From an optimization exercise on the open Yosys and OpenROAD flow, aimed at small area, a short achievable clock period and few clock cycles; shortcuts taken in it are not production practice. Function was checked by simulation only, so behaviour that the tests miss may differ from the original. Not every run is shown, and edits may drop behaviour that the tests do not exercise. Power and IR drop assume default switching activity.

==> flow/design.v <==
`timescale 1ns / 1ps
module Simple_Dual_BRAM #(
    parameter BRAM_DATA_WIDTH = 96,
    parameter BRAM_DEPTH = 256,
    parameter BRAM_ADDR_WIDTH = $clog2(BRAM_DEPTH)
)
(
    input clk,
    input we_a,
    input en_a,
    input [BRAM_ADDR_WIDTH - 1 : 0] addr_a,
    input [BRAM_DATA_WIDTH - 1 : 0] din_a,
    input en_b,
    input [BRAM_ADDR_WIDTH - 1 : 0] addr_b,
    output [BRAM_DATA_WIDTH - 1 : 0] dout_b
);
reg [BRAM_DATA_WIDTH - 1 : 0] dout_b_r;
assign dout_b = dout_b_r;
(* RAM_STYLE = "BLOCK" *) reg [BRAM_DATA_WIDTH - 1 : 0] ram [BRAM_DEPTH - 1 : 0];
always @(posedge clk) begin
    if (en_a)
        if (we_a)
            ram[addr_a] <= din_a;
    if (en_b)
        dout_b_r <= ram[addr_b];
end
endmodule
`timescale 1ns/1ps
module ddr_axi_read #(
    parameter DATA_WIDTH = 64,
    parameter ADDR_WIDTH = 29,
    parameter BURST_LEN_WIDTH = 8,
    parameter NUM_BURST_WIDTH = 8
)
(
    input ACLK,
    input ARESETN,
    input rd_start,
    input [BURST_LEN_WIDTH - 1 : 0] rd_burst_len, 
    input [ADDR_WIDTH - 1 : 0] rd_start_addr,
    input [NUM_BURST_WIDTH - 1 : 0] rd_num_burst,  
    output rd_ready,  
    output [DATA_WIDTH - 1 : 0] rd_fifo_data,
    output rd_fifo_we,
    output rd_done,  
    output [3 : 0] m_axi_arid,
    output [ADDR_WIDTH - 1 : 0] m_axi_araddr,
    output [BURST_LEN_WIDTH - 1 : 0] m_axi_arlen,
    output [2 : 0] m_axi_arsize,
    output [1 : 0] m_axi_arburst,
    output [0 : 0] m_axi_arlock,
    output [3 : 0] m_axi_arcache,
    output [2 : 0] m_axi_arprot,
    output [3 : 0] m_axi_arqos,
    output m_axi_arvalid,
    input m_axi_arready,
    output m_axi_rready,
    input m_axi_rlast,
    input m_axi_rvalid,
    input [1 : 0] m_axi_rresp,
    input [3 : 0] m_axi_rid,
    input [DATA_WIDTH - 1 : 0] m_axi_rdata
);
    localparam S_RD_IDLE = 3'd0;
    localparam S_RA_START = 3'd1;
    localparam S_RA_WAIT = 3'd2;
    localparam S_RD_PROC = 3'd3;
    localparam S_RD_DONE = 3'd4;
    reg [2 : 0] rd_state;
    reg [2 : 0] rd_state_d1;
    always @(posedge ACLK) begin
        rd_state_d1 <= rd_state;
    end
    reg [ADDR_WIDTH - 1 : 0] m_axi_araddr_reg;
    reg [BURST_LEN_WIDTH - 1 : 0] m_axi_arlen_reg;
    reg m_axi_arvalid_reg;
    assign m_axi_arid = 4'b1111;
    assign m_axi_arsize = 3'b011;  
    assign m_axi_arburst = 2'b01;  
    assign m_axi_arlock = 1'b0;  
    assign m_axi_arcache = 4'b0011;  
    assign m_axi_arprot = 3'b000;  
    assign m_axi_arqos = 4'b0000;  
    assign m_axi_rready = 1'b1;
    reg [NUM_BURST_WIDTH - 1 : 0] num_burst_counter;  
    reg [NUM_BURST_WIDTH - 1 : 0] num_burst_rd_counter;  
    always @(posedge ACLK or negedge ARESETN) begin
        if (~ARESETN) begin
            num_burst_counter <= 0;
        end else if (rd_state == S_RD_IDLE & rd_start) begin
            num_burst_counter <= rd_num_burst - 1;
        end else if (rd_state == S_RA_WAIT & (m_axi_arvalid & m_axi_arready)) begin
            num_burst_counter <= num_burst_counter - 1;
        end
    end
    always @(posedge ACLK or negedge ARESETN) begin
        if (~ARESETN) begin
            num_burst_rd_counter <= 0;
        end else if (rd_state == S_RD_IDLE & rd_start) begin
            num_burst_rd_counter <= rd_num_burst;
        end else if (rd_state != S_RD_IDLE & (m_axi_rlast & m_axi_rvalid & m_axi_rready)) begin
            num_burst_rd_counter <= num_burst_rd_counter - 1;
        end
    end
    always @(posedge ACLK or negedge ARESETN) begin
        if (!ARESETN) begin
            rd_state <= S_RD_IDLE;
            m_axi_araddr_reg <= 0;
            m_axi_arlen_reg <= 0;
            m_axi_arvalid_reg <= 0;
        end else begin
            case (rd_state)
                S_RD_IDLE: begin
                    if (rd_start) begin
                        rd_state <= S_RA_START;
                        m_axi_araddr_reg <= rd_start_addr;
                        m_axi_arlen_reg <= rd_burst_len - 1;
                    end
                end
                S_RA_START: begin
                    rd_state <= S_RA_WAIT;
                    m_axi_arvalid_reg <= 1;
                end
                S_RA_WAIT: begin
                    if (m_axi_arvalid & m_axi_arready) begin
                        if (num_burst_counter == 0) begin
                            rd_state <= S_RD_PROC;
                            m_axi_arvalid_reg <= 0;
                        end else if (num_burst_counter > 0) begin
                            rd_state <= S_RA_START;
                            m_axi_arvalid_reg <= 0;
                            m_axi_araddr_reg <= m_axi_araddr_reg + ((m_axi_arlen_reg + 1) << m_axi_arsize);
                        end
                    end
                end
                S_RD_PROC: begin
                    if (num_burst_rd_counter == 0) begin
                        rd_state <= S_RD_DONE;
                    end
                end
                S_RD_DONE: begin
                    rd_state <= S_RD_IDLE;
                end
            endcase
        end
    end
    assign rd_ready = (rd_state == S_RD_IDLE);
    assign m_axi_arvalid = m_axi_arvalid_reg;
    assign m_axi_araddr = m_axi_araddr_reg;
    assign m_axi_arlen = m_axi_arlen_reg;
    assign rd_done = (rd_state == S_RD_DONE);
    assign rd_fifo_we = m_axi_rvalid & m_axi_rready;
    assign rd_fifo_data = m_axi_rdata;
endmodule
`timescale 1ns / 1ps
module pp_buffer_wrapper #(
    parameter BRAM0_DEPTH = 32,
    parameter BRAM0_DW = 64,
    parameter BRAM1_DEPTH = 32,
    parameter BRAM1_DW = 64,
    parameter BURST_LEN_WIDTH = 8,
    parameter NUM_BURST_WIDTH = 8,
    parameter DDR_ADDR_WIDTH = 29,
    parameter DDR_DW = 64,
    parameter BRAM0_ADDR_WIDTH = $clog2(BRAM0_DEPTH),
    parameter BRAM1_ADDR_WIDTH = $clog2(BRAM1_DEPTH)
)
(
    input clk,
    input rst_n,
    input rd_start,
    input [BURST_LEN_WIDTH - 1 : 0] rd_burst_len,
    input [NUM_BURST_WIDTH - 1 : 0] rd_num_burst,
    input [DDR_ADDR_WIDTH - 1 : 0] rd_start_addr,    
    output rd_ready,
    output rd_done,
    input [BRAM0_ADDR_WIDTH - 1 : 0] rd_start_bram_addr,
    input bram0_r_en,
    input bram1_r_en,
    output [BRAM0_DW - 1 : 0] bram0_rdata,
    output [BRAM1_DW - 1 : 0] bram1_rdata,
    input [BRAM0_ADDR_WIDTH - 1 : 0] bram0_r_addr,
    input [BRAM1_ADDR_WIDTH - 1 : 0] bram1_r_addr,
    output [3: 0] m_axi_arid,
    output [DDR_ADDR_WIDTH - 1 : 0] m_axi_araddr,
    output [BURST_LEN_WIDTH - 1 : 0] m_axi_arlen,
    output [2 : 0] m_axi_arsize,
    output [1 : 0] m_axi_arburst,
    output         m_axi_arlock,
    output [3 : 0] m_axi_arcache,
    output [2 : 0] m_axi_arprot,
    output [3 : 0] m_axi_arqos,
    output         m_axi_arvalid,
    input          m_axi_arready,
    output m_axi_rready,
    input m_axi_rlast,
    input m_axi_rvalid,
    input [1 : 0] m_axi_rresp,
    input [3 : 0] m_axi_rid,
    input [DDR_DW - 1 : 0] m_axi_rdata
);
reg [1 : 0] d2b_active_bram;  
reg [BRAM0_ADDR_WIDTH - 1 : 0] d2b_bram_addr;
wire [BRAM0_ADDR_WIDTH - 1 : 0] bram0_w_addr;
wire [BRAM1_ADDR_WIDTH - 1 : 0] bram1_w_addr;
wire [BRAM0_DW - 1 : 0] bram0_wdata;
wire [BRAM1_DW - 1 : 0] bram1_wdata;
wire [BRAM0_DW - 1 : 0] rd_fifo_data;
wire rd_fifo_we;
wire bram0_w_en, bram1_w_en;
wire bram0_we, bram1_we;
always @(posedge clk or negedge rst_n) begin
    if (~rst_n) begin
        d2b_active_bram <= 2'b01;  
    end else if (rd_done) begin
        d2b_active_bram <= ~d2b_active_bram;  
    end
end
always @(posedge clk or negedge rst_n) begin
    if (~rst_n) begin
        d2b_bram_addr <= 0;
    end else if (rd_start & rd_ready) begin
        d2b_bram_addr <= rd_start_bram_addr;
    end else if (rd_fifo_we) begin
        d2b_bram_addr <= d2b_bram_addr + 1;
    end
end
assign bram0_w_en = 1;
assign bram1_w_en = 1;
assign bram0_wdata = (d2b_active_bram[0])? rd_fifo_data : 0;
assign bram1_wdata = (d2b_active_bram[1])? rd_fifo_data : 0;
assign bram0_we = (d2b_active_bram[0])? rd_fifo_we : 0;
assign bram1_we = (d2b_active_bram[1])? rd_fifo_we : 0;
assign bram0_w_addr = (d2b_active_bram[0])? d2b_bram_addr : 0;
assign bram1_w_addr = (d2b_active_bram[1])? d2b_bram_addr : 0;
ddr_axi_read #(
    .DATA_WIDTH(DDR_DW), 
    .ADDR_WIDTH(DDR_ADDR_WIDTH), 
    .BURST_LEN_WIDTH(BURST_LEN_WIDTH), 
    .NUM_BURST_WIDTH(NUM_BURST_WIDTH) 
)
inst_ddr_axi_read
(
    .ACLK(clk), 
    .ARESETN(rst_n), 
    .rd_start(rd_start), 
    .rd_burst_len(rd_burst_len), 
    .rd_start_addr(rd_start_addr), 
    .rd_num_burst(rd_num_burst), 
    .rd_ready(rd_ready), 
    .rd_fifo_data(rd_fifo_data), 
    .rd_fifo_we(rd_fifo_we), 
    .rd_done(rd_done), 
    .m_axi_arid(m_axi_arid), 
    .m_axi_araddr(m_axi_araddr), 
    .m_axi_arlen(m_axi_arlen), 
    .m_axi_arsize(m_axi_arsize), 
    .m_axi_arburst(m_axi_arburst), 
    .m_axi_arlock(m_axi_arlock), 
    .m_axi_arcache(m_axi_arcache), 
    .m_axi_arprot(m_axi_arprot), 
    .m_axi_arqos(m_axi_arqos), 
    .m_axi_arvalid(m_axi_arvalid), 
    .m_axi_arready(m_axi_arready), 
    .m_axi_rready(m_axi_rready), 
    .m_axi_rlast(m_axi_rlast), 
    .m_axi_rvalid(m_axi_rvalid), 
    .m_axi_rresp(m_axi_rresp), 
    .m_axi_rid(m_axi_rid), 
    .m_axi_rdata(m_axi_rdata) 
);
Simple_Dual_BRAM #(
    .BRAM_DATA_WIDTH(BRAM0_DW),
    .BRAM_DEPTH(BRAM0_DEPTH),
    .BRAM_ADDR_WIDTH(BRAM0_ADDR_WIDTH)
)
inst0_Simple_Dual_BRAM
(
    .clk(clk),
    .we_a(bram0_we),
    .en_a(bram0_w_en),
    .addr_a(bram0_w_addr),
    .din_a(bram0_wdata),
    .en_b(bram0_r_en),
    .addr_b(bram0_r_addr),
    .dout_b(bram0_rdata)
);
Simple_Dual_BRAM #(
    .BRAM_DATA_WIDTH(BRAM1_DW),
    .BRAM_DEPTH(BRAM1_DEPTH),
    .BRAM_ADDR_WIDTH(BRAM1_ADDR_WIDTH)
)
inst1_Simple_Dual_BRAM
(
    .clk(clk),
    .we_a(bram1_we),
    .en_a(bram1_w_en),
    .addr_a(bram1_w_addr),
    .din_a(bram1_wdata),
    .en_b(bram1_r_en),
    .addr_b(bram1_r_addr),
    .dout_b(bram1_rdata)
);
endmodule
==> flow/run.sh <==
#!/bin/bash
# synth_recipe.tcl (not shown) runs the flow's synth.tcl, then flattens the netlist and writes it again
# the make line also repeats each setting of config.mk as NAME=value (left out here)
make -C /OpenROAD-flow-scripts/flow DESIGN_CONFIG=/design/flow/config.mk WORK_HOME=/design/flow/orfs CLKGATE_MAP_FILE= SYNTH_SCRIPT=/design/flow/synth_recipe.tcl finish
==> flow/config.mk <==
export PLATFORM = sky130hd
export DESIGN_NAME = pp_buffer_wrapper
export DESIGN_NICKNAME = pp_buffer_wrapper
export VERILOG_FILES = /design/flow/design.v
export SDC_FILE = /design/flow/constraint.sdc
export NUM_CORES = 4
export LEC_CHECK = 0
export CAP_MARGIN = 20
export CORE_MARGIN = 2
export CORE_UTILIZATION = 40
export PLACE_DENSITY = 0.6
export SLEW_MARGIN = 20
==> flow/constraint.sdc <==
create_clock -name core_clock -period 4.0 [get_ports {clk}]
set_input_delay 0.8000 -clock core_clock [delete_from_list [all_inputs] [get_ports {clk}]]
set_output_delay 0.8000 -clock core_clock [all_outputs]
set_load 0.01 [all_outputs]
**Run 1: routing congestion**

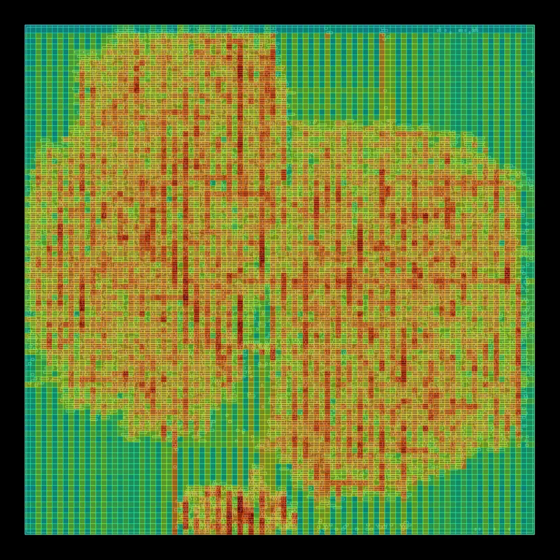
met3 usage: 0.0290
GR peak layer: met2
met1 usage in global routing: 0.285

**Run 1: wire density map**

Bar = 200 µm. 32 x 32 tiles, from white (low) to dark blue (high), scaled to the fullest tile. Values are wire area over tile area, all layers added.
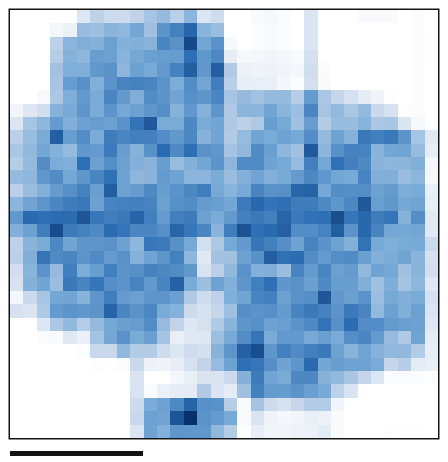
fullest tile: 0.43
tiles over half the peak: 44%
nearly empty tiles: 19%
routed wire length: 437000 µm
wire length per cell: 31.8 µm
GRT Util Overall: 0.207
Via Count: 79400

==> flow_metrics.py, run 1 <==
metrics = {
    "status": {
        "status": "complete, no violations",
    },
    "route": {
        "highest_layer": "met5",
        "wl_met1_um": 175000,
        "detail-route-antenna-nets": 0,
    },
    "setup_path": {
        "worst-path-buf-inv": 2,
        "crit_family": "buffers and inverters",
        "reg2reg_to": "inst_ddr_axi_read.m_axi_araddr_reg[26]$_DFFE_PN0P_",
        "setup.worst_path.end_class": "output pin",
        "max_stage_delay_ns": 0.60,
        "cp_num_cells": 3,
        "critPathMaxFanout": 11,
        "startpoint_type": "register",
        "endpoint": "rd_done",
        "critPathKind": "reg -> out",
        "rrSetupSlack_ns": 0.76,
    },
    "floorplanning": {
        "start_util": 0.401,
        "tap_cells": 5451,
        "ios": 328,
        "core_area_um2": 409000,
    },
    "hold_path": {
        "hold_path_end": "inst_ddr_axi_read.m_axi_araddr_reg[2]$_DFFE_PN0P_",
        "hold_class": "in -> reg",
        "whs_path_depth": 3,
        "holdCritStartpoint": "rd_start_addr[2]",
    },
    "timing": {
        "max-slew-margin-rel": 0.275,
        "finalHoldViolCount": 0,
        "setup_viol": 0,
        "final.period_utilization": 0.856,
        "tns_ns": 0,
    },
    "power": {
        "pg_clk_mw": 40.0,
        "top_power_group": "registers",
        "pwr-share-comb": 0.121,
        "power.share.switching": 0.247,
        "powerDensity_nw_per_um2": 566,
        "p_int_mw": 82.2,
        "power_leakage_nw": 61.6,
        "power_frac_clock": 0.366,
        "power_mw": 109,
        "switchingPower_mw": 27.0,
        "p_seq_frac": 0.513,
    },
    "synth": {
        "synthTopCellsByCount": "edfxtp_1, mux4_2, mux2i_1",
        "async_flop_share": 0.0149,
        "yosysSeqAreaShare": 0.782,
        "ys_types": 63,
        "synthMuxAreaShare": 0.172,
        "yosys.area_share.adder": 0.00126,
        "synth_compound_area_frac": 0.0188,
        "synth_top_area_frac": 0.772,
        "synth.avg_cell_area_um2": 23.1,
        "post-synth-top-area-cell": "edfxtp_1",
        "synth_flop_cell": "edfxtp_1",
        "syn_inst": 7116,
        "syn_area_um2": 164000,
        "synth_top_family_by_area": "multiplexers",
    },
    "cts": {
        "post_cts_resized": 0,
        "clkTransAtPathRegs_ns": 0.06,
        "htree_num_levels": 5,
        "cts_inserted_buffers": 430,
        "tritoncts": "yes",
        "clock_sinks": 4288,
    },
    "layout": {
        "inverters": 14,
        "drive_gt1_frac": 0.264,
        "flops_and_latches": 4288,
        "fin_area_um2": 193000,
        "clkbuf_count": 519,
        "seq_share": 0.666,
        "multi_input_area_um2": 34700,
        "nMultiInputCombCells": 2428,
        "largest_class": "sequential cells",
    },
    "grt": {
        "grt-ovfl-total": 0,
        "grt_use_met2": 0.349,
        "grt_pass1_vias": 81000,
    },
    "place": {
        "place_congestion": 0.791,
        "placed_cell_area_um2": 179000,
    },
}
Testbench counts for the RTL of run 1, summed over its fixed seeds: cycles 18,508.
**Run 1: I/O pins on the die edge**

Bar = 200 µm. Pins as bars across the die edge, other pins in grey.
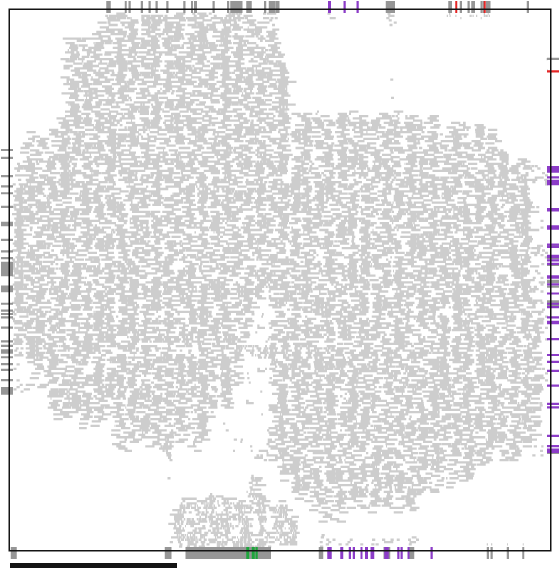
[bram0_rdata] purple | pins: 64 | direction: output | edge: 42 east, 18 south, 4 north
[m_axi_arprot] red | pins: 3 | direction: output | edge: 2 north, 1 east
[rd_start_bram_addr] green | pins: 5 | direction: input | edge: south
all pins by edge: 153 south, 74 north, 55 east, 46 west
die height: 645 µm
die width: 645 µm

**Run 1: cell outlines without signal wires**

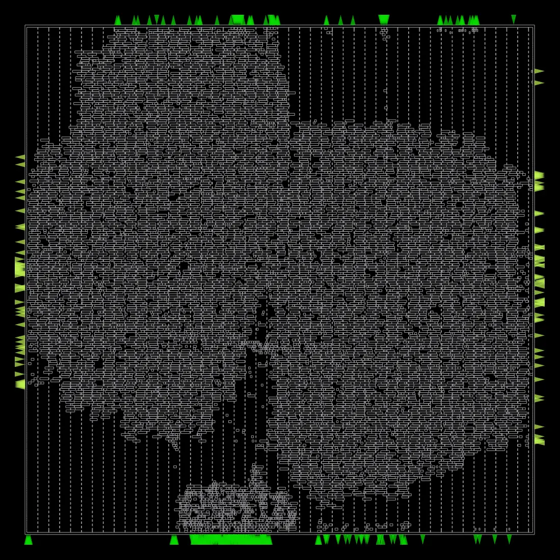
fill count: 33300
FP Rows: 235
final cell count without fillers: 13700

**Run 1: cell area per tile**

32 x 32 tiles, from white (low) to dark blue (high), 0 to 100% covered.
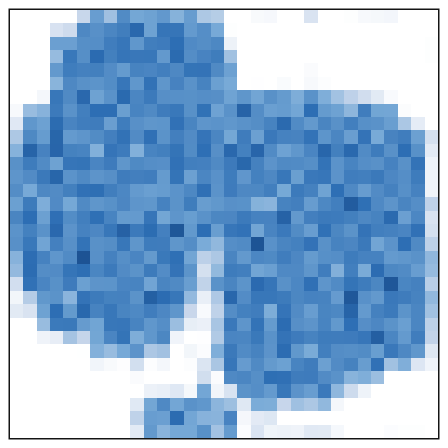

## Run 2: files that changed since run 1, shown whole
==> flow/design.v <==
`timescale 1ns / 1ps
module Simple_Dual_BRAM #(
    parameter BRAM_DATA_WIDTH = 96,
    parameter BRAM_DEPTH = 256,
    parameter BRAM_ADDR_WIDTH = $clog2(BRAM_DEPTH)
)
(
    input clk,
    input we_a,
    input en_a,
    input [BRAM_ADDR_WIDTH - 1 : 0] addr_a,
    input [BRAM_DATA_WIDTH - 1 : 0] din_a,
    input en_b,
    input [BRAM_ADDR_WIDTH - 1 : 0] addr_b,
    output [BRAM_DATA_WIDTH - 1 : 0] dout_b
);
reg [BRAM_DATA_WIDTH - 1 : 0] dout_b_r;
assign dout_b = dout_b_r;
(* RAM_STYLE = "BLOCK" *) reg [BRAM_DATA_WIDTH - 1 : 0] ram [BRAM_DEPTH - 1 : 0];
always @(posedge clk) begin
    if (en_a)
        if (we_a)
            ram[addr_a] <= din_a;
    if (en_b)
        dout_b_r <= ram[addr_b];
end
endmodule
`timescale 1ns/1ps
module ddr_axi_read #(
    parameter DATA_WIDTH = 64,
    parameter ADDR_WIDTH = 29,
    parameter BURST_LEN_WIDTH = 8,
    parameter NUM_BURST_WIDTH = 8,
    parameter BRAM_ADDR_WIDTH = 5,
    parameter COMB_AR = 0
)
(
    input ACLK,
    input ARESETN,
    input rd_start,
    input [BURST_LEN_WIDTH - 1 : 0] rd_burst_len,
    input [ADDR_WIDTH - 1 : 0] rd_start_addr,
    input [NUM_BURST_WIDTH - 1 : 0] rd_num_burst,
    input [BRAM_ADDR_WIDTH - 1 : 0] rd_start_bram_addr,
    output rd_ready,
    output [DATA_WIDTH - 1 : 0] rd_fifo_data,
    output rd_fifo_we,
    output [BRAM_ADDR_WIDTH - 1 : 0] rd_fifo_addr,
    output rd_fifo_bank,
    output rd_done,
    output [3 : 0] m_axi_arid,
    output [ADDR_WIDTH - 1 : 0] m_axi_araddr,
    output [BURST_LEN_WIDTH - 1 : 0] m_axi_arlen,
    output [2 : 0] m_axi_arsize,
    output [1 : 0] m_axi_arburst,
    output [0 : 0] m_axi_arlock,
    output [3 : 0] m_axi_arcache,
    output [2 : 0] m_axi_arprot,
    output [3 : 0] m_axi_arqos,
    output m_axi_arvalid,
    input m_axi_arready,
    output m_axi_rready,
    input m_axi_rlast,
    input m_axi_rvalid,
    input [1 : 0] m_axi_rresp,
    input [3 : 0] m_axi_rid,
    input [DATA_WIDTH - 1 : 0] m_axi_rdata
);
    assign m_axi_arid = 4'b1111;
    assign m_axi_arsize = 3'b011;
    assign m_axi_arburst = 2'b01;
    assign m_axi_arlock = 1'b0;
    assign m_axi_arcache = 4'b0011;
    assign m_axi_arprot = 3'b000;
    assign m_axi_arqos = 4'b0000;
    assign m_axi_rready = 1'b1;
    reg [1:0] ncmd;
    reg ar_busy;
    reg [ADDR_WIDTH - 1 : 0] ar_addr;
    reg [BURST_LEN_WIDTH - 1 : 0] ar_len;
    reg [NUM_BURST_WIDTH - 1 : 0] ar_nb;      
    reg [NUM_BURST_WIDTH - 1 : 0] h_nb;       
    reg [BRAM_ADDR_WIDTH - 1 : 0] waddr;
    reg bank;
    reg [NUM_BURST_WIDTH - 1 : 0] n_nb;
    reg [BRAM_ADDR_WIDTH - 1 : 0] n_baddr;
    assign rd_ready = ~ar_busy & ~ar_step & ~ncmd[1];
    wire acc = rd_start & rd_ready;
    wire beat = m_axi_rvalid;
    wire last = beat & m_axi_rlast;
    wire done = last & (h_nb == 1);
    wire arv, ar_hs;
    generate if (COMB_AR) begin : g_comb
        assign arv = ar_busy | acc;
        assign m_axi_araddr = ar_busy ? ar_addr : rd_start_addr;
        assign m_axi_arlen = ar_busy ? ar_len : rd_burst_len - 1'b1;
    end else begin : g_reg
        assign arv = ar_busy;
        assign m_axi_araddr = ar_addr;
        assign m_axi_arlen = ar_len;
    end endgenerate
    assign m_axi_arvalid = arv;
    assign ar_hs = arv & m_axi_arready;
    reg ar_step;
    always @(posedge ACLK or negedge ARESETN) begin
        if (~ARESETN) begin
            ar_busy <= 1'b0;
            ar_step <= 1'b0;
            ar_addr <= 0;
            ar_len <= 0;
            ar_nb <= 0;
        end else begin
            if (acc) begin
                ar_addr <= rd_start_addr;
                ar_len <= rd_burst_len - 1'b1;
                if (COMB_AR && m_axi_arready) begin
                    ar_nb <= rd_num_burst - 1'b1;
                    ar_busy <= 1'b0;
                    ar_step <= (rd_num_burst != 1);
                end else begin
                    ar_nb <= rd_num_burst;
                    ar_busy <= 1'b1;
                end
            end else if (ar_step) begin
                ar_step <= 1'b0;
                ar_busy <= 1'b1;
                ar_addr <= ar_addr + ({{(ADDR_WIDTH-BURST_LEN_WIDTH){1'b0}}, ar_len} + 1'b1) * 8;
            end else if (ar_busy & m_axi_arready) begin
                ar_nb <= ar_nb - 1'b1;
                ar_busy <= (ar_nb != 1);
                ar_addr <= ar_addr + ({{(ADDR_WIDTH-BURST_LEN_WIDTH){1'b0}}, ar_len} + 1'b1) * 8;
            end
        end
    end
    always @(posedge ACLK or negedge ARESETN) begin
        if (~ARESETN) begin
            ncmd <= 0;
            h_nb <= 0;
            waddr <= 0;
            bank <= 1'b0;
            n_nb <= 0;
            n_baddr <= 0;
        end else begin
            ncmd <= ncmd + acc - done;
            if (done)
                bank <= ~bank;
            if (acc & (ncmd == 0 | (ncmd == 1 & done))) begin
                h_nb <= rd_num_burst;
                waddr <= rd_start_bram_addr;
            end else if (done) begin
                h_nb <= n_nb;
                waddr <= n_baddr;
            end else begin
                if (last)
                    h_nb <= h_nb - 1'b1;
                if (beat)
                    waddr <= waddr + 1'b1;
            end
            if (acc) begin
                n_nb <= rd_num_burst;
                n_baddr <= rd_start_bram_addr;
            end
        end
    end
    assign rd_done = done;
    assign rd_fifo_we = beat;
    assign rd_fifo_addr = waddr;
    assign rd_fifo_bank = bank;
    assign rd_fifo_data = m_axi_rdata;
endmodule
`timescale 1ns / 1ps
module pp_buffer_wrapper #(
    parameter BRAM0_DEPTH = 32,
    parameter BRAM0_DW = 64,
    parameter BRAM1_DEPTH = 32,
    parameter BRAM1_DW = 64,
    parameter BURST_LEN_WIDTH = 8,
    parameter NUM_BURST_WIDTH = 8,
    parameter DDR_ADDR_WIDTH = 29,
    parameter DDR_DW = 64,
    parameter BRAM0_ADDR_WIDTH = $clog2(BRAM0_DEPTH),
    parameter BRAM1_ADDR_WIDTH = $clog2(BRAM1_DEPTH)
)
(
    input clk,
    input rst_n,
    input rd_start,
    input [BURST_LEN_WIDTH - 1 : 0] rd_burst_len,
    input [NUM_BURST_WIDTH - 1 : 0] rd_num_burst,
    input [DDR_ADDR_WIDTH - 1 : 0] rd_start_addr,    
    output rd_ready,
    output rd_done,
    input [BRAM0_ADDR_WIDTH - 1 : 0] rd_start_bram_addr,
    input bram0_r_en,
    input bram1_r_en,
    output [BRAM0_DW - 1 : 0] bram0_rdata,
    output [BRAM1_DW - 1 : 0] bram1_rdata,
    input [BRAM0_ADDR_WIDTH - 1 : 0] bram0_r_addr,
    input [BRAM1_ADDR_WIDTH - 1 : 0] bram1_r_addr,
    output [3: 0] m_axi_arid,
    output [DDR_ADDR_WIDTH - 1 : 0] m_axi_araddr,
    output [BURST_LEN_WIDTH - 1 : 0] m_axi_arlen,
    output [2 : 0] m_axi_arsize,
    output [1 : 0] m_axi_arburst,
    output         m_axi_arlock,
    output [3 : 0] m_axi_arcache,
    output [2 : 0] m_axi_arprot,
    output [3 : 0] m_axi_arqos,
    output         m_axi_arvalid,
    input          m_axi_arready,
    output m_axi_rready,
    input m_axi_rlast,
    input m_axi_rvalid,
    input [1 : 0] m_axi_rresp,
    input [3 : 0] m_axi_rid,
    input [DDR_DW - 1 : 0] m_axi_rdata
);
wire [DDR_DW - 1 : 0] rd_fifo_data;
wire rd_fifo_we;
wire [BRAM0_ADDR_WIDTH - 1 : 0] rd_fifo_addr;
wire rd_fifo_bank;
ddr_axi_read #(
    .DATA_WIDTH(DDR_DW),
    .ADDR_WIDTH(DDR_ADDR_WIDTH),
    .BURST_LEN_WIDTH(BURST_LEN_WIDTH),
    .NUM_BURST_WIDTH(NUM_BURST_WIDTH),
    .BRAM_ADDR_WIDTH(BRAM0_ADDR_WIDTH)
)
inst_ddr_axi_read
(
    .ACLK(clk),
    .ARESETN(rst_n),
    .rd_start(rd_start),
    .rd_burst_len(rd_burst_len),
    .rd_start_addr(rd_start_addr),
    .rd_num_burst(rd_num_burst),
    .rd_start_bram_addr(rd_start_bram_addr),
    .rd_ready(rd_ready),
    .rd_fifo_data(rd_fifo_data),
    .rd_fifo_we(rd_fifo_we),
    .rd_fifo_addr(rd_fifo_addr),
    .rd_fifo_bank(rd_fifo_bank),
    .rd_done(rd_done),
    .m_axi_arid(m_axi_arid),
    .m_axi_araddr(m_axi_araddr),
    .m_axi_arlen(m_axi_arlen),
    .m_axi_arsize(m_axi_arsize),
    .m_axi_arburst(m_axi_arburst),
    .m_axi_arlock(m_axi_arlock),
    .m_axi_arcache(m_axi_arcache),
    .m_axi_arprot(m_axi_arprot),
    .m_axi_arqos(m_axi_arqos),
    .m_axi_arvalid(m_axi_arvalid),
    .m_axi_arready(m_axi_arready),
    .m_axi_rready(m_axi_rready),
    .m_axi_rlast(m_axi_rlast),
    .m_axi_rvalid(m_axi_rvalid),
    .m_axi_rresp(m_axi_rresp),
    .m_axi_rid(m_axi_rid),
    .m_axi_rdata(m_axi_rdata)
);
Simple_Dual_BRAM #(
    .BRAM_DATA_WIDTH(BRAM0_DW),
    .BRAM_DEPTH(BRAM0_DEPTH),
    .BRAM_ADDR_WIDTH(BRAM0_ADDR_WIDTH)
)
inst0_Simple_Dual_BRAM
(
    .clk(clk),
    .we_a(rd_fifo_we & ~rd_fifo_bank),
    .en_a(1'b1),
    .addr_a(rd_fifo_addr),
    .din_a(rd_fifo_data),
    .en_b(bram0_r_en),
    .addr_b(bram0_r_addr),
    .dout_b(bram0_rdata)
);
Simple_Dual_BRAM #(
    .BRAM_DATA_WIDTH(BRAM1_DW),
    .BRAM_DEPTH(BRAM1_DEPTH),
    .BRAM_ADDR_WIDTH(BRAM1_ADDR_WIDTH)
)
inst1_Simple_Dual_BRAM
(
    .clk(clk),
    .we_a(rd_fifo_we & rd_fifo_bank),
    .en_a(1'b1),
    .addr_a(rd_fifo_addr),
    .din_a(rd_fifo_data),
    .en_b(bram1_r_en),
    .addr_b(bram1_r_addr),
    .dout_b(bram1_rdata)
);
endmodule
**Run 2: cell area per tile**

32 x 32 tiles, from white (low) to dark blue (high), 0 to 100% covered.
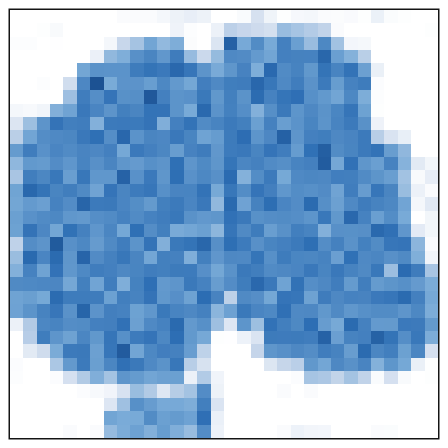
tiles over 75% full: 3.9%
nearly empty tiles: 20%
fullest tile: 86%
mean over tiles: 44%
emptiest ninth of the die: north-east
final design utilization: 0.468
Core Region: 409000 µm²

**Run 2: wire density map**

Bar = 200 µm. 32 x 32 tiles, from white (low) to dark blue (high), scaled to the fullest tile. Values are wire area over tile area, all layers added.
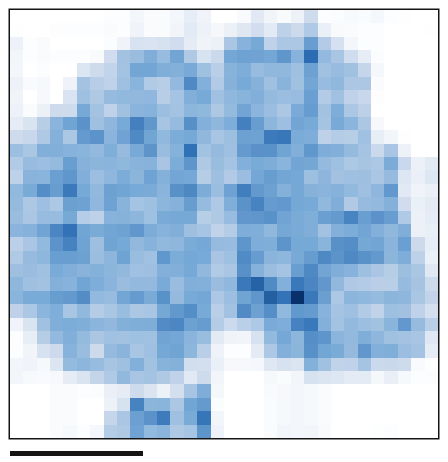
nearly empty tiles: 15%
mean over tiles: 0.17
tiles over half the peak: 19%
fullest tile: 0.53
routed wire length: 428000 µm
wire length per cell: 31.4 µm

==> flow_metrics.py, run 2 <==
metrics = {
    "synth": {
        "syn_inst": 7051,
        "post-synth-top-area-cell": "edfxtp_1",
        "synth.avg_cell_area_um2": 23.3,
        "synthMuxAreaShare": 0.174,
        "ys_types": 58,
        "synth_flop_cell": "edfxtp_1",
        "synthTopCellsByCount": "edfxtp_1, mux4_2, mux2i_1",
        "yosys.area_share.adder": 0.00172,
        "yosysSeqAreaShare": 0.785,
        "async_flop_share": 0.0177,
        "synth_top_family_by_area": "multiplexers",
        "synth_compound_area_frac": 0.0167,
        "syn_area_um2": 164000,
        "yosysMostFrequentCell": "edfxtp_1",
    },
    "layout": {
        "largest_class": "sequential cells",
        "fin_area_um2": 191000,
        "multi_input_area_um2": 34100,
        "seq_share": 0.673,
        "flops_and_latches": 4300,
        "final-clk-cell-share": 0.0702,
        "drive_gt1_frac": 0.296,
        "clkbuf_count": 502,
        "nMultiInputCombCells": 2353,
        "inverters": 21,
        "final_cell_mix": "edfxtp_1, mux4_2, clkbuf_16, mux2i_1, buf_4",
        "fillers": 33300,
        "final_cells": 13600,
    },
    "route": {
        "highest_layer": "met5",
        "wl_met1_um": 170000,
        "detail-route-antenna-nets": 0,
        "avgViaCountPerCell": 5.74,
        "routed-wl-met2_um": 214000,
        "vias": 78200,
    },
    "hold_path": {
        "holdCritStartpoint": "m_axi_rdata[38]",
        "hold_class": "in -> reg",
        "whs_path_depth": 1,
        "hold_path_end": "inst0_Simple_Dual_BRAM.ram[18][38]$_DFFE_PP_",
    },
    "power": {
        "power.share.switching": 0.230,
        "power_frac_clock": 0.391,
        "top_power_group": "registers",
        "p_seq_frac": 0.524,
        "power_mw": 99.5,
        "ir_drop_mv": 0.377,
        "powerDensity_nw_per_um2": 520,
        "pg_clk_mw": 38.9,
        "p_int_mw": 76.7,
        "switchingPower_mw": 22.8,
        "power_leakage_nw": 60.5,
        "pwr-share-comb": 0.085,
    },
    "grt": {
        "top_usage_layer": "met2",
        "grt_pass1_vias": 80200,
        "grt_use_met2": 0.341,
        "grt-ovfl-total": 0,
        "use_met1": 0.274,
    },
    "cts": {
        "cts_inserted_buffers": 429,
        "postCtsHoldBufs": 1,
        "htree_num_levels": 5,
        "tritoncts": "yes",
        "clock_sinks": 4300,
        "clkTransAtPathRegs_ns": 0.06,
    },
    "place": {
        "place_congestion": 0.789,
        "portBuffers": 299,
        "placed_cell_area_um2": 178000,
    },
    "timing": {
        "finalHoldViolCount": 0,
        "setup_viol": 0,
        "final.period_utilization": 0.966,
        "max-slew-margin-rel": 0.236,
        "tns_ns": 0,
    },
    "setup_path": {
        "startpoint_type": "register",
        "cp_num_cells": 4,
        "worst-path-buf-inv": 2,
        "critPathMaxFanout": 18,
        "reg2reg_to": "inst_ddr_axi_read.ar_addr[27]$_DFFE_PN0P_",
        "max_stage_delay_ns": 0.57,
        "endpoint": "rd_done",
        "required_ns": 3.20,
        "rrSetupSlack_ns": 0.78,
        "crit_family": "simple AND/OR/NAND/NOR gates",
        "critPathKind": "reg -> out",
        "setup.worst_path.end_class": "output pin",
    },
    "floorplanning": {
        "tap_cells": 5451,
        "start_util": 0.401,
        "rows": 235,
        "ios": 328,
        "die_width_um": 645,
        "die_h_um": 645,
    },
    "status": {
        "status": "complete, no violations",
    },
    "job": {
        "maxCapViolations": 0,
    },
}
Testbench counts for the RTL of run 2, summed over its fixed seeds: cycles 15,498.
**Run 2: routing congestion**

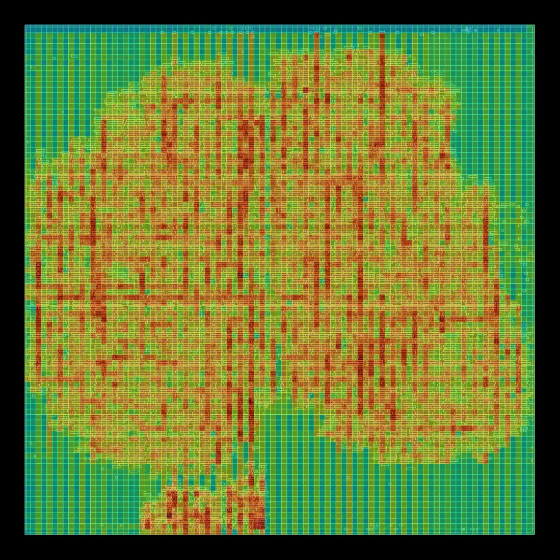
met3 usage: 0.0299
GRT Util Overall: 0.203

**Run 2: I/O pins on the die edge**

Bar = 200 µm. Pins as bars across the die edge, other pins in grey.
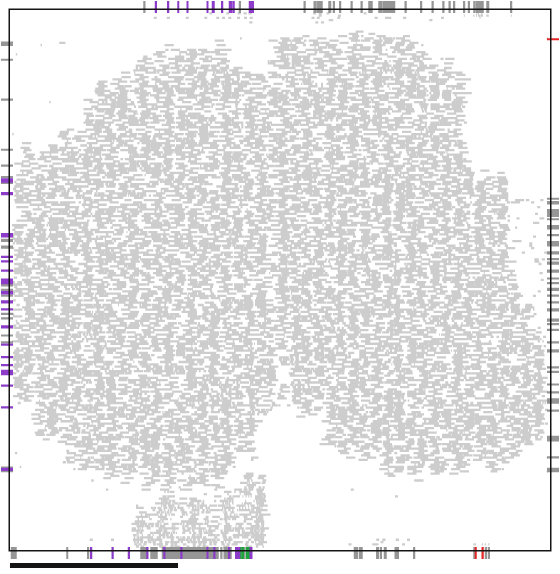

==> run 3: a larger rewrite; changed files in full <==
==> flow/design.v <==
`timescale 1ns / 1ps
module Simple_Dual_BRAM #(
    parameter BRAM_DATA_WIDTH = 96,
    parameter BRAM_DEPTH = 256,
    parameter BRAM_ADDR_WIDTH = $clog2(BRAM_DEPTH)
)
(
    input clk,
    input we_a,
    input en_a,
    input [BRAM_DEPTH - 1 : 0] addr_a,        
    input [BRAM_DATA_WIDTH - 1 : 0] din_a,
    input en_b,
    input [BRAM_ADDR_WIDTH - 1 : 0] addr_b,
    output [BRAM_DATA_WIDTH - 1 : 0] dout_b
);
reg [BRAM_DATA_WIDTH - 1 : 0] dout_b_r;
assign dout_b = dout_b_r;
reg [BRAM_DATA_WIDTH - 1 : 0] ram [BRAM_DEPTH - 1 : 0];
genvar i;
generate for (i = 0; i < BRAM_DEPTH; i = i + 1) begin : g_word
    always @(posedge clk)
        if (en_a & we_a & addr_a[i])
            ram[i] <= din_a;
end endgenerate
reg [BRAM_DATA_WIDTH - 1 : 0] rd;
integer k;
always @* begin
    rd = {BRAM_DATA_WIDTH{1'b0}};
    for (k = 0; k < BRAM_DEPTH; k = k + 1)
        rd = rd | ({BRAM_DATA_WIDTH{addr_b == k}} & ram[k]);
end
always @(posedge clk)
    if (en_b)
        dout_b_r <= rd;
endmodule
`timescale 1ns/1ps
module ddr_axi_read #(
    parameter DATA_WIDTH = 64,
    parameter ADDR_WIDTH = 29,
    parameter BURST_LEN_WIDTH = 8,
    parameter NUM_BURST_WIDTH = 8,
    parameter BRAM_ADDR_WIDTH = 5
)
(
    input ACLK,
    input ARESETN,
    input rd_start,
    input [BURST_LEN_WIDTH - 1 : 0] rd_burst_len,
    input [ADDR_WIDTH - 1 : 0] rd_start_addr,
    input [NUM_BURST_WIDTH - 1 : 0] rd_num_burst,
    input [BRAM_ADDR_WIDTH - 1 : 0] rd_start_bram_addr,
    output rd_ready,
    output [DATA_WIDTH - 1 : 0] rd_fifo_data,
    output rd_fifo_we,
    output [(1 << BRAM_ADDR_WIDTH) - 1 : 0] rd_fifo_addr,    
    output rd_fifo_bank,
    output rd_done,
    output [3 : 0] m_axi_arid,
    output [ADDR_WIDTH - 1 : 0] m_axi_araddr,
    output [BURST_LEN_WIDTH - 1 : 0] m_axi_arlen,
    output [2 : 0] m_axi_arsize,
    output [1 : 0] m_axi_arburst,
    output [0 : 0] m_axi_arlock,
    output [3 : 0] m_axi_arcache,
    output [2 : 0] m_axi_arprot,
    output [3 : 0] m_axi_arqos,
    output m_axi_arvalid,
    input m_axi_arready,
    output m_axi_rready,
    input m_axi_rlast,
    input m_axi_rvalid,
    input [1 : 0] m_axi_rresp,
    input [3 : 0] m_axi_rid,
    input [DATA_WIDTH - 1 : 0] m_axi_rdata
);
    assign m_axi_arid = 4'b1111;
    assign m_axi_arsize = 3'b011;
    assign m_axi_arburst = 2'b01;
    assign m_axi_arlock = 1'b0;
    assign m_axi_arcache = 4'b0011;
    assign m_axi_arprot = 3'b000;
    assign m_axi_arqos = 4'b0000;
    assign m_axi_rready = 1'b1;
    reg [1:0] ncmd;
    reg rdy;                                      
    reg ar_busy;
    reg [ADDR_WIDTH - 1 : 0] ar_addr;
    reg [BURST_LEN_WIDTH - 1 : 0] ar_len;
    reg [NUM_BURST_WIDTH - 1 : 0] ar_nb;      
    reg [NUM_BURST_WIDTH - 1 : 0] h_nb;       
    reg h_last;                               
    reg [(1 << BRAM_ADDR_WIDTH) - 1 : 0] waddr;   
    reg bank;
    reg [NUM_BURST_WIDTH - 1 : 0] n_nb;
    reg [BRAM_ADDR_WIDTH - 1 : 0] n_baddr;
    assign rd_ready = rdy;
    wire acc = rd_start & rdy;
    wire beat = m_axi_rvalid;
    wire last = beat & m_axi_rlast;
    wire done = last & h_last;
    assign m_axi_araddr = ar_addr;
    assign m_axi_arlen = ar_len;
    reg ar_gap;     
    reg ar_cy;      
    wire ar_carry;
    wire [BURST_LEN_WIDTH - 1 : 0] ar_addr_lo_nx;
    assign {ar_carry, ar_addr_lo_nx} = {1'b0, ar_addr[BURST_LEN_WIDTH + 2 : 3]} + {1'b0, ar_len} + 1'b1;
    wire ar_hs = ar_busy & ~ar_gap & m_axi_arready;
    assign m_axi_arvalid = ar_busy & ~ar_gap;
    always @(posedge ACLK or negedge ARESETN) begin
        if (~ARESETN) begin
            ar_busy <= 1'b0;
            ar_gap <= 1'b0;
            ar_cy <= 1'b0;
            ar_addr <= 0;
            ar_len <= 0;
            ar_nb <= 0;
        end else if (acc) begin
            ar_busy <= 1'b1;
            ar_addr <= rd_start_addr;
            ar_len <= rd_burst_len - 1'b1;
            ar_nb <= rd_num_burst;
        end else if (ar_gap) begin
            ar_gap <= 1'b0;
            ar_addr[ADDR_WIDTH - 1 : BURST_LEN_WIDTH + 3] <= ar_addr[ADDR_WIDTH - 1 : BURST_LEN_WIDTH + 3] + ar_cy;
        end else if (ar_hs) begin
            ar_busy <= (ar_nb != 1);
            ar_gap <= (ar_nb != 1);
            ar_nb <= ar_nb - 1'b1;
            ar_addr[BURST_LEN_WIDTH + 2 : 3] <= ar_addr_lo_nx;
            ar_cy <= ar_carry;
        end
    end
    wire ar_busy_nx = acc | (ar_busy & ~(ar_hs & (ar_nb == 1)));
    wire [1:0] ncmd_nx = ncmd + acc - done;
    always @(posedge ACLK or negedge ARESETN)
        if (~ARESETN)
            rdy <= 1'b1;
        else
            rdy <= ~ar_busy_nx & ~ncmd_nx[1];
    always @(posedge ACLK or negedge ARESETN) begin
        if (~ARESETN) begin
            ncmd <= 0;
            h_nb <= 0;
            h_last <= 1'b0;
            waddr <= 1;
            bank <= 1'b0;
            n_nb <= 0;
            n_baddr <= 0;
        end else begin
            ncmd <= ncmd_nx;
            if (done)
                bank <= ~bank;
            if (acc & (ncmd == 0 | (ncmd == 1 & done))) begin
                h_nb <= rd_num_burst;
                h_last <= (rd_num_burst == 1);
                waddr <= 1 << rd_start_bram_addr;
            end else if (done) begin
                h_nb <= n_nb;
                h_last <= (n_nb == 1);
                waddr <= 1 << n_baddr;
            end else begin
                if (last) begin
                    h_nb <= h_nb - 1'b1;
                    h_last <= (h_nb == 2);
                end
                if (beat)
                    waddr <= {waddr[(1 << BRAM_ADDR_WIDTH) - 2 : 0], waddr[(1 << BRAM_ADDR_WIDTH) - 1]};
            end
            if (acc) begin
                n_nb <= rd_num_burst;
                n_baddr <= rd_start_bram_addr;
            end
        end
    end
    assign rd_done = done;
    assign rd_fifo_we = beat;
    assign rd_fifo_addr = waddr;
    assign rd_fifo_bank = bank;
    assign rd_fifo_data = m_axi_rdata;
endmodule
`timescale 1ns / 1ps
module pp_buffer_wrapper #(
    parameter BRAM0_DEPTH = 32,
    parameter BRAM0_DW = 64,
    parameter BRAM1_DEPTH = 32,
    parameter BRAM1_DW = 64,
    parameter BURST_LEN_WIDTH = 8,
    parameter NUM_BURST_WIDTH = 8,
    parameter DDR_ADDR_WIDTH = 29,
    parameter DDR_DW = 64,
    parameter BRAM0_ADDR_WIDTH = $clog2(BRAM0_DEPTH),
    parameter BRAM1_ADDR_WIDTH = $clog2(BRAM1_DEPTH)
)
(
    input clk,
    input rst_n,
    input rd_start,
    input [BURST_LEN_WIDTH - 1 : 0] rd_burst_len,
    input [NUM_BURST_WIDTH - 1 : 0] rd_num_burst,
    input [DDR_ADDR_WIDTH - 1 : 0] rd_start_addr,    
    output rd_ready,
    output rd_done,
    input [BRAM0_ADDR_WIDTH - 1 : 0] rd_start_bram_addr,
    input bram0_r_en,
    input bram1_r_en,
    output [BRAM0_DW - 1 : 0] bram0_rdata,
    output [BRAM1_DW - 1 : 0] bram1_rdata,
    input [BRAM0_ADDR_WIDTH - 1 : 0] bram0_r_addr,
    input [BRAM1_ADDR_WIDTH - 1 : 0] bram1_r_addr,
    output [3: 0] m_axi_arid,
    output [DDR_ADDR_WIDTH - 1 : 0] m_axi_araddr,
    output [BURST_LEN_WIDTH - 1 : 0] m_axi_arlen,
    output [2 : 0] m_axi_arsize,
    output [1 : 0] m_axi_arburst,
    output         m_axi_arlock,
    output [3 : 0] m_axi_arcache,
    output [2 : 0] m_axi_arprot,
    output [3 : 0] m_axi_arqos,
    output         m_axi_arvalid,
    input          m_axi_arready,
    output m_axi_rready,
    input m_axi_rlast,
    input m_axi_rvalid,
    input [1 : 0] m_axi_rresp,
    input [3 : 0] m_axi_rid,
    input [DDR_DW - 1 : 0] m_axi_rdata
);
wire [DDR_DW - 1 : 0] rd_fifo_data;
wire rd_fifo_we;
wire [BRAM0_DEPTH - 1 : 0] rd_fifo_addr;
wire rd_fifo_bank;
ddr_axi_read #(
    .DATA_WIDTH(DDR_DW),
    .ADDR_WIDTH(DDR_ADDR_WIDTH),
    .BURST_LEN_WIDTH(BURST_LEN_WIDTH),
    .NUM_BURST_WIDTH(NUM_BURST_WIDTH),
    .BRAM_ADDR_WIDTH(BRAM0_ADDR_WIDTH)
)
inst_ddr_axi_read
(
    .ACLK(clk),
    .ARESETN(rst_n),
    .rd_start(rd_start),
    .rd_burst_len(rd_burst_len),
    .rd_start_addr(rd_start_addr),
    .rd_num_burst(rd_num_burst),
    .rd_start_bram_addr(rd_start_bram_addr),
    .rd_ready(rd_ready),
    .rd_fifo_data(rd_fifo_data),
    .rd_fifo_we(rd_fifo_we),
    .rd_fifo_addr(rd_fifo_addr),
    .rd_fifo_bank(rd_fifo_bank),
    .rd_done(rd_done),
    .m_axi_arid(m_axi_arid),
    .m_axi_araddr(m_axi_araddr),
    .m_axi_arlen(m_axi_arlen),
    .m_axi_arsize(m_axi_arsize),
    .m_axi_arburst(m_axi_arburst),
    .m_axi_arlock(m_axi_arlock),
    .m_axi_arcache(m_axi_arcache),
    .m_axi_arprot(m_axi_arprot),
    .m_axi_arqos(m_axi_arqos),
    .m_axi_arvalid(m_axi_arvalid),
    .m_axi_arready(m_axi_arready),
    .m_axi_rready(m_axi_rready),
    .m_axi_rlast(m_axi_rlast),
    .m_axi_rvalid(m_axi_rvalid),
    .m_axi_rresp(m_axi_rresp),
    .m_axi_rid(m_axi_rid),
    .m_axi_rdata(m_axi_rdata)
);
Simple_Dual_BRAM #(
    .BRAM_DATA_WIDTH(BRAM0_DW),
    .BRAM_DEPTH(BRAM0_DEPTH),
    .BRAM_ADDR_WIDTH(BRAM0_ADDR_WIDTH)
)
inst0_Simple_Dual_BRAM
(
    .clk(clk),
    .we_a(rd_fifo_we & ~rd_fifo_bank),
    .en_a(1'b1),
    .addr_a(rd_fifo_addr),
    .din_a(rd_fifo_data),
    .en_b(bram0_r_en),
    .addr_b(bram0_r_addr),
    .dout_b(bram0_rdata)
);
Simple_Dual_BRAM #(
    .BRAM_DATA_WIDTH(BRAM1_DW),
    .BRAM_DEPTH(BRAM1_DEPTH),
    .BRAM_ADDR_WIDTH(BRAM1_ADDR_WIDTH)
)
inst1_Simple_Dual_BRAM
(
    .clk(clk),
    .we_a(rd_fifo_we & rd_fifo_bank),
    .en_a(1'b1),
    .addr_a(rd_fifo_addr),
    .din_a(rd_fifo_data),
    .en_b(bram1_r_en),
    .addr_b(bram1_r_addr),
    .dout_b(bram1_rdata)
);
endmodule
==> flow/config.mk <==
export PLATFORM = sky130hd
export DESIGN_NAME = pp_buffer_wrapper
export DESIGN_NICKNAME = pp_buffer_wrapper
export VERILOG_FILES = /design/flow/design.v
export SDC_FILE = /design/flow/constraint.sdc
export NUM_CORES = 4
export LEC_CHECK = 0
export CAP_MARGIN = 20
export CORE_MARGIN = 2
export CORE_UTILIZATION = 60
export CTS_CLUSTER_DIAMETER = 80
export CTS_CLUSTER_SIZE = 25
export HOLD_SLACK_MARGIN = 0.03
export PLACE_DENSITY = 0.72
export SETUP_SLACK_MARGIN = 1.7
export SLEW_MARGIN = 20
**Run 3: I/O pins on the die edge**

Bar = 200 µm. Pins as bars across the die edge, other pins in grey.
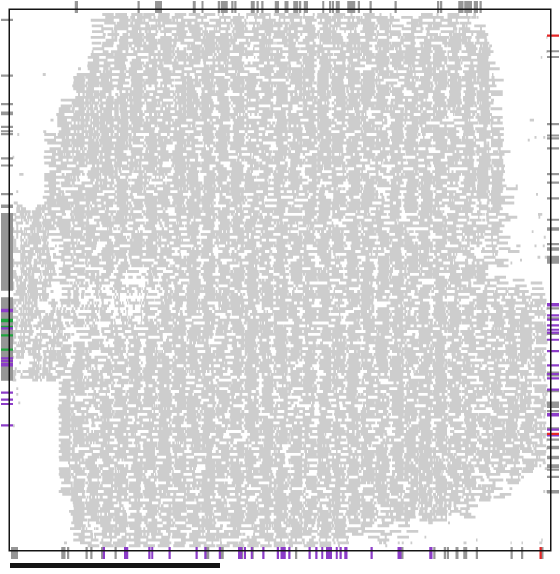
[bram0_rdata] purple | pins: 64 | direction: output | edge: 36 south, 17 east, 11 west
[m_axi_arprot] red | pins: 3 | direction: output | edge: 2 east, 1 south
[rd_start_bram_addr] green | pins: 5 | direction: input | edge: west
die height: 514 µm
die width: 514 µm
port bufs: 299

**Run 3: cell outlines without signal wires**

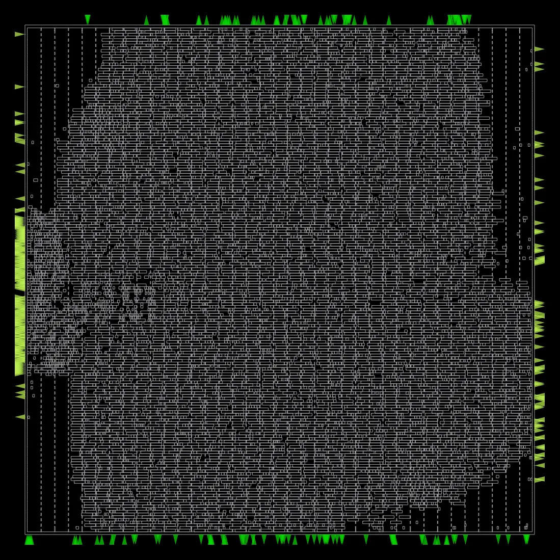
Core Region: 259000 µm²
flip-flop and latch share of the layout cell area: 0.734
final cell count without fillers: 12800
fill count: 16200
FFs & Latches: 4330

**Run 3: routing congestion**

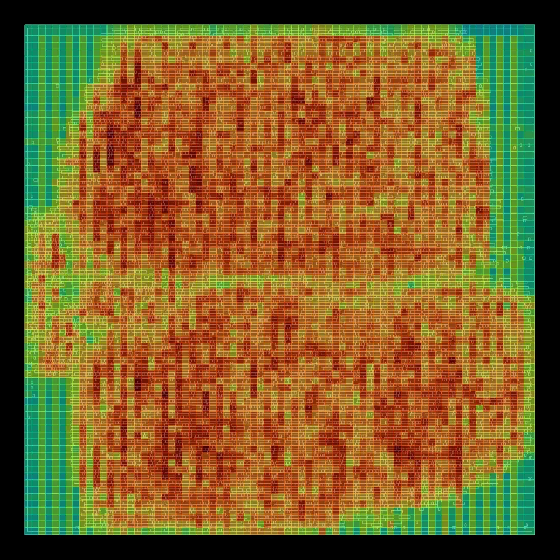
met2 Use GR: 0.579
met3 usage: 0.103
wire length per cell: 40.5 µm
met1 usage in global routing: 0.538

==> flow_metrics.py, run 3 <==
metrics = {
    "cts": {
        "cts_root_buf": "clkbuf_16",
        "postCtsHoldBufs": 1,
        "clock_sinks": 4330,
        "cts_inserted_buffers": 196,
        "tritoncts": "yes",
        "htree_num_levels": 4,
        "clkTransAtPathRegs_ns": 0.10,
        "cts_buffer_depth": 3,
    },
    "setup_path": {
        "required_ns": 3.20,
        "critPathKind": "reg -> out",
        "startpoint_type": "register",
        "cp_num_cells": 1,
        "endpoint": "bram1_rdata[32]",
        "critPathMaxFanout": 1,
        "reg2reg_to": "inst0_Simple_Dual_BRAM.ram[23][45]$_DFFE_PP_",
        "setup.worst_path.end_class": "output pin",
        "worst-path-buf-inv": 1,
        "crit_family": "flip-flops",
        "rrSetupSlack_ns": 1.73,
    },
    "layout": {
        "inverters": 17,
        "largest_class": "sequential cells",
        "nMultiInputCombCells": 3696,
        "clkbuf_count": 221,
        "multi_input_area_um2": 25700,
        "utilization": 0.681,
        "final_cell_mix": "edfxtp_1, a22oi_1, buf_4, nand2_1, nand4_1",
        "drive_gt1_frac": 0.159,
        "fin_area_um2": 177000,
        "final-clk-cell-share": 0.0312,
    },
    "synth": {
        "syn_inst": 8490,
        "yosysMostFrequentCell": "edfxtp_1",
        "synth_top_area_frac": 0.812,
        "synth_flop_cell": "edfxtp_1",
        "synthMuxAreaShare": 0.000392,
        "yosys.area_share.adder": 0.00149,
        "ys_types": 63,
        "synth_top_family_by_area": "compound AO/OA/AOI/OAI gates",
        "yosysSeqAreaShare": 0.829,
        "post-synth-top-area-cell": "edfxtp_1",
        "synth.avg_cell_area_um2": 18.4,
        "synthTopCellsByCount": "edfxtp_1, a22oi_1, nand2_1",
        "syn_area_um2": 156000,
    },
    "place": {
        "placed_cell_area_um2": 168000,
        "place_congestion": 0.874,
    },
    "power": {
        "switchingPower_mw": 30.7,
        "power.share.switching": 0.291,
        "p_seq_frac": 0.603,
        "pwr-share-comb": 0.181,
        "ir_drop_mv": 0.607,
        "pg_clk_mw": 22.8,
        "powerDensity_nw_per_um2": 598,
        "p_int_mw": 74.9,
        "top_power_group": "registers",
        "power_leakage_nw": 57.4,
    },
    "hold_path": {
        "holdCritStartpoint": "m_axi_rdata[21]",
        "hold_class": "in -> reg",
        "whs_path_depth": 1,
        "hold_path_end": "inst0_Simple_Dual_BRAM.ram[24][21]$_DFFE_PP_",
    },
    "route": {
        "wl_met1_um": 171000,
        "finalWirelength_um": 517000,
        "routed-wl-met2_um": 230000,
        "avgViaCountPerCell": 7.50,
        "vias": 95800,
        "detail-route-antenna-nets": 0,
    },
    "floorplanning": {
        "tap_cells": 3402,
        "dieArea_um2": 264000,
        "rows": 187,
    },
    "timing": {
        "max-slew-margin-rel": 0.204,
        "tns_ns": 0,
        "setup_viol": 0,
        "finalHoldViolCount": 0,
    },
    "grt": {
        "top_usage_layer": "met2",
        "grt-ovfl-total": 0,
        "grt_usage": 0.384,
        "grt_pass1_vias": 89900,
        "grt_start_max_net_pins": 65,
    },
    "status": {
        "status": "complete, no violations",
    },
    "job": {
        "maxCapViolations": 0,
    },
}
Testbench counts for the RTL of run 3, summed over its fixed seeds: cycles 15,526.
**Run 3: wire density map**

Bar = 200 µm. 26 x 26 tiles, from white (low) to dark blue (high), scaled to the fullest tile. Values are wire area over tile area, all layers added.
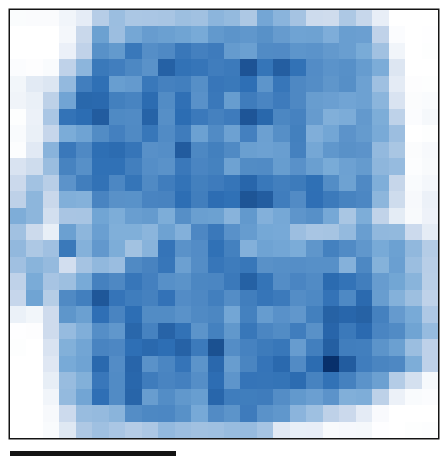

## Run 4: what changed since run 3
--- a/flow/design.v
+++ b/flow/design.v
@@ -107,6 +107,12 @@
     wire [BURST_LEN_WIDTH - 1 : 0] ar_addr_lo_nx;
     assign {ar_carry, ar_addr_lo_nx} = {1'b0, ar_addr[BURST_LEN_WIDTH + 2 : 3]} + {1'b0, ar_len} + 1'b1;
-    wire ar_hs = ar_busy & ~ar_gap & m_axi_arready;
-    assign m_axi_arvalid = ar_busy & ~ar_gap;
+    reg ar_valid;   
+    wire ar_hs = ar_valid & m_axi_arready;
+    assign m_axi_arvalid = ar_valid;
+    always @(posedge ACLK or negedge ARESETN)
+        if (~ARESETN)
+            ar_valid <= 1'b0;
+        else
+            ar_valid <= acc | ar_gap | (ar_valid & ~m_axi_arready);
     always @(posedge ACLK or negedge ARESETN) begin
         if (~ARESETN) begin
--- a/flow/config.mk
+++ b/flow/config.mk
@@ -8,9 +8,9 @@
 export CAP_MARGIN = 20
 export CORE_MARGIN = 2
-export CORE_UTILIZATION = 60
+export CORE_UTILIZATION = 70
 export CTS_CLUSTER_DIAMETER = 80
 export CTS_CLUSTER_SIZE = 25
 export HOLD_SLACK_MARGIN = 0.03
-export PLACE_DENSITY = 0.72
-export SETUP_SLACK_MARGIN = 1.7
+export PLACE_DENSITY = 0.8
+export SETUP_SLACK_MARGIN = 1.8
 export SLEW_MARGIN = 20
**Run 4: wire density map**

Bar = 100 µm. 24 x 24 tiles, from white (low) to dark blue (high), scaled to the fullest tile. Values are wire area over tile area, all layers added.
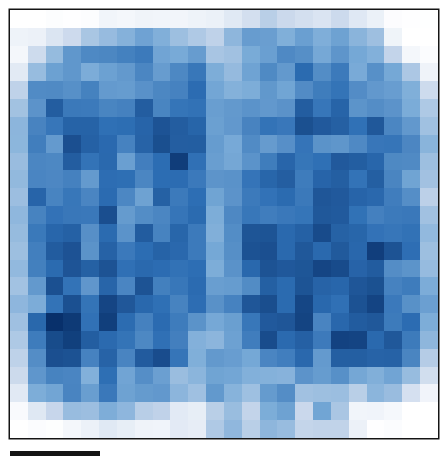
mean over tiles: 0.44
fullest tile: 0.76
tiles over half the peak: 70%
nearly empty tiles: 3.5%
routed wire length: 525000 µm
Via Count: 98400

**Run 4: routing congestion**

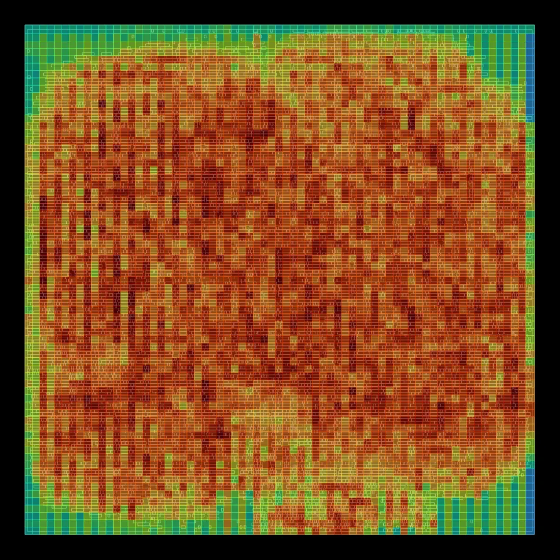
met2 Use GR: 0.681
final design utilization: 0.793
GRT Util Overall: 0.453
met3 usage: 0.136
wire length per cell: 42.1 µm

**Run 4: cell area per tile**

24 x 24 tiles, from white (low) to dark blue (high), 0 to 100% covered.
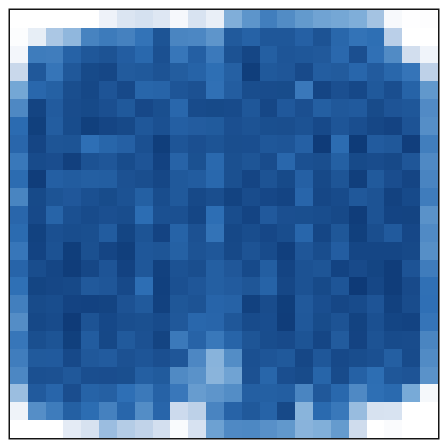
mean over tiles: 76%
nearly empty tiles: 3.1%
tiles over 75% full: 75%
starting density of the core: 0.705
Core Region: 223000 µm²

==> flow_metrics.py, run 4 <==
metrics = {
    "status": {
        "status": "complete, no violations",
    },
    "floorplanning": {
        "rows": 173,
        "dieArea_um2": 228000,
        "die_width_um": 477,
        "tap_cells": 2975,
        "ios": 328,
    },
    "route": {
        "wl_met1_um": 150000,
        "avgViaCountPerCell": 7.88,
        "routed-wl-met2_um": 234000,
        "highest_layer": "met5",
        "detail-route-antenna-nets": 0,
    },
    "synth": {
        "syn_area_um2": 157000,
        "synth_flop_cell": "edfxtp_1",
        "post-synth-top-area-cell": "edfxtp_1",
        "syn_inst": 8639,
        "synthTopCellsByCount": "edfxtp_1, a22oi_1, nand2_1",
        "async_flop_share": 0.0247,
        "synth.avg_cell_area_um2": 18.2,
        "yosysSeqAreaShare": 0.826,
        "synth_compound_area_frac": 0.105,
        "ys_types": 72,
        "yosys.area_share.adder": 0.00148,
        "yosysMostFrequentCell": "edfxtp_1",
        "yosys.area_share.simple": 0.0492,
        "synth_top_family_by_area": "compound AO/OA/AOI/OAI gates",
    },
    "layout": {
        "seq_share": 0.734,
        "fin_area_um2": 177000,
        "largest_registers": "inst0_Simple_Dual_BRAM.ram (2048), inst1_Simple_Dual_BRAM.ram (2048)",
        "final-clk-cell-share": 0.0300,
        "drive_gt1_frac": 0.159,
        "nMultiInputCombCells": 3841,
        "inverters": 28,
        "layout_commonest_cell": "edfxtp_1",
        "multi_input_area_um2": 26300,
        "final_cells": 12500,
        "largest_class": "sequential cells",
        "flops_and_latches": 4331,
        "final_cell_mix": "edfxtp_1, a22oi_1, nand2_1, buf_4, nand4_1",
    },
    "power": {
        "p_seq_frac": 0.605,
        "switchingPower_mw": 30.6,
        "power_leakage_nw": 58.0,
        "powerDensity_nw_per_um2": 596,
        "ir_drop_mv": 0.581,
        "pg_clk_mw": 22.5,
        "power_mw": 105,
        "pwr-share-comb": 0.181,
        "power_frac_clock": 0.214,
        "p_int_mw": 74.5,
        "top_power_group": "registers",
    },
    "cts": {
        "postCtsHoldBufs": 0,
        "htree_num_levels": 4,
        "post_cts_resized": 894,
        "clock_sinks": 4331,
        "cts_inserted_buffers": 194,
        "tritoncts": "yes",
        "cts_root_buf": "clkbuf_16",
        "clkTransAtPathRegs_ns": 0.10,
        "cts_buffer_depth": 3,
    },
    "timing": {
        "setup_viol": 0,
        "max-slew-margin-rel": 0.111,
        "finalHoldViolCount": 0,
        "tns_ns": 0,
    },
    "grt": {
        "grt_start_max_net_pins": 75,
        "grt_pass1_vias": 95000,
        "top_usage_layer": "met2",
    },
    "setup_path": {
        "max_stage_delay_ns": 0.60,
        "setup.worst_path.end_class": "output pin",
        "critPathKind": "reg -> out",
        "startpoint_type": "register",
        "required_ns": 3.20,
        "rrSetupSlack_ns": 1.78,
        "critPathMaxFanout": 2,
        "crit_family": "flip-flops",
        "worst-path-buf-inv": 1,
        "endpoint": "bram0_rdata[15]",
        "reg2reg_to": "inst1_Simple_Dual_BRAM.ram[23][14]$_DFFE_PP_",
        "cp_num_cells": 1,
    },
    "hold_path": {
        "hold_class": "in -> async",
    },
    "place": {
        "portBuffers": 299,
        "dp.cells": 11900,
        "place_congestion": 0.889,
        "placed_cell_area_um2": 168000,
    },
    "job": {
        "maxCapViolations": 0,
    },
}
Testbench counts for the RTL of run 4, summed over its fixed seeds: cycles 15,526.
**Run 4: I/O pins on the die edge**

Bar = 100 µm. Pins as bars across the die edge, other pins in grey.
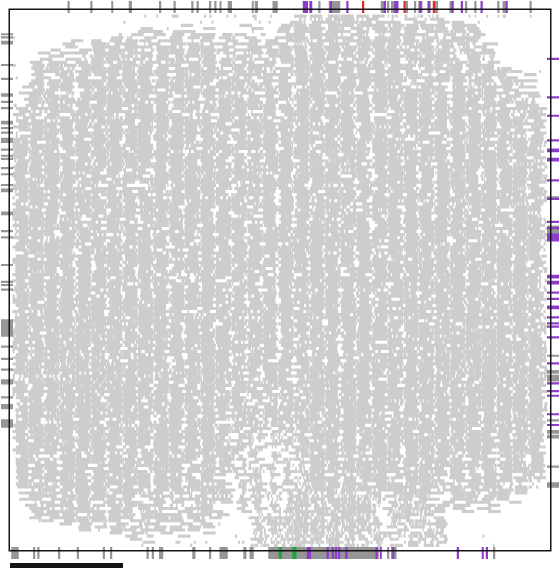

## Run 5: what changed since run 4
==> flow/flow/run.sh (new file) <==
#!/bin/bash
# Standard layout (standard.sh: standard synthesis, floorplan, placement,
# CTS, routing) with one hook after global placement: each output port's buffer
# is moved from the port toward the cell that drives it (move_obuf.tcl), so the
# long wire to the port is driven by the port buffer instead of the register.
set -e
WORK=$PWD
export POST_GLOBAL_PLACE_TCL=$WORK/flow/move_obuf.tcl
echo "export POST_GLOBAL_PLACE_TCL = $WORK/flow/move_obuf.tcl" >> config.mk
bash standard.sh > $WORK/standard.log 2>&1
grep -h "move_obuf" $WORK/standard.log orfs/logs/*/*/*/3_3_place_gp.log 2>/dev/null | tee $WORK/move_obuf.log || true
==> flow/flow/move_obuf.tcl (new file) <==
# Move each output port's buffer from the port toward the cell that drives it,
# so that the long wire to the port is driven by the (sizable) port buffer.
set block [ord::get_db_block]
set frac 0.2
set moved 0
foreach bt [$block getBTerms] {
  if {[$bt getIoType] != "OUTPUT"} continue
  set net [$bt getNet]
  if {$net == "NULL"} continue
  set buf ""
  foreach it [$net getITerms] { if {[$it isOutputSignal]} { set buf [$it getInst] } }
  if {$buf == ""} continue
  set n2 ""
  foreach it [$buf getITerms] { if {[$it isInputSignal] && [$it getNet] != "NULL"} { set n2 [$it getNet] } }
  if {$n2 == ""} continue
  set drv ""
  foreach it [$n2 getITerms] { if {[$it isOutputSignal]} { set drv [$it getInst] } }
  if {$drv == ""} continue
  set dl [$drv getLocation]
  set pb [$bt getBBox]
  set px [expr {([$pb xMin] + [$pb xMax]) / 2}]
  set py [expr {([$pb yMin] + [$pb yMax]) / 2}]
  set x [expr {int([lindex $dl 0] + $frac * ($px - [lindex $dl 0]))}]
  set y [expr {int([lindex $dl 1] + $frac * ($py - [lindex $dl 1]))}]
  $buf setLocation $x $y
  incr moved
}
puts "move_obuf: moved $moved output buffers"
==> flow/standard.sh (new file) <==
#!/bin/bash
# synth_recipe.tcl (not shown) runs the flow's synth.tcl, then flattens the netlist and writes it again
# the make line also repeats each setting of config.mk as NAME=value (left out here)
make -C /OpenROAD-flow-scripts/flow DESIGN_CONFIG=/design/flow/config.mk WORK_HOME=/design/flow/orfs CLKGATE_MAP_FILE= SYNTH_SCRIPT=/design/flow/synth_recipe.tcl "${@:-finish}"
--- a/flow/config.mk
+++ b/flow/config.mk
@@ -15,2 +15,3 @@
 export SETUP_SLACK_MARGIN = 1.8
 export SLEW_MARGIN = 20
+export POST_GLOBAL_PLACE_TCL = /design/flow/flow/move_obuf.tcl
removed: flow/run.sh
**Run 5: I/O pins on the die edge**

Bar = 100 µm. Pins as bars across the die edge, other pins in grey.
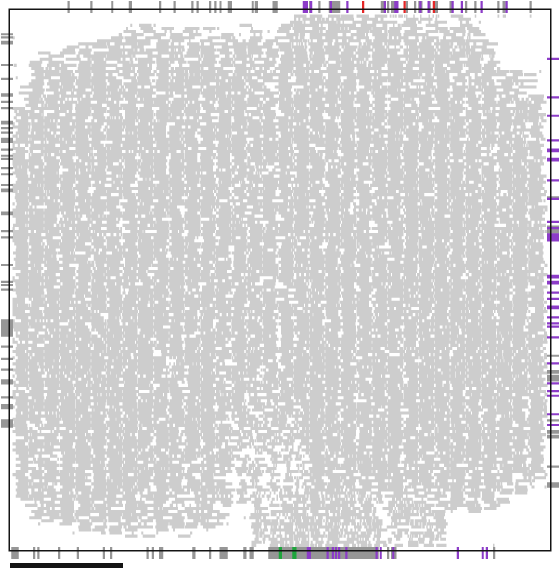
[bram0_rdata] purple | pins: 64 | direction: output | edge: 35 east, 16 north, 13 south
[m_axi_arprot] red | pins: 3 | direction: output | edge: north
[rd_start_bram_addr] green | pins: 5 | direction: input | edge: south
all pins by edge: 142 south, 71 north, 59 west, 56 east
die width: 477 µm
die height: 477 µm

**Run 5: wire density map**

Bar = 100 µm. 24 x 24 tiles, from white (low) to dark blue (high), scaled to the fullest tile. Values are wire area over tile area, all layers added.
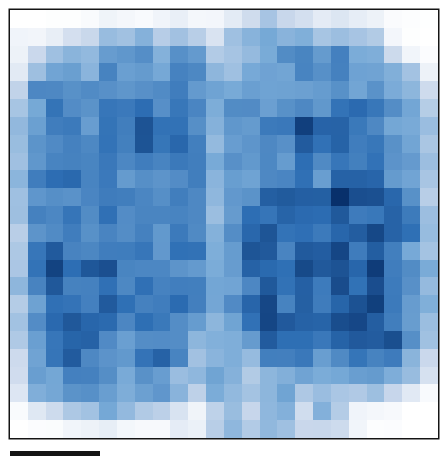
densest ninth of the die: east
nearly empty tiles: 3.0%
mean over tiles: 0.45
fullest tile: 0.83
tiles over half the peak: 65%
routed wire length: 533000 µm
wire length per cell: 42.6 µm
Via Count: 99600
GRT Util Overall: 0.449

**Run 5: cell area per tile**

24 x 24 tiles, from white (low) to dark blue (high), 0 to 100% covered.
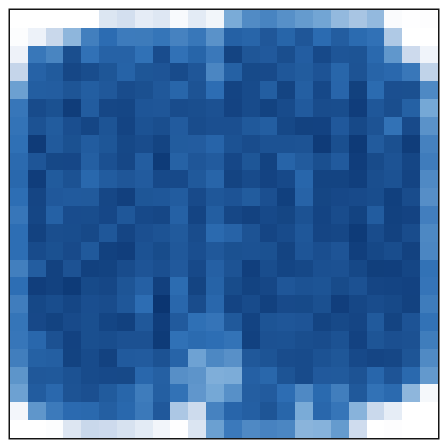
mean over tiles: 76%
nearly empty tiles: 3.5%
tiles over 75% full: 75%
fullest tile: 98%
final design utilization: 0.796

==> flow_metrics.py, run 5 <==
metrics = {
    "power": {
        "power_leakage_nw": 58.2,
        "powerDensity_nw_per_um2": 595,
        "pwr-share-comb": 0.182,
        "ir_drop_mv": 0.561,
        "power.share.switching": 0.294,
        "top_power_group": "registers",
        "power_frac_clock": 0.215,
        "power_mw": 105,
        "pg_clk_mw": 22.6,
        "switchingPower_mw": 31.0,
        "p_seq_frac": 0.604,
    },
    "layout": {
        "flow.area_growth_from_synthesis_pct": 13.0,
        "largest_class": "sequential cells",
        "final_cell_mix": "edfxtp_1, a22oi_1, nand2_1, buf_4, nand4_1",
        "fin_area_um2": 177000,
        "layout_commonest_cell": "edfxtp_1",
        "final-clk-cell-share": 0.0300,
        "fillers": 10600,
        "multi_input_area_share": 0.149,
        "final_cells": 12500,
        "multi_input_area_um2": 26500,
        "nMultiInputCombCells": 3842,
        "drive_gt1_frac": 0.164,
        "seq_share": 0.731,
        "inverters": 28,
        "largest_registers": "inst0_Simple_Dual_BRAM.ram (2048), inst1_Simple_Dual_BRAM.ram (2048)",
        "flops_and_latches": 4331,
        "clkbuf_count": 221,
    },
    "cts": {
        "postCtsHoldBufs": 0,
        "post_cts_resized": 941,
        "cts_buffer_depth": 3,
        "clkTransAtPathRegs_ns": 0.10,
        "clock_sinks": 4331,
        "cts_root_buf": "clkbuf_16",
        "tritoncts": "yes",
        "cts_inserted_buffers": 194,
        "htree_num_levels": 4,
    },
    "grt": {
        "met3_usage": 0.131,
        "grt-ovfl-total": 0,
        "top_usage_layer": "met2",
        "use_met1": 0.585,
        "grt_pass1_vias": 94400,
        "grt_start_max_net_pins": 75,
        "grt_use_met2": 0.685,
    },
    "synth": {
        "post-synth-top-area-cell": "edfxtp_1",
        "yosysSeqAreaShare": 0.826,
        "synth_compound_area_frac": 0.105,
        "syn_area_um2": 157000,
        "yosys.area_share.simple": 0.0492,
        "async_flop_share": 0.0247,
        "synth_top_area_frac": 0.809,
        "synth_top_family_by_area": "compound AO/OA/AOI/OAI gates",
        "synthTopCellsByCount": "edfxtp_1, a22oi_1, nand2_1",
        "yosysMostFrequentCell": "edfxtp_1",
        "syn_inst": 8639,
        "ys_types": 72,
        "yosys.area_share.adder": 0.00148,
        "synthMuxAreaShare": 0.000646,
        "synth.avg_cell_area_um2": 18.2,
    },
    "setup_path": {
        "endpoint": "bram0_rdata[46]",
        "critPathMaxFanout": 1,
        "critPathKind": "reg -> out",
        "required_ns": 3.20,
        "worst-path-buf-inv": 1,
        "crit_family": "flip-flops",
        "rrSetupSlack_ns": 1.82,
        "setup.worst_path.end_class": "output pin",
        "max_stage_delay_ns": 0.52,
        "startpoint_type": "register",
        "reg2reg_to": "inst0_Simple_Dual_BRAM.ram[9][47]$_DFFE_PP_",
        "cp_num_cells": 1,
    },
    "floorplanning": {
        "ios": 328,
        "core_area_um2": 223000,
        "tap_cells": 2975,
        "start_util": 0.705,
        "rows": 173,
        "dieArea_um2": 228000,
    },
    "hold_path": {
        "hold_path_end": "inst_ddr_axi_read.ar_addr[1]$_DFFE_PN0P_",
        "whs_path_depth": 3,
        "holdCritStartpoint": "rd_start_addr[1]",
        "hold_class": "in -> reg",
    },
    "place": {
        "portBuffers": 299,
        "placed_cell_area_um2": 168000,
        "dp.cells": 11900,
    },
    "route": {
        "avgViaCountPerCell": 7.96,
        "highest_layer": "met5",
        "detail-route-antenna-nets": 0,
        "wl_met1_um": 151000,
        "routed-wl-met2_um": 236000,
    },
    "timing": {
        "whs_ns": 0.424,
        "rsz0062_at_grt": "yes",
        "setup_viol": 0,
        "final.period_utilization": 0.607,
        "max-slew-margin-rel": 0.136,
        "finalHoldViolCount": 0,
        "tns_ns": 0,
    },
    "status": {
        "status": "complete, no violations",
    },
    "job": {
        "maxCapViolations": 0,
    },
}

## what the ideal ports hide
In the flow no input, the clock included, has a driving cell. The finished layouts below were timed again as built, in two steps. Step 1, drivers: a clkbuf_16 drives clk and a buf_2 each remaining input, both assumed. Step 2 also shifts input and output timing later by t, the mid clock arrival at the registers, as if the neighbouring blocks saw the same clock. Slacks: ideal ports / drivers / drivers and shift; pairs: ideal ports / drivers.
| run | t, ns | setup WS [ns] | worst hold slack (ns) | worst setup path after step 2 | latest minus earliest clock arrival (ns) | cell pins on the clock port's net |
|---|---|---|---|---|---|---|
| run 1 | 1.100 | 0.576 / 0.478 / 0.736 | 0.309 / 0.237 / 0.483 | input to register | 0.080 / 0.079 | 1 |
| run 2 | 1.073 | 0.135 / 0.023 / 0.488 | 0.073 / 0.032 / 0.481 | input to register | 0.042 / 0.043 | 1 |
| run 3 | 1.016 | 1.272 / 1.164 / 0.725 | 0.303 / 0.228 / 0.492 | input to register | 0.050 / 0.051 | 1 |
| run 4 | 1.004 | 1.478 / 1.376 / 0.675 | 0.060 / -0.017 / 0.463 | input to register | 0.046 / 0.046 | 1 |
| run 5 | 1.002 | 1.572 / 1.472 / 0.671 | 0.424 / 0.348 / 0.450 | input to register | 0.065 / 0.065 | 1 |
After both steps every run listed still meets setup and hold. For run 5, which loses most, drivers alone change the setup slack by -0.100 ns; drivers and shift together by -0.901 ns.
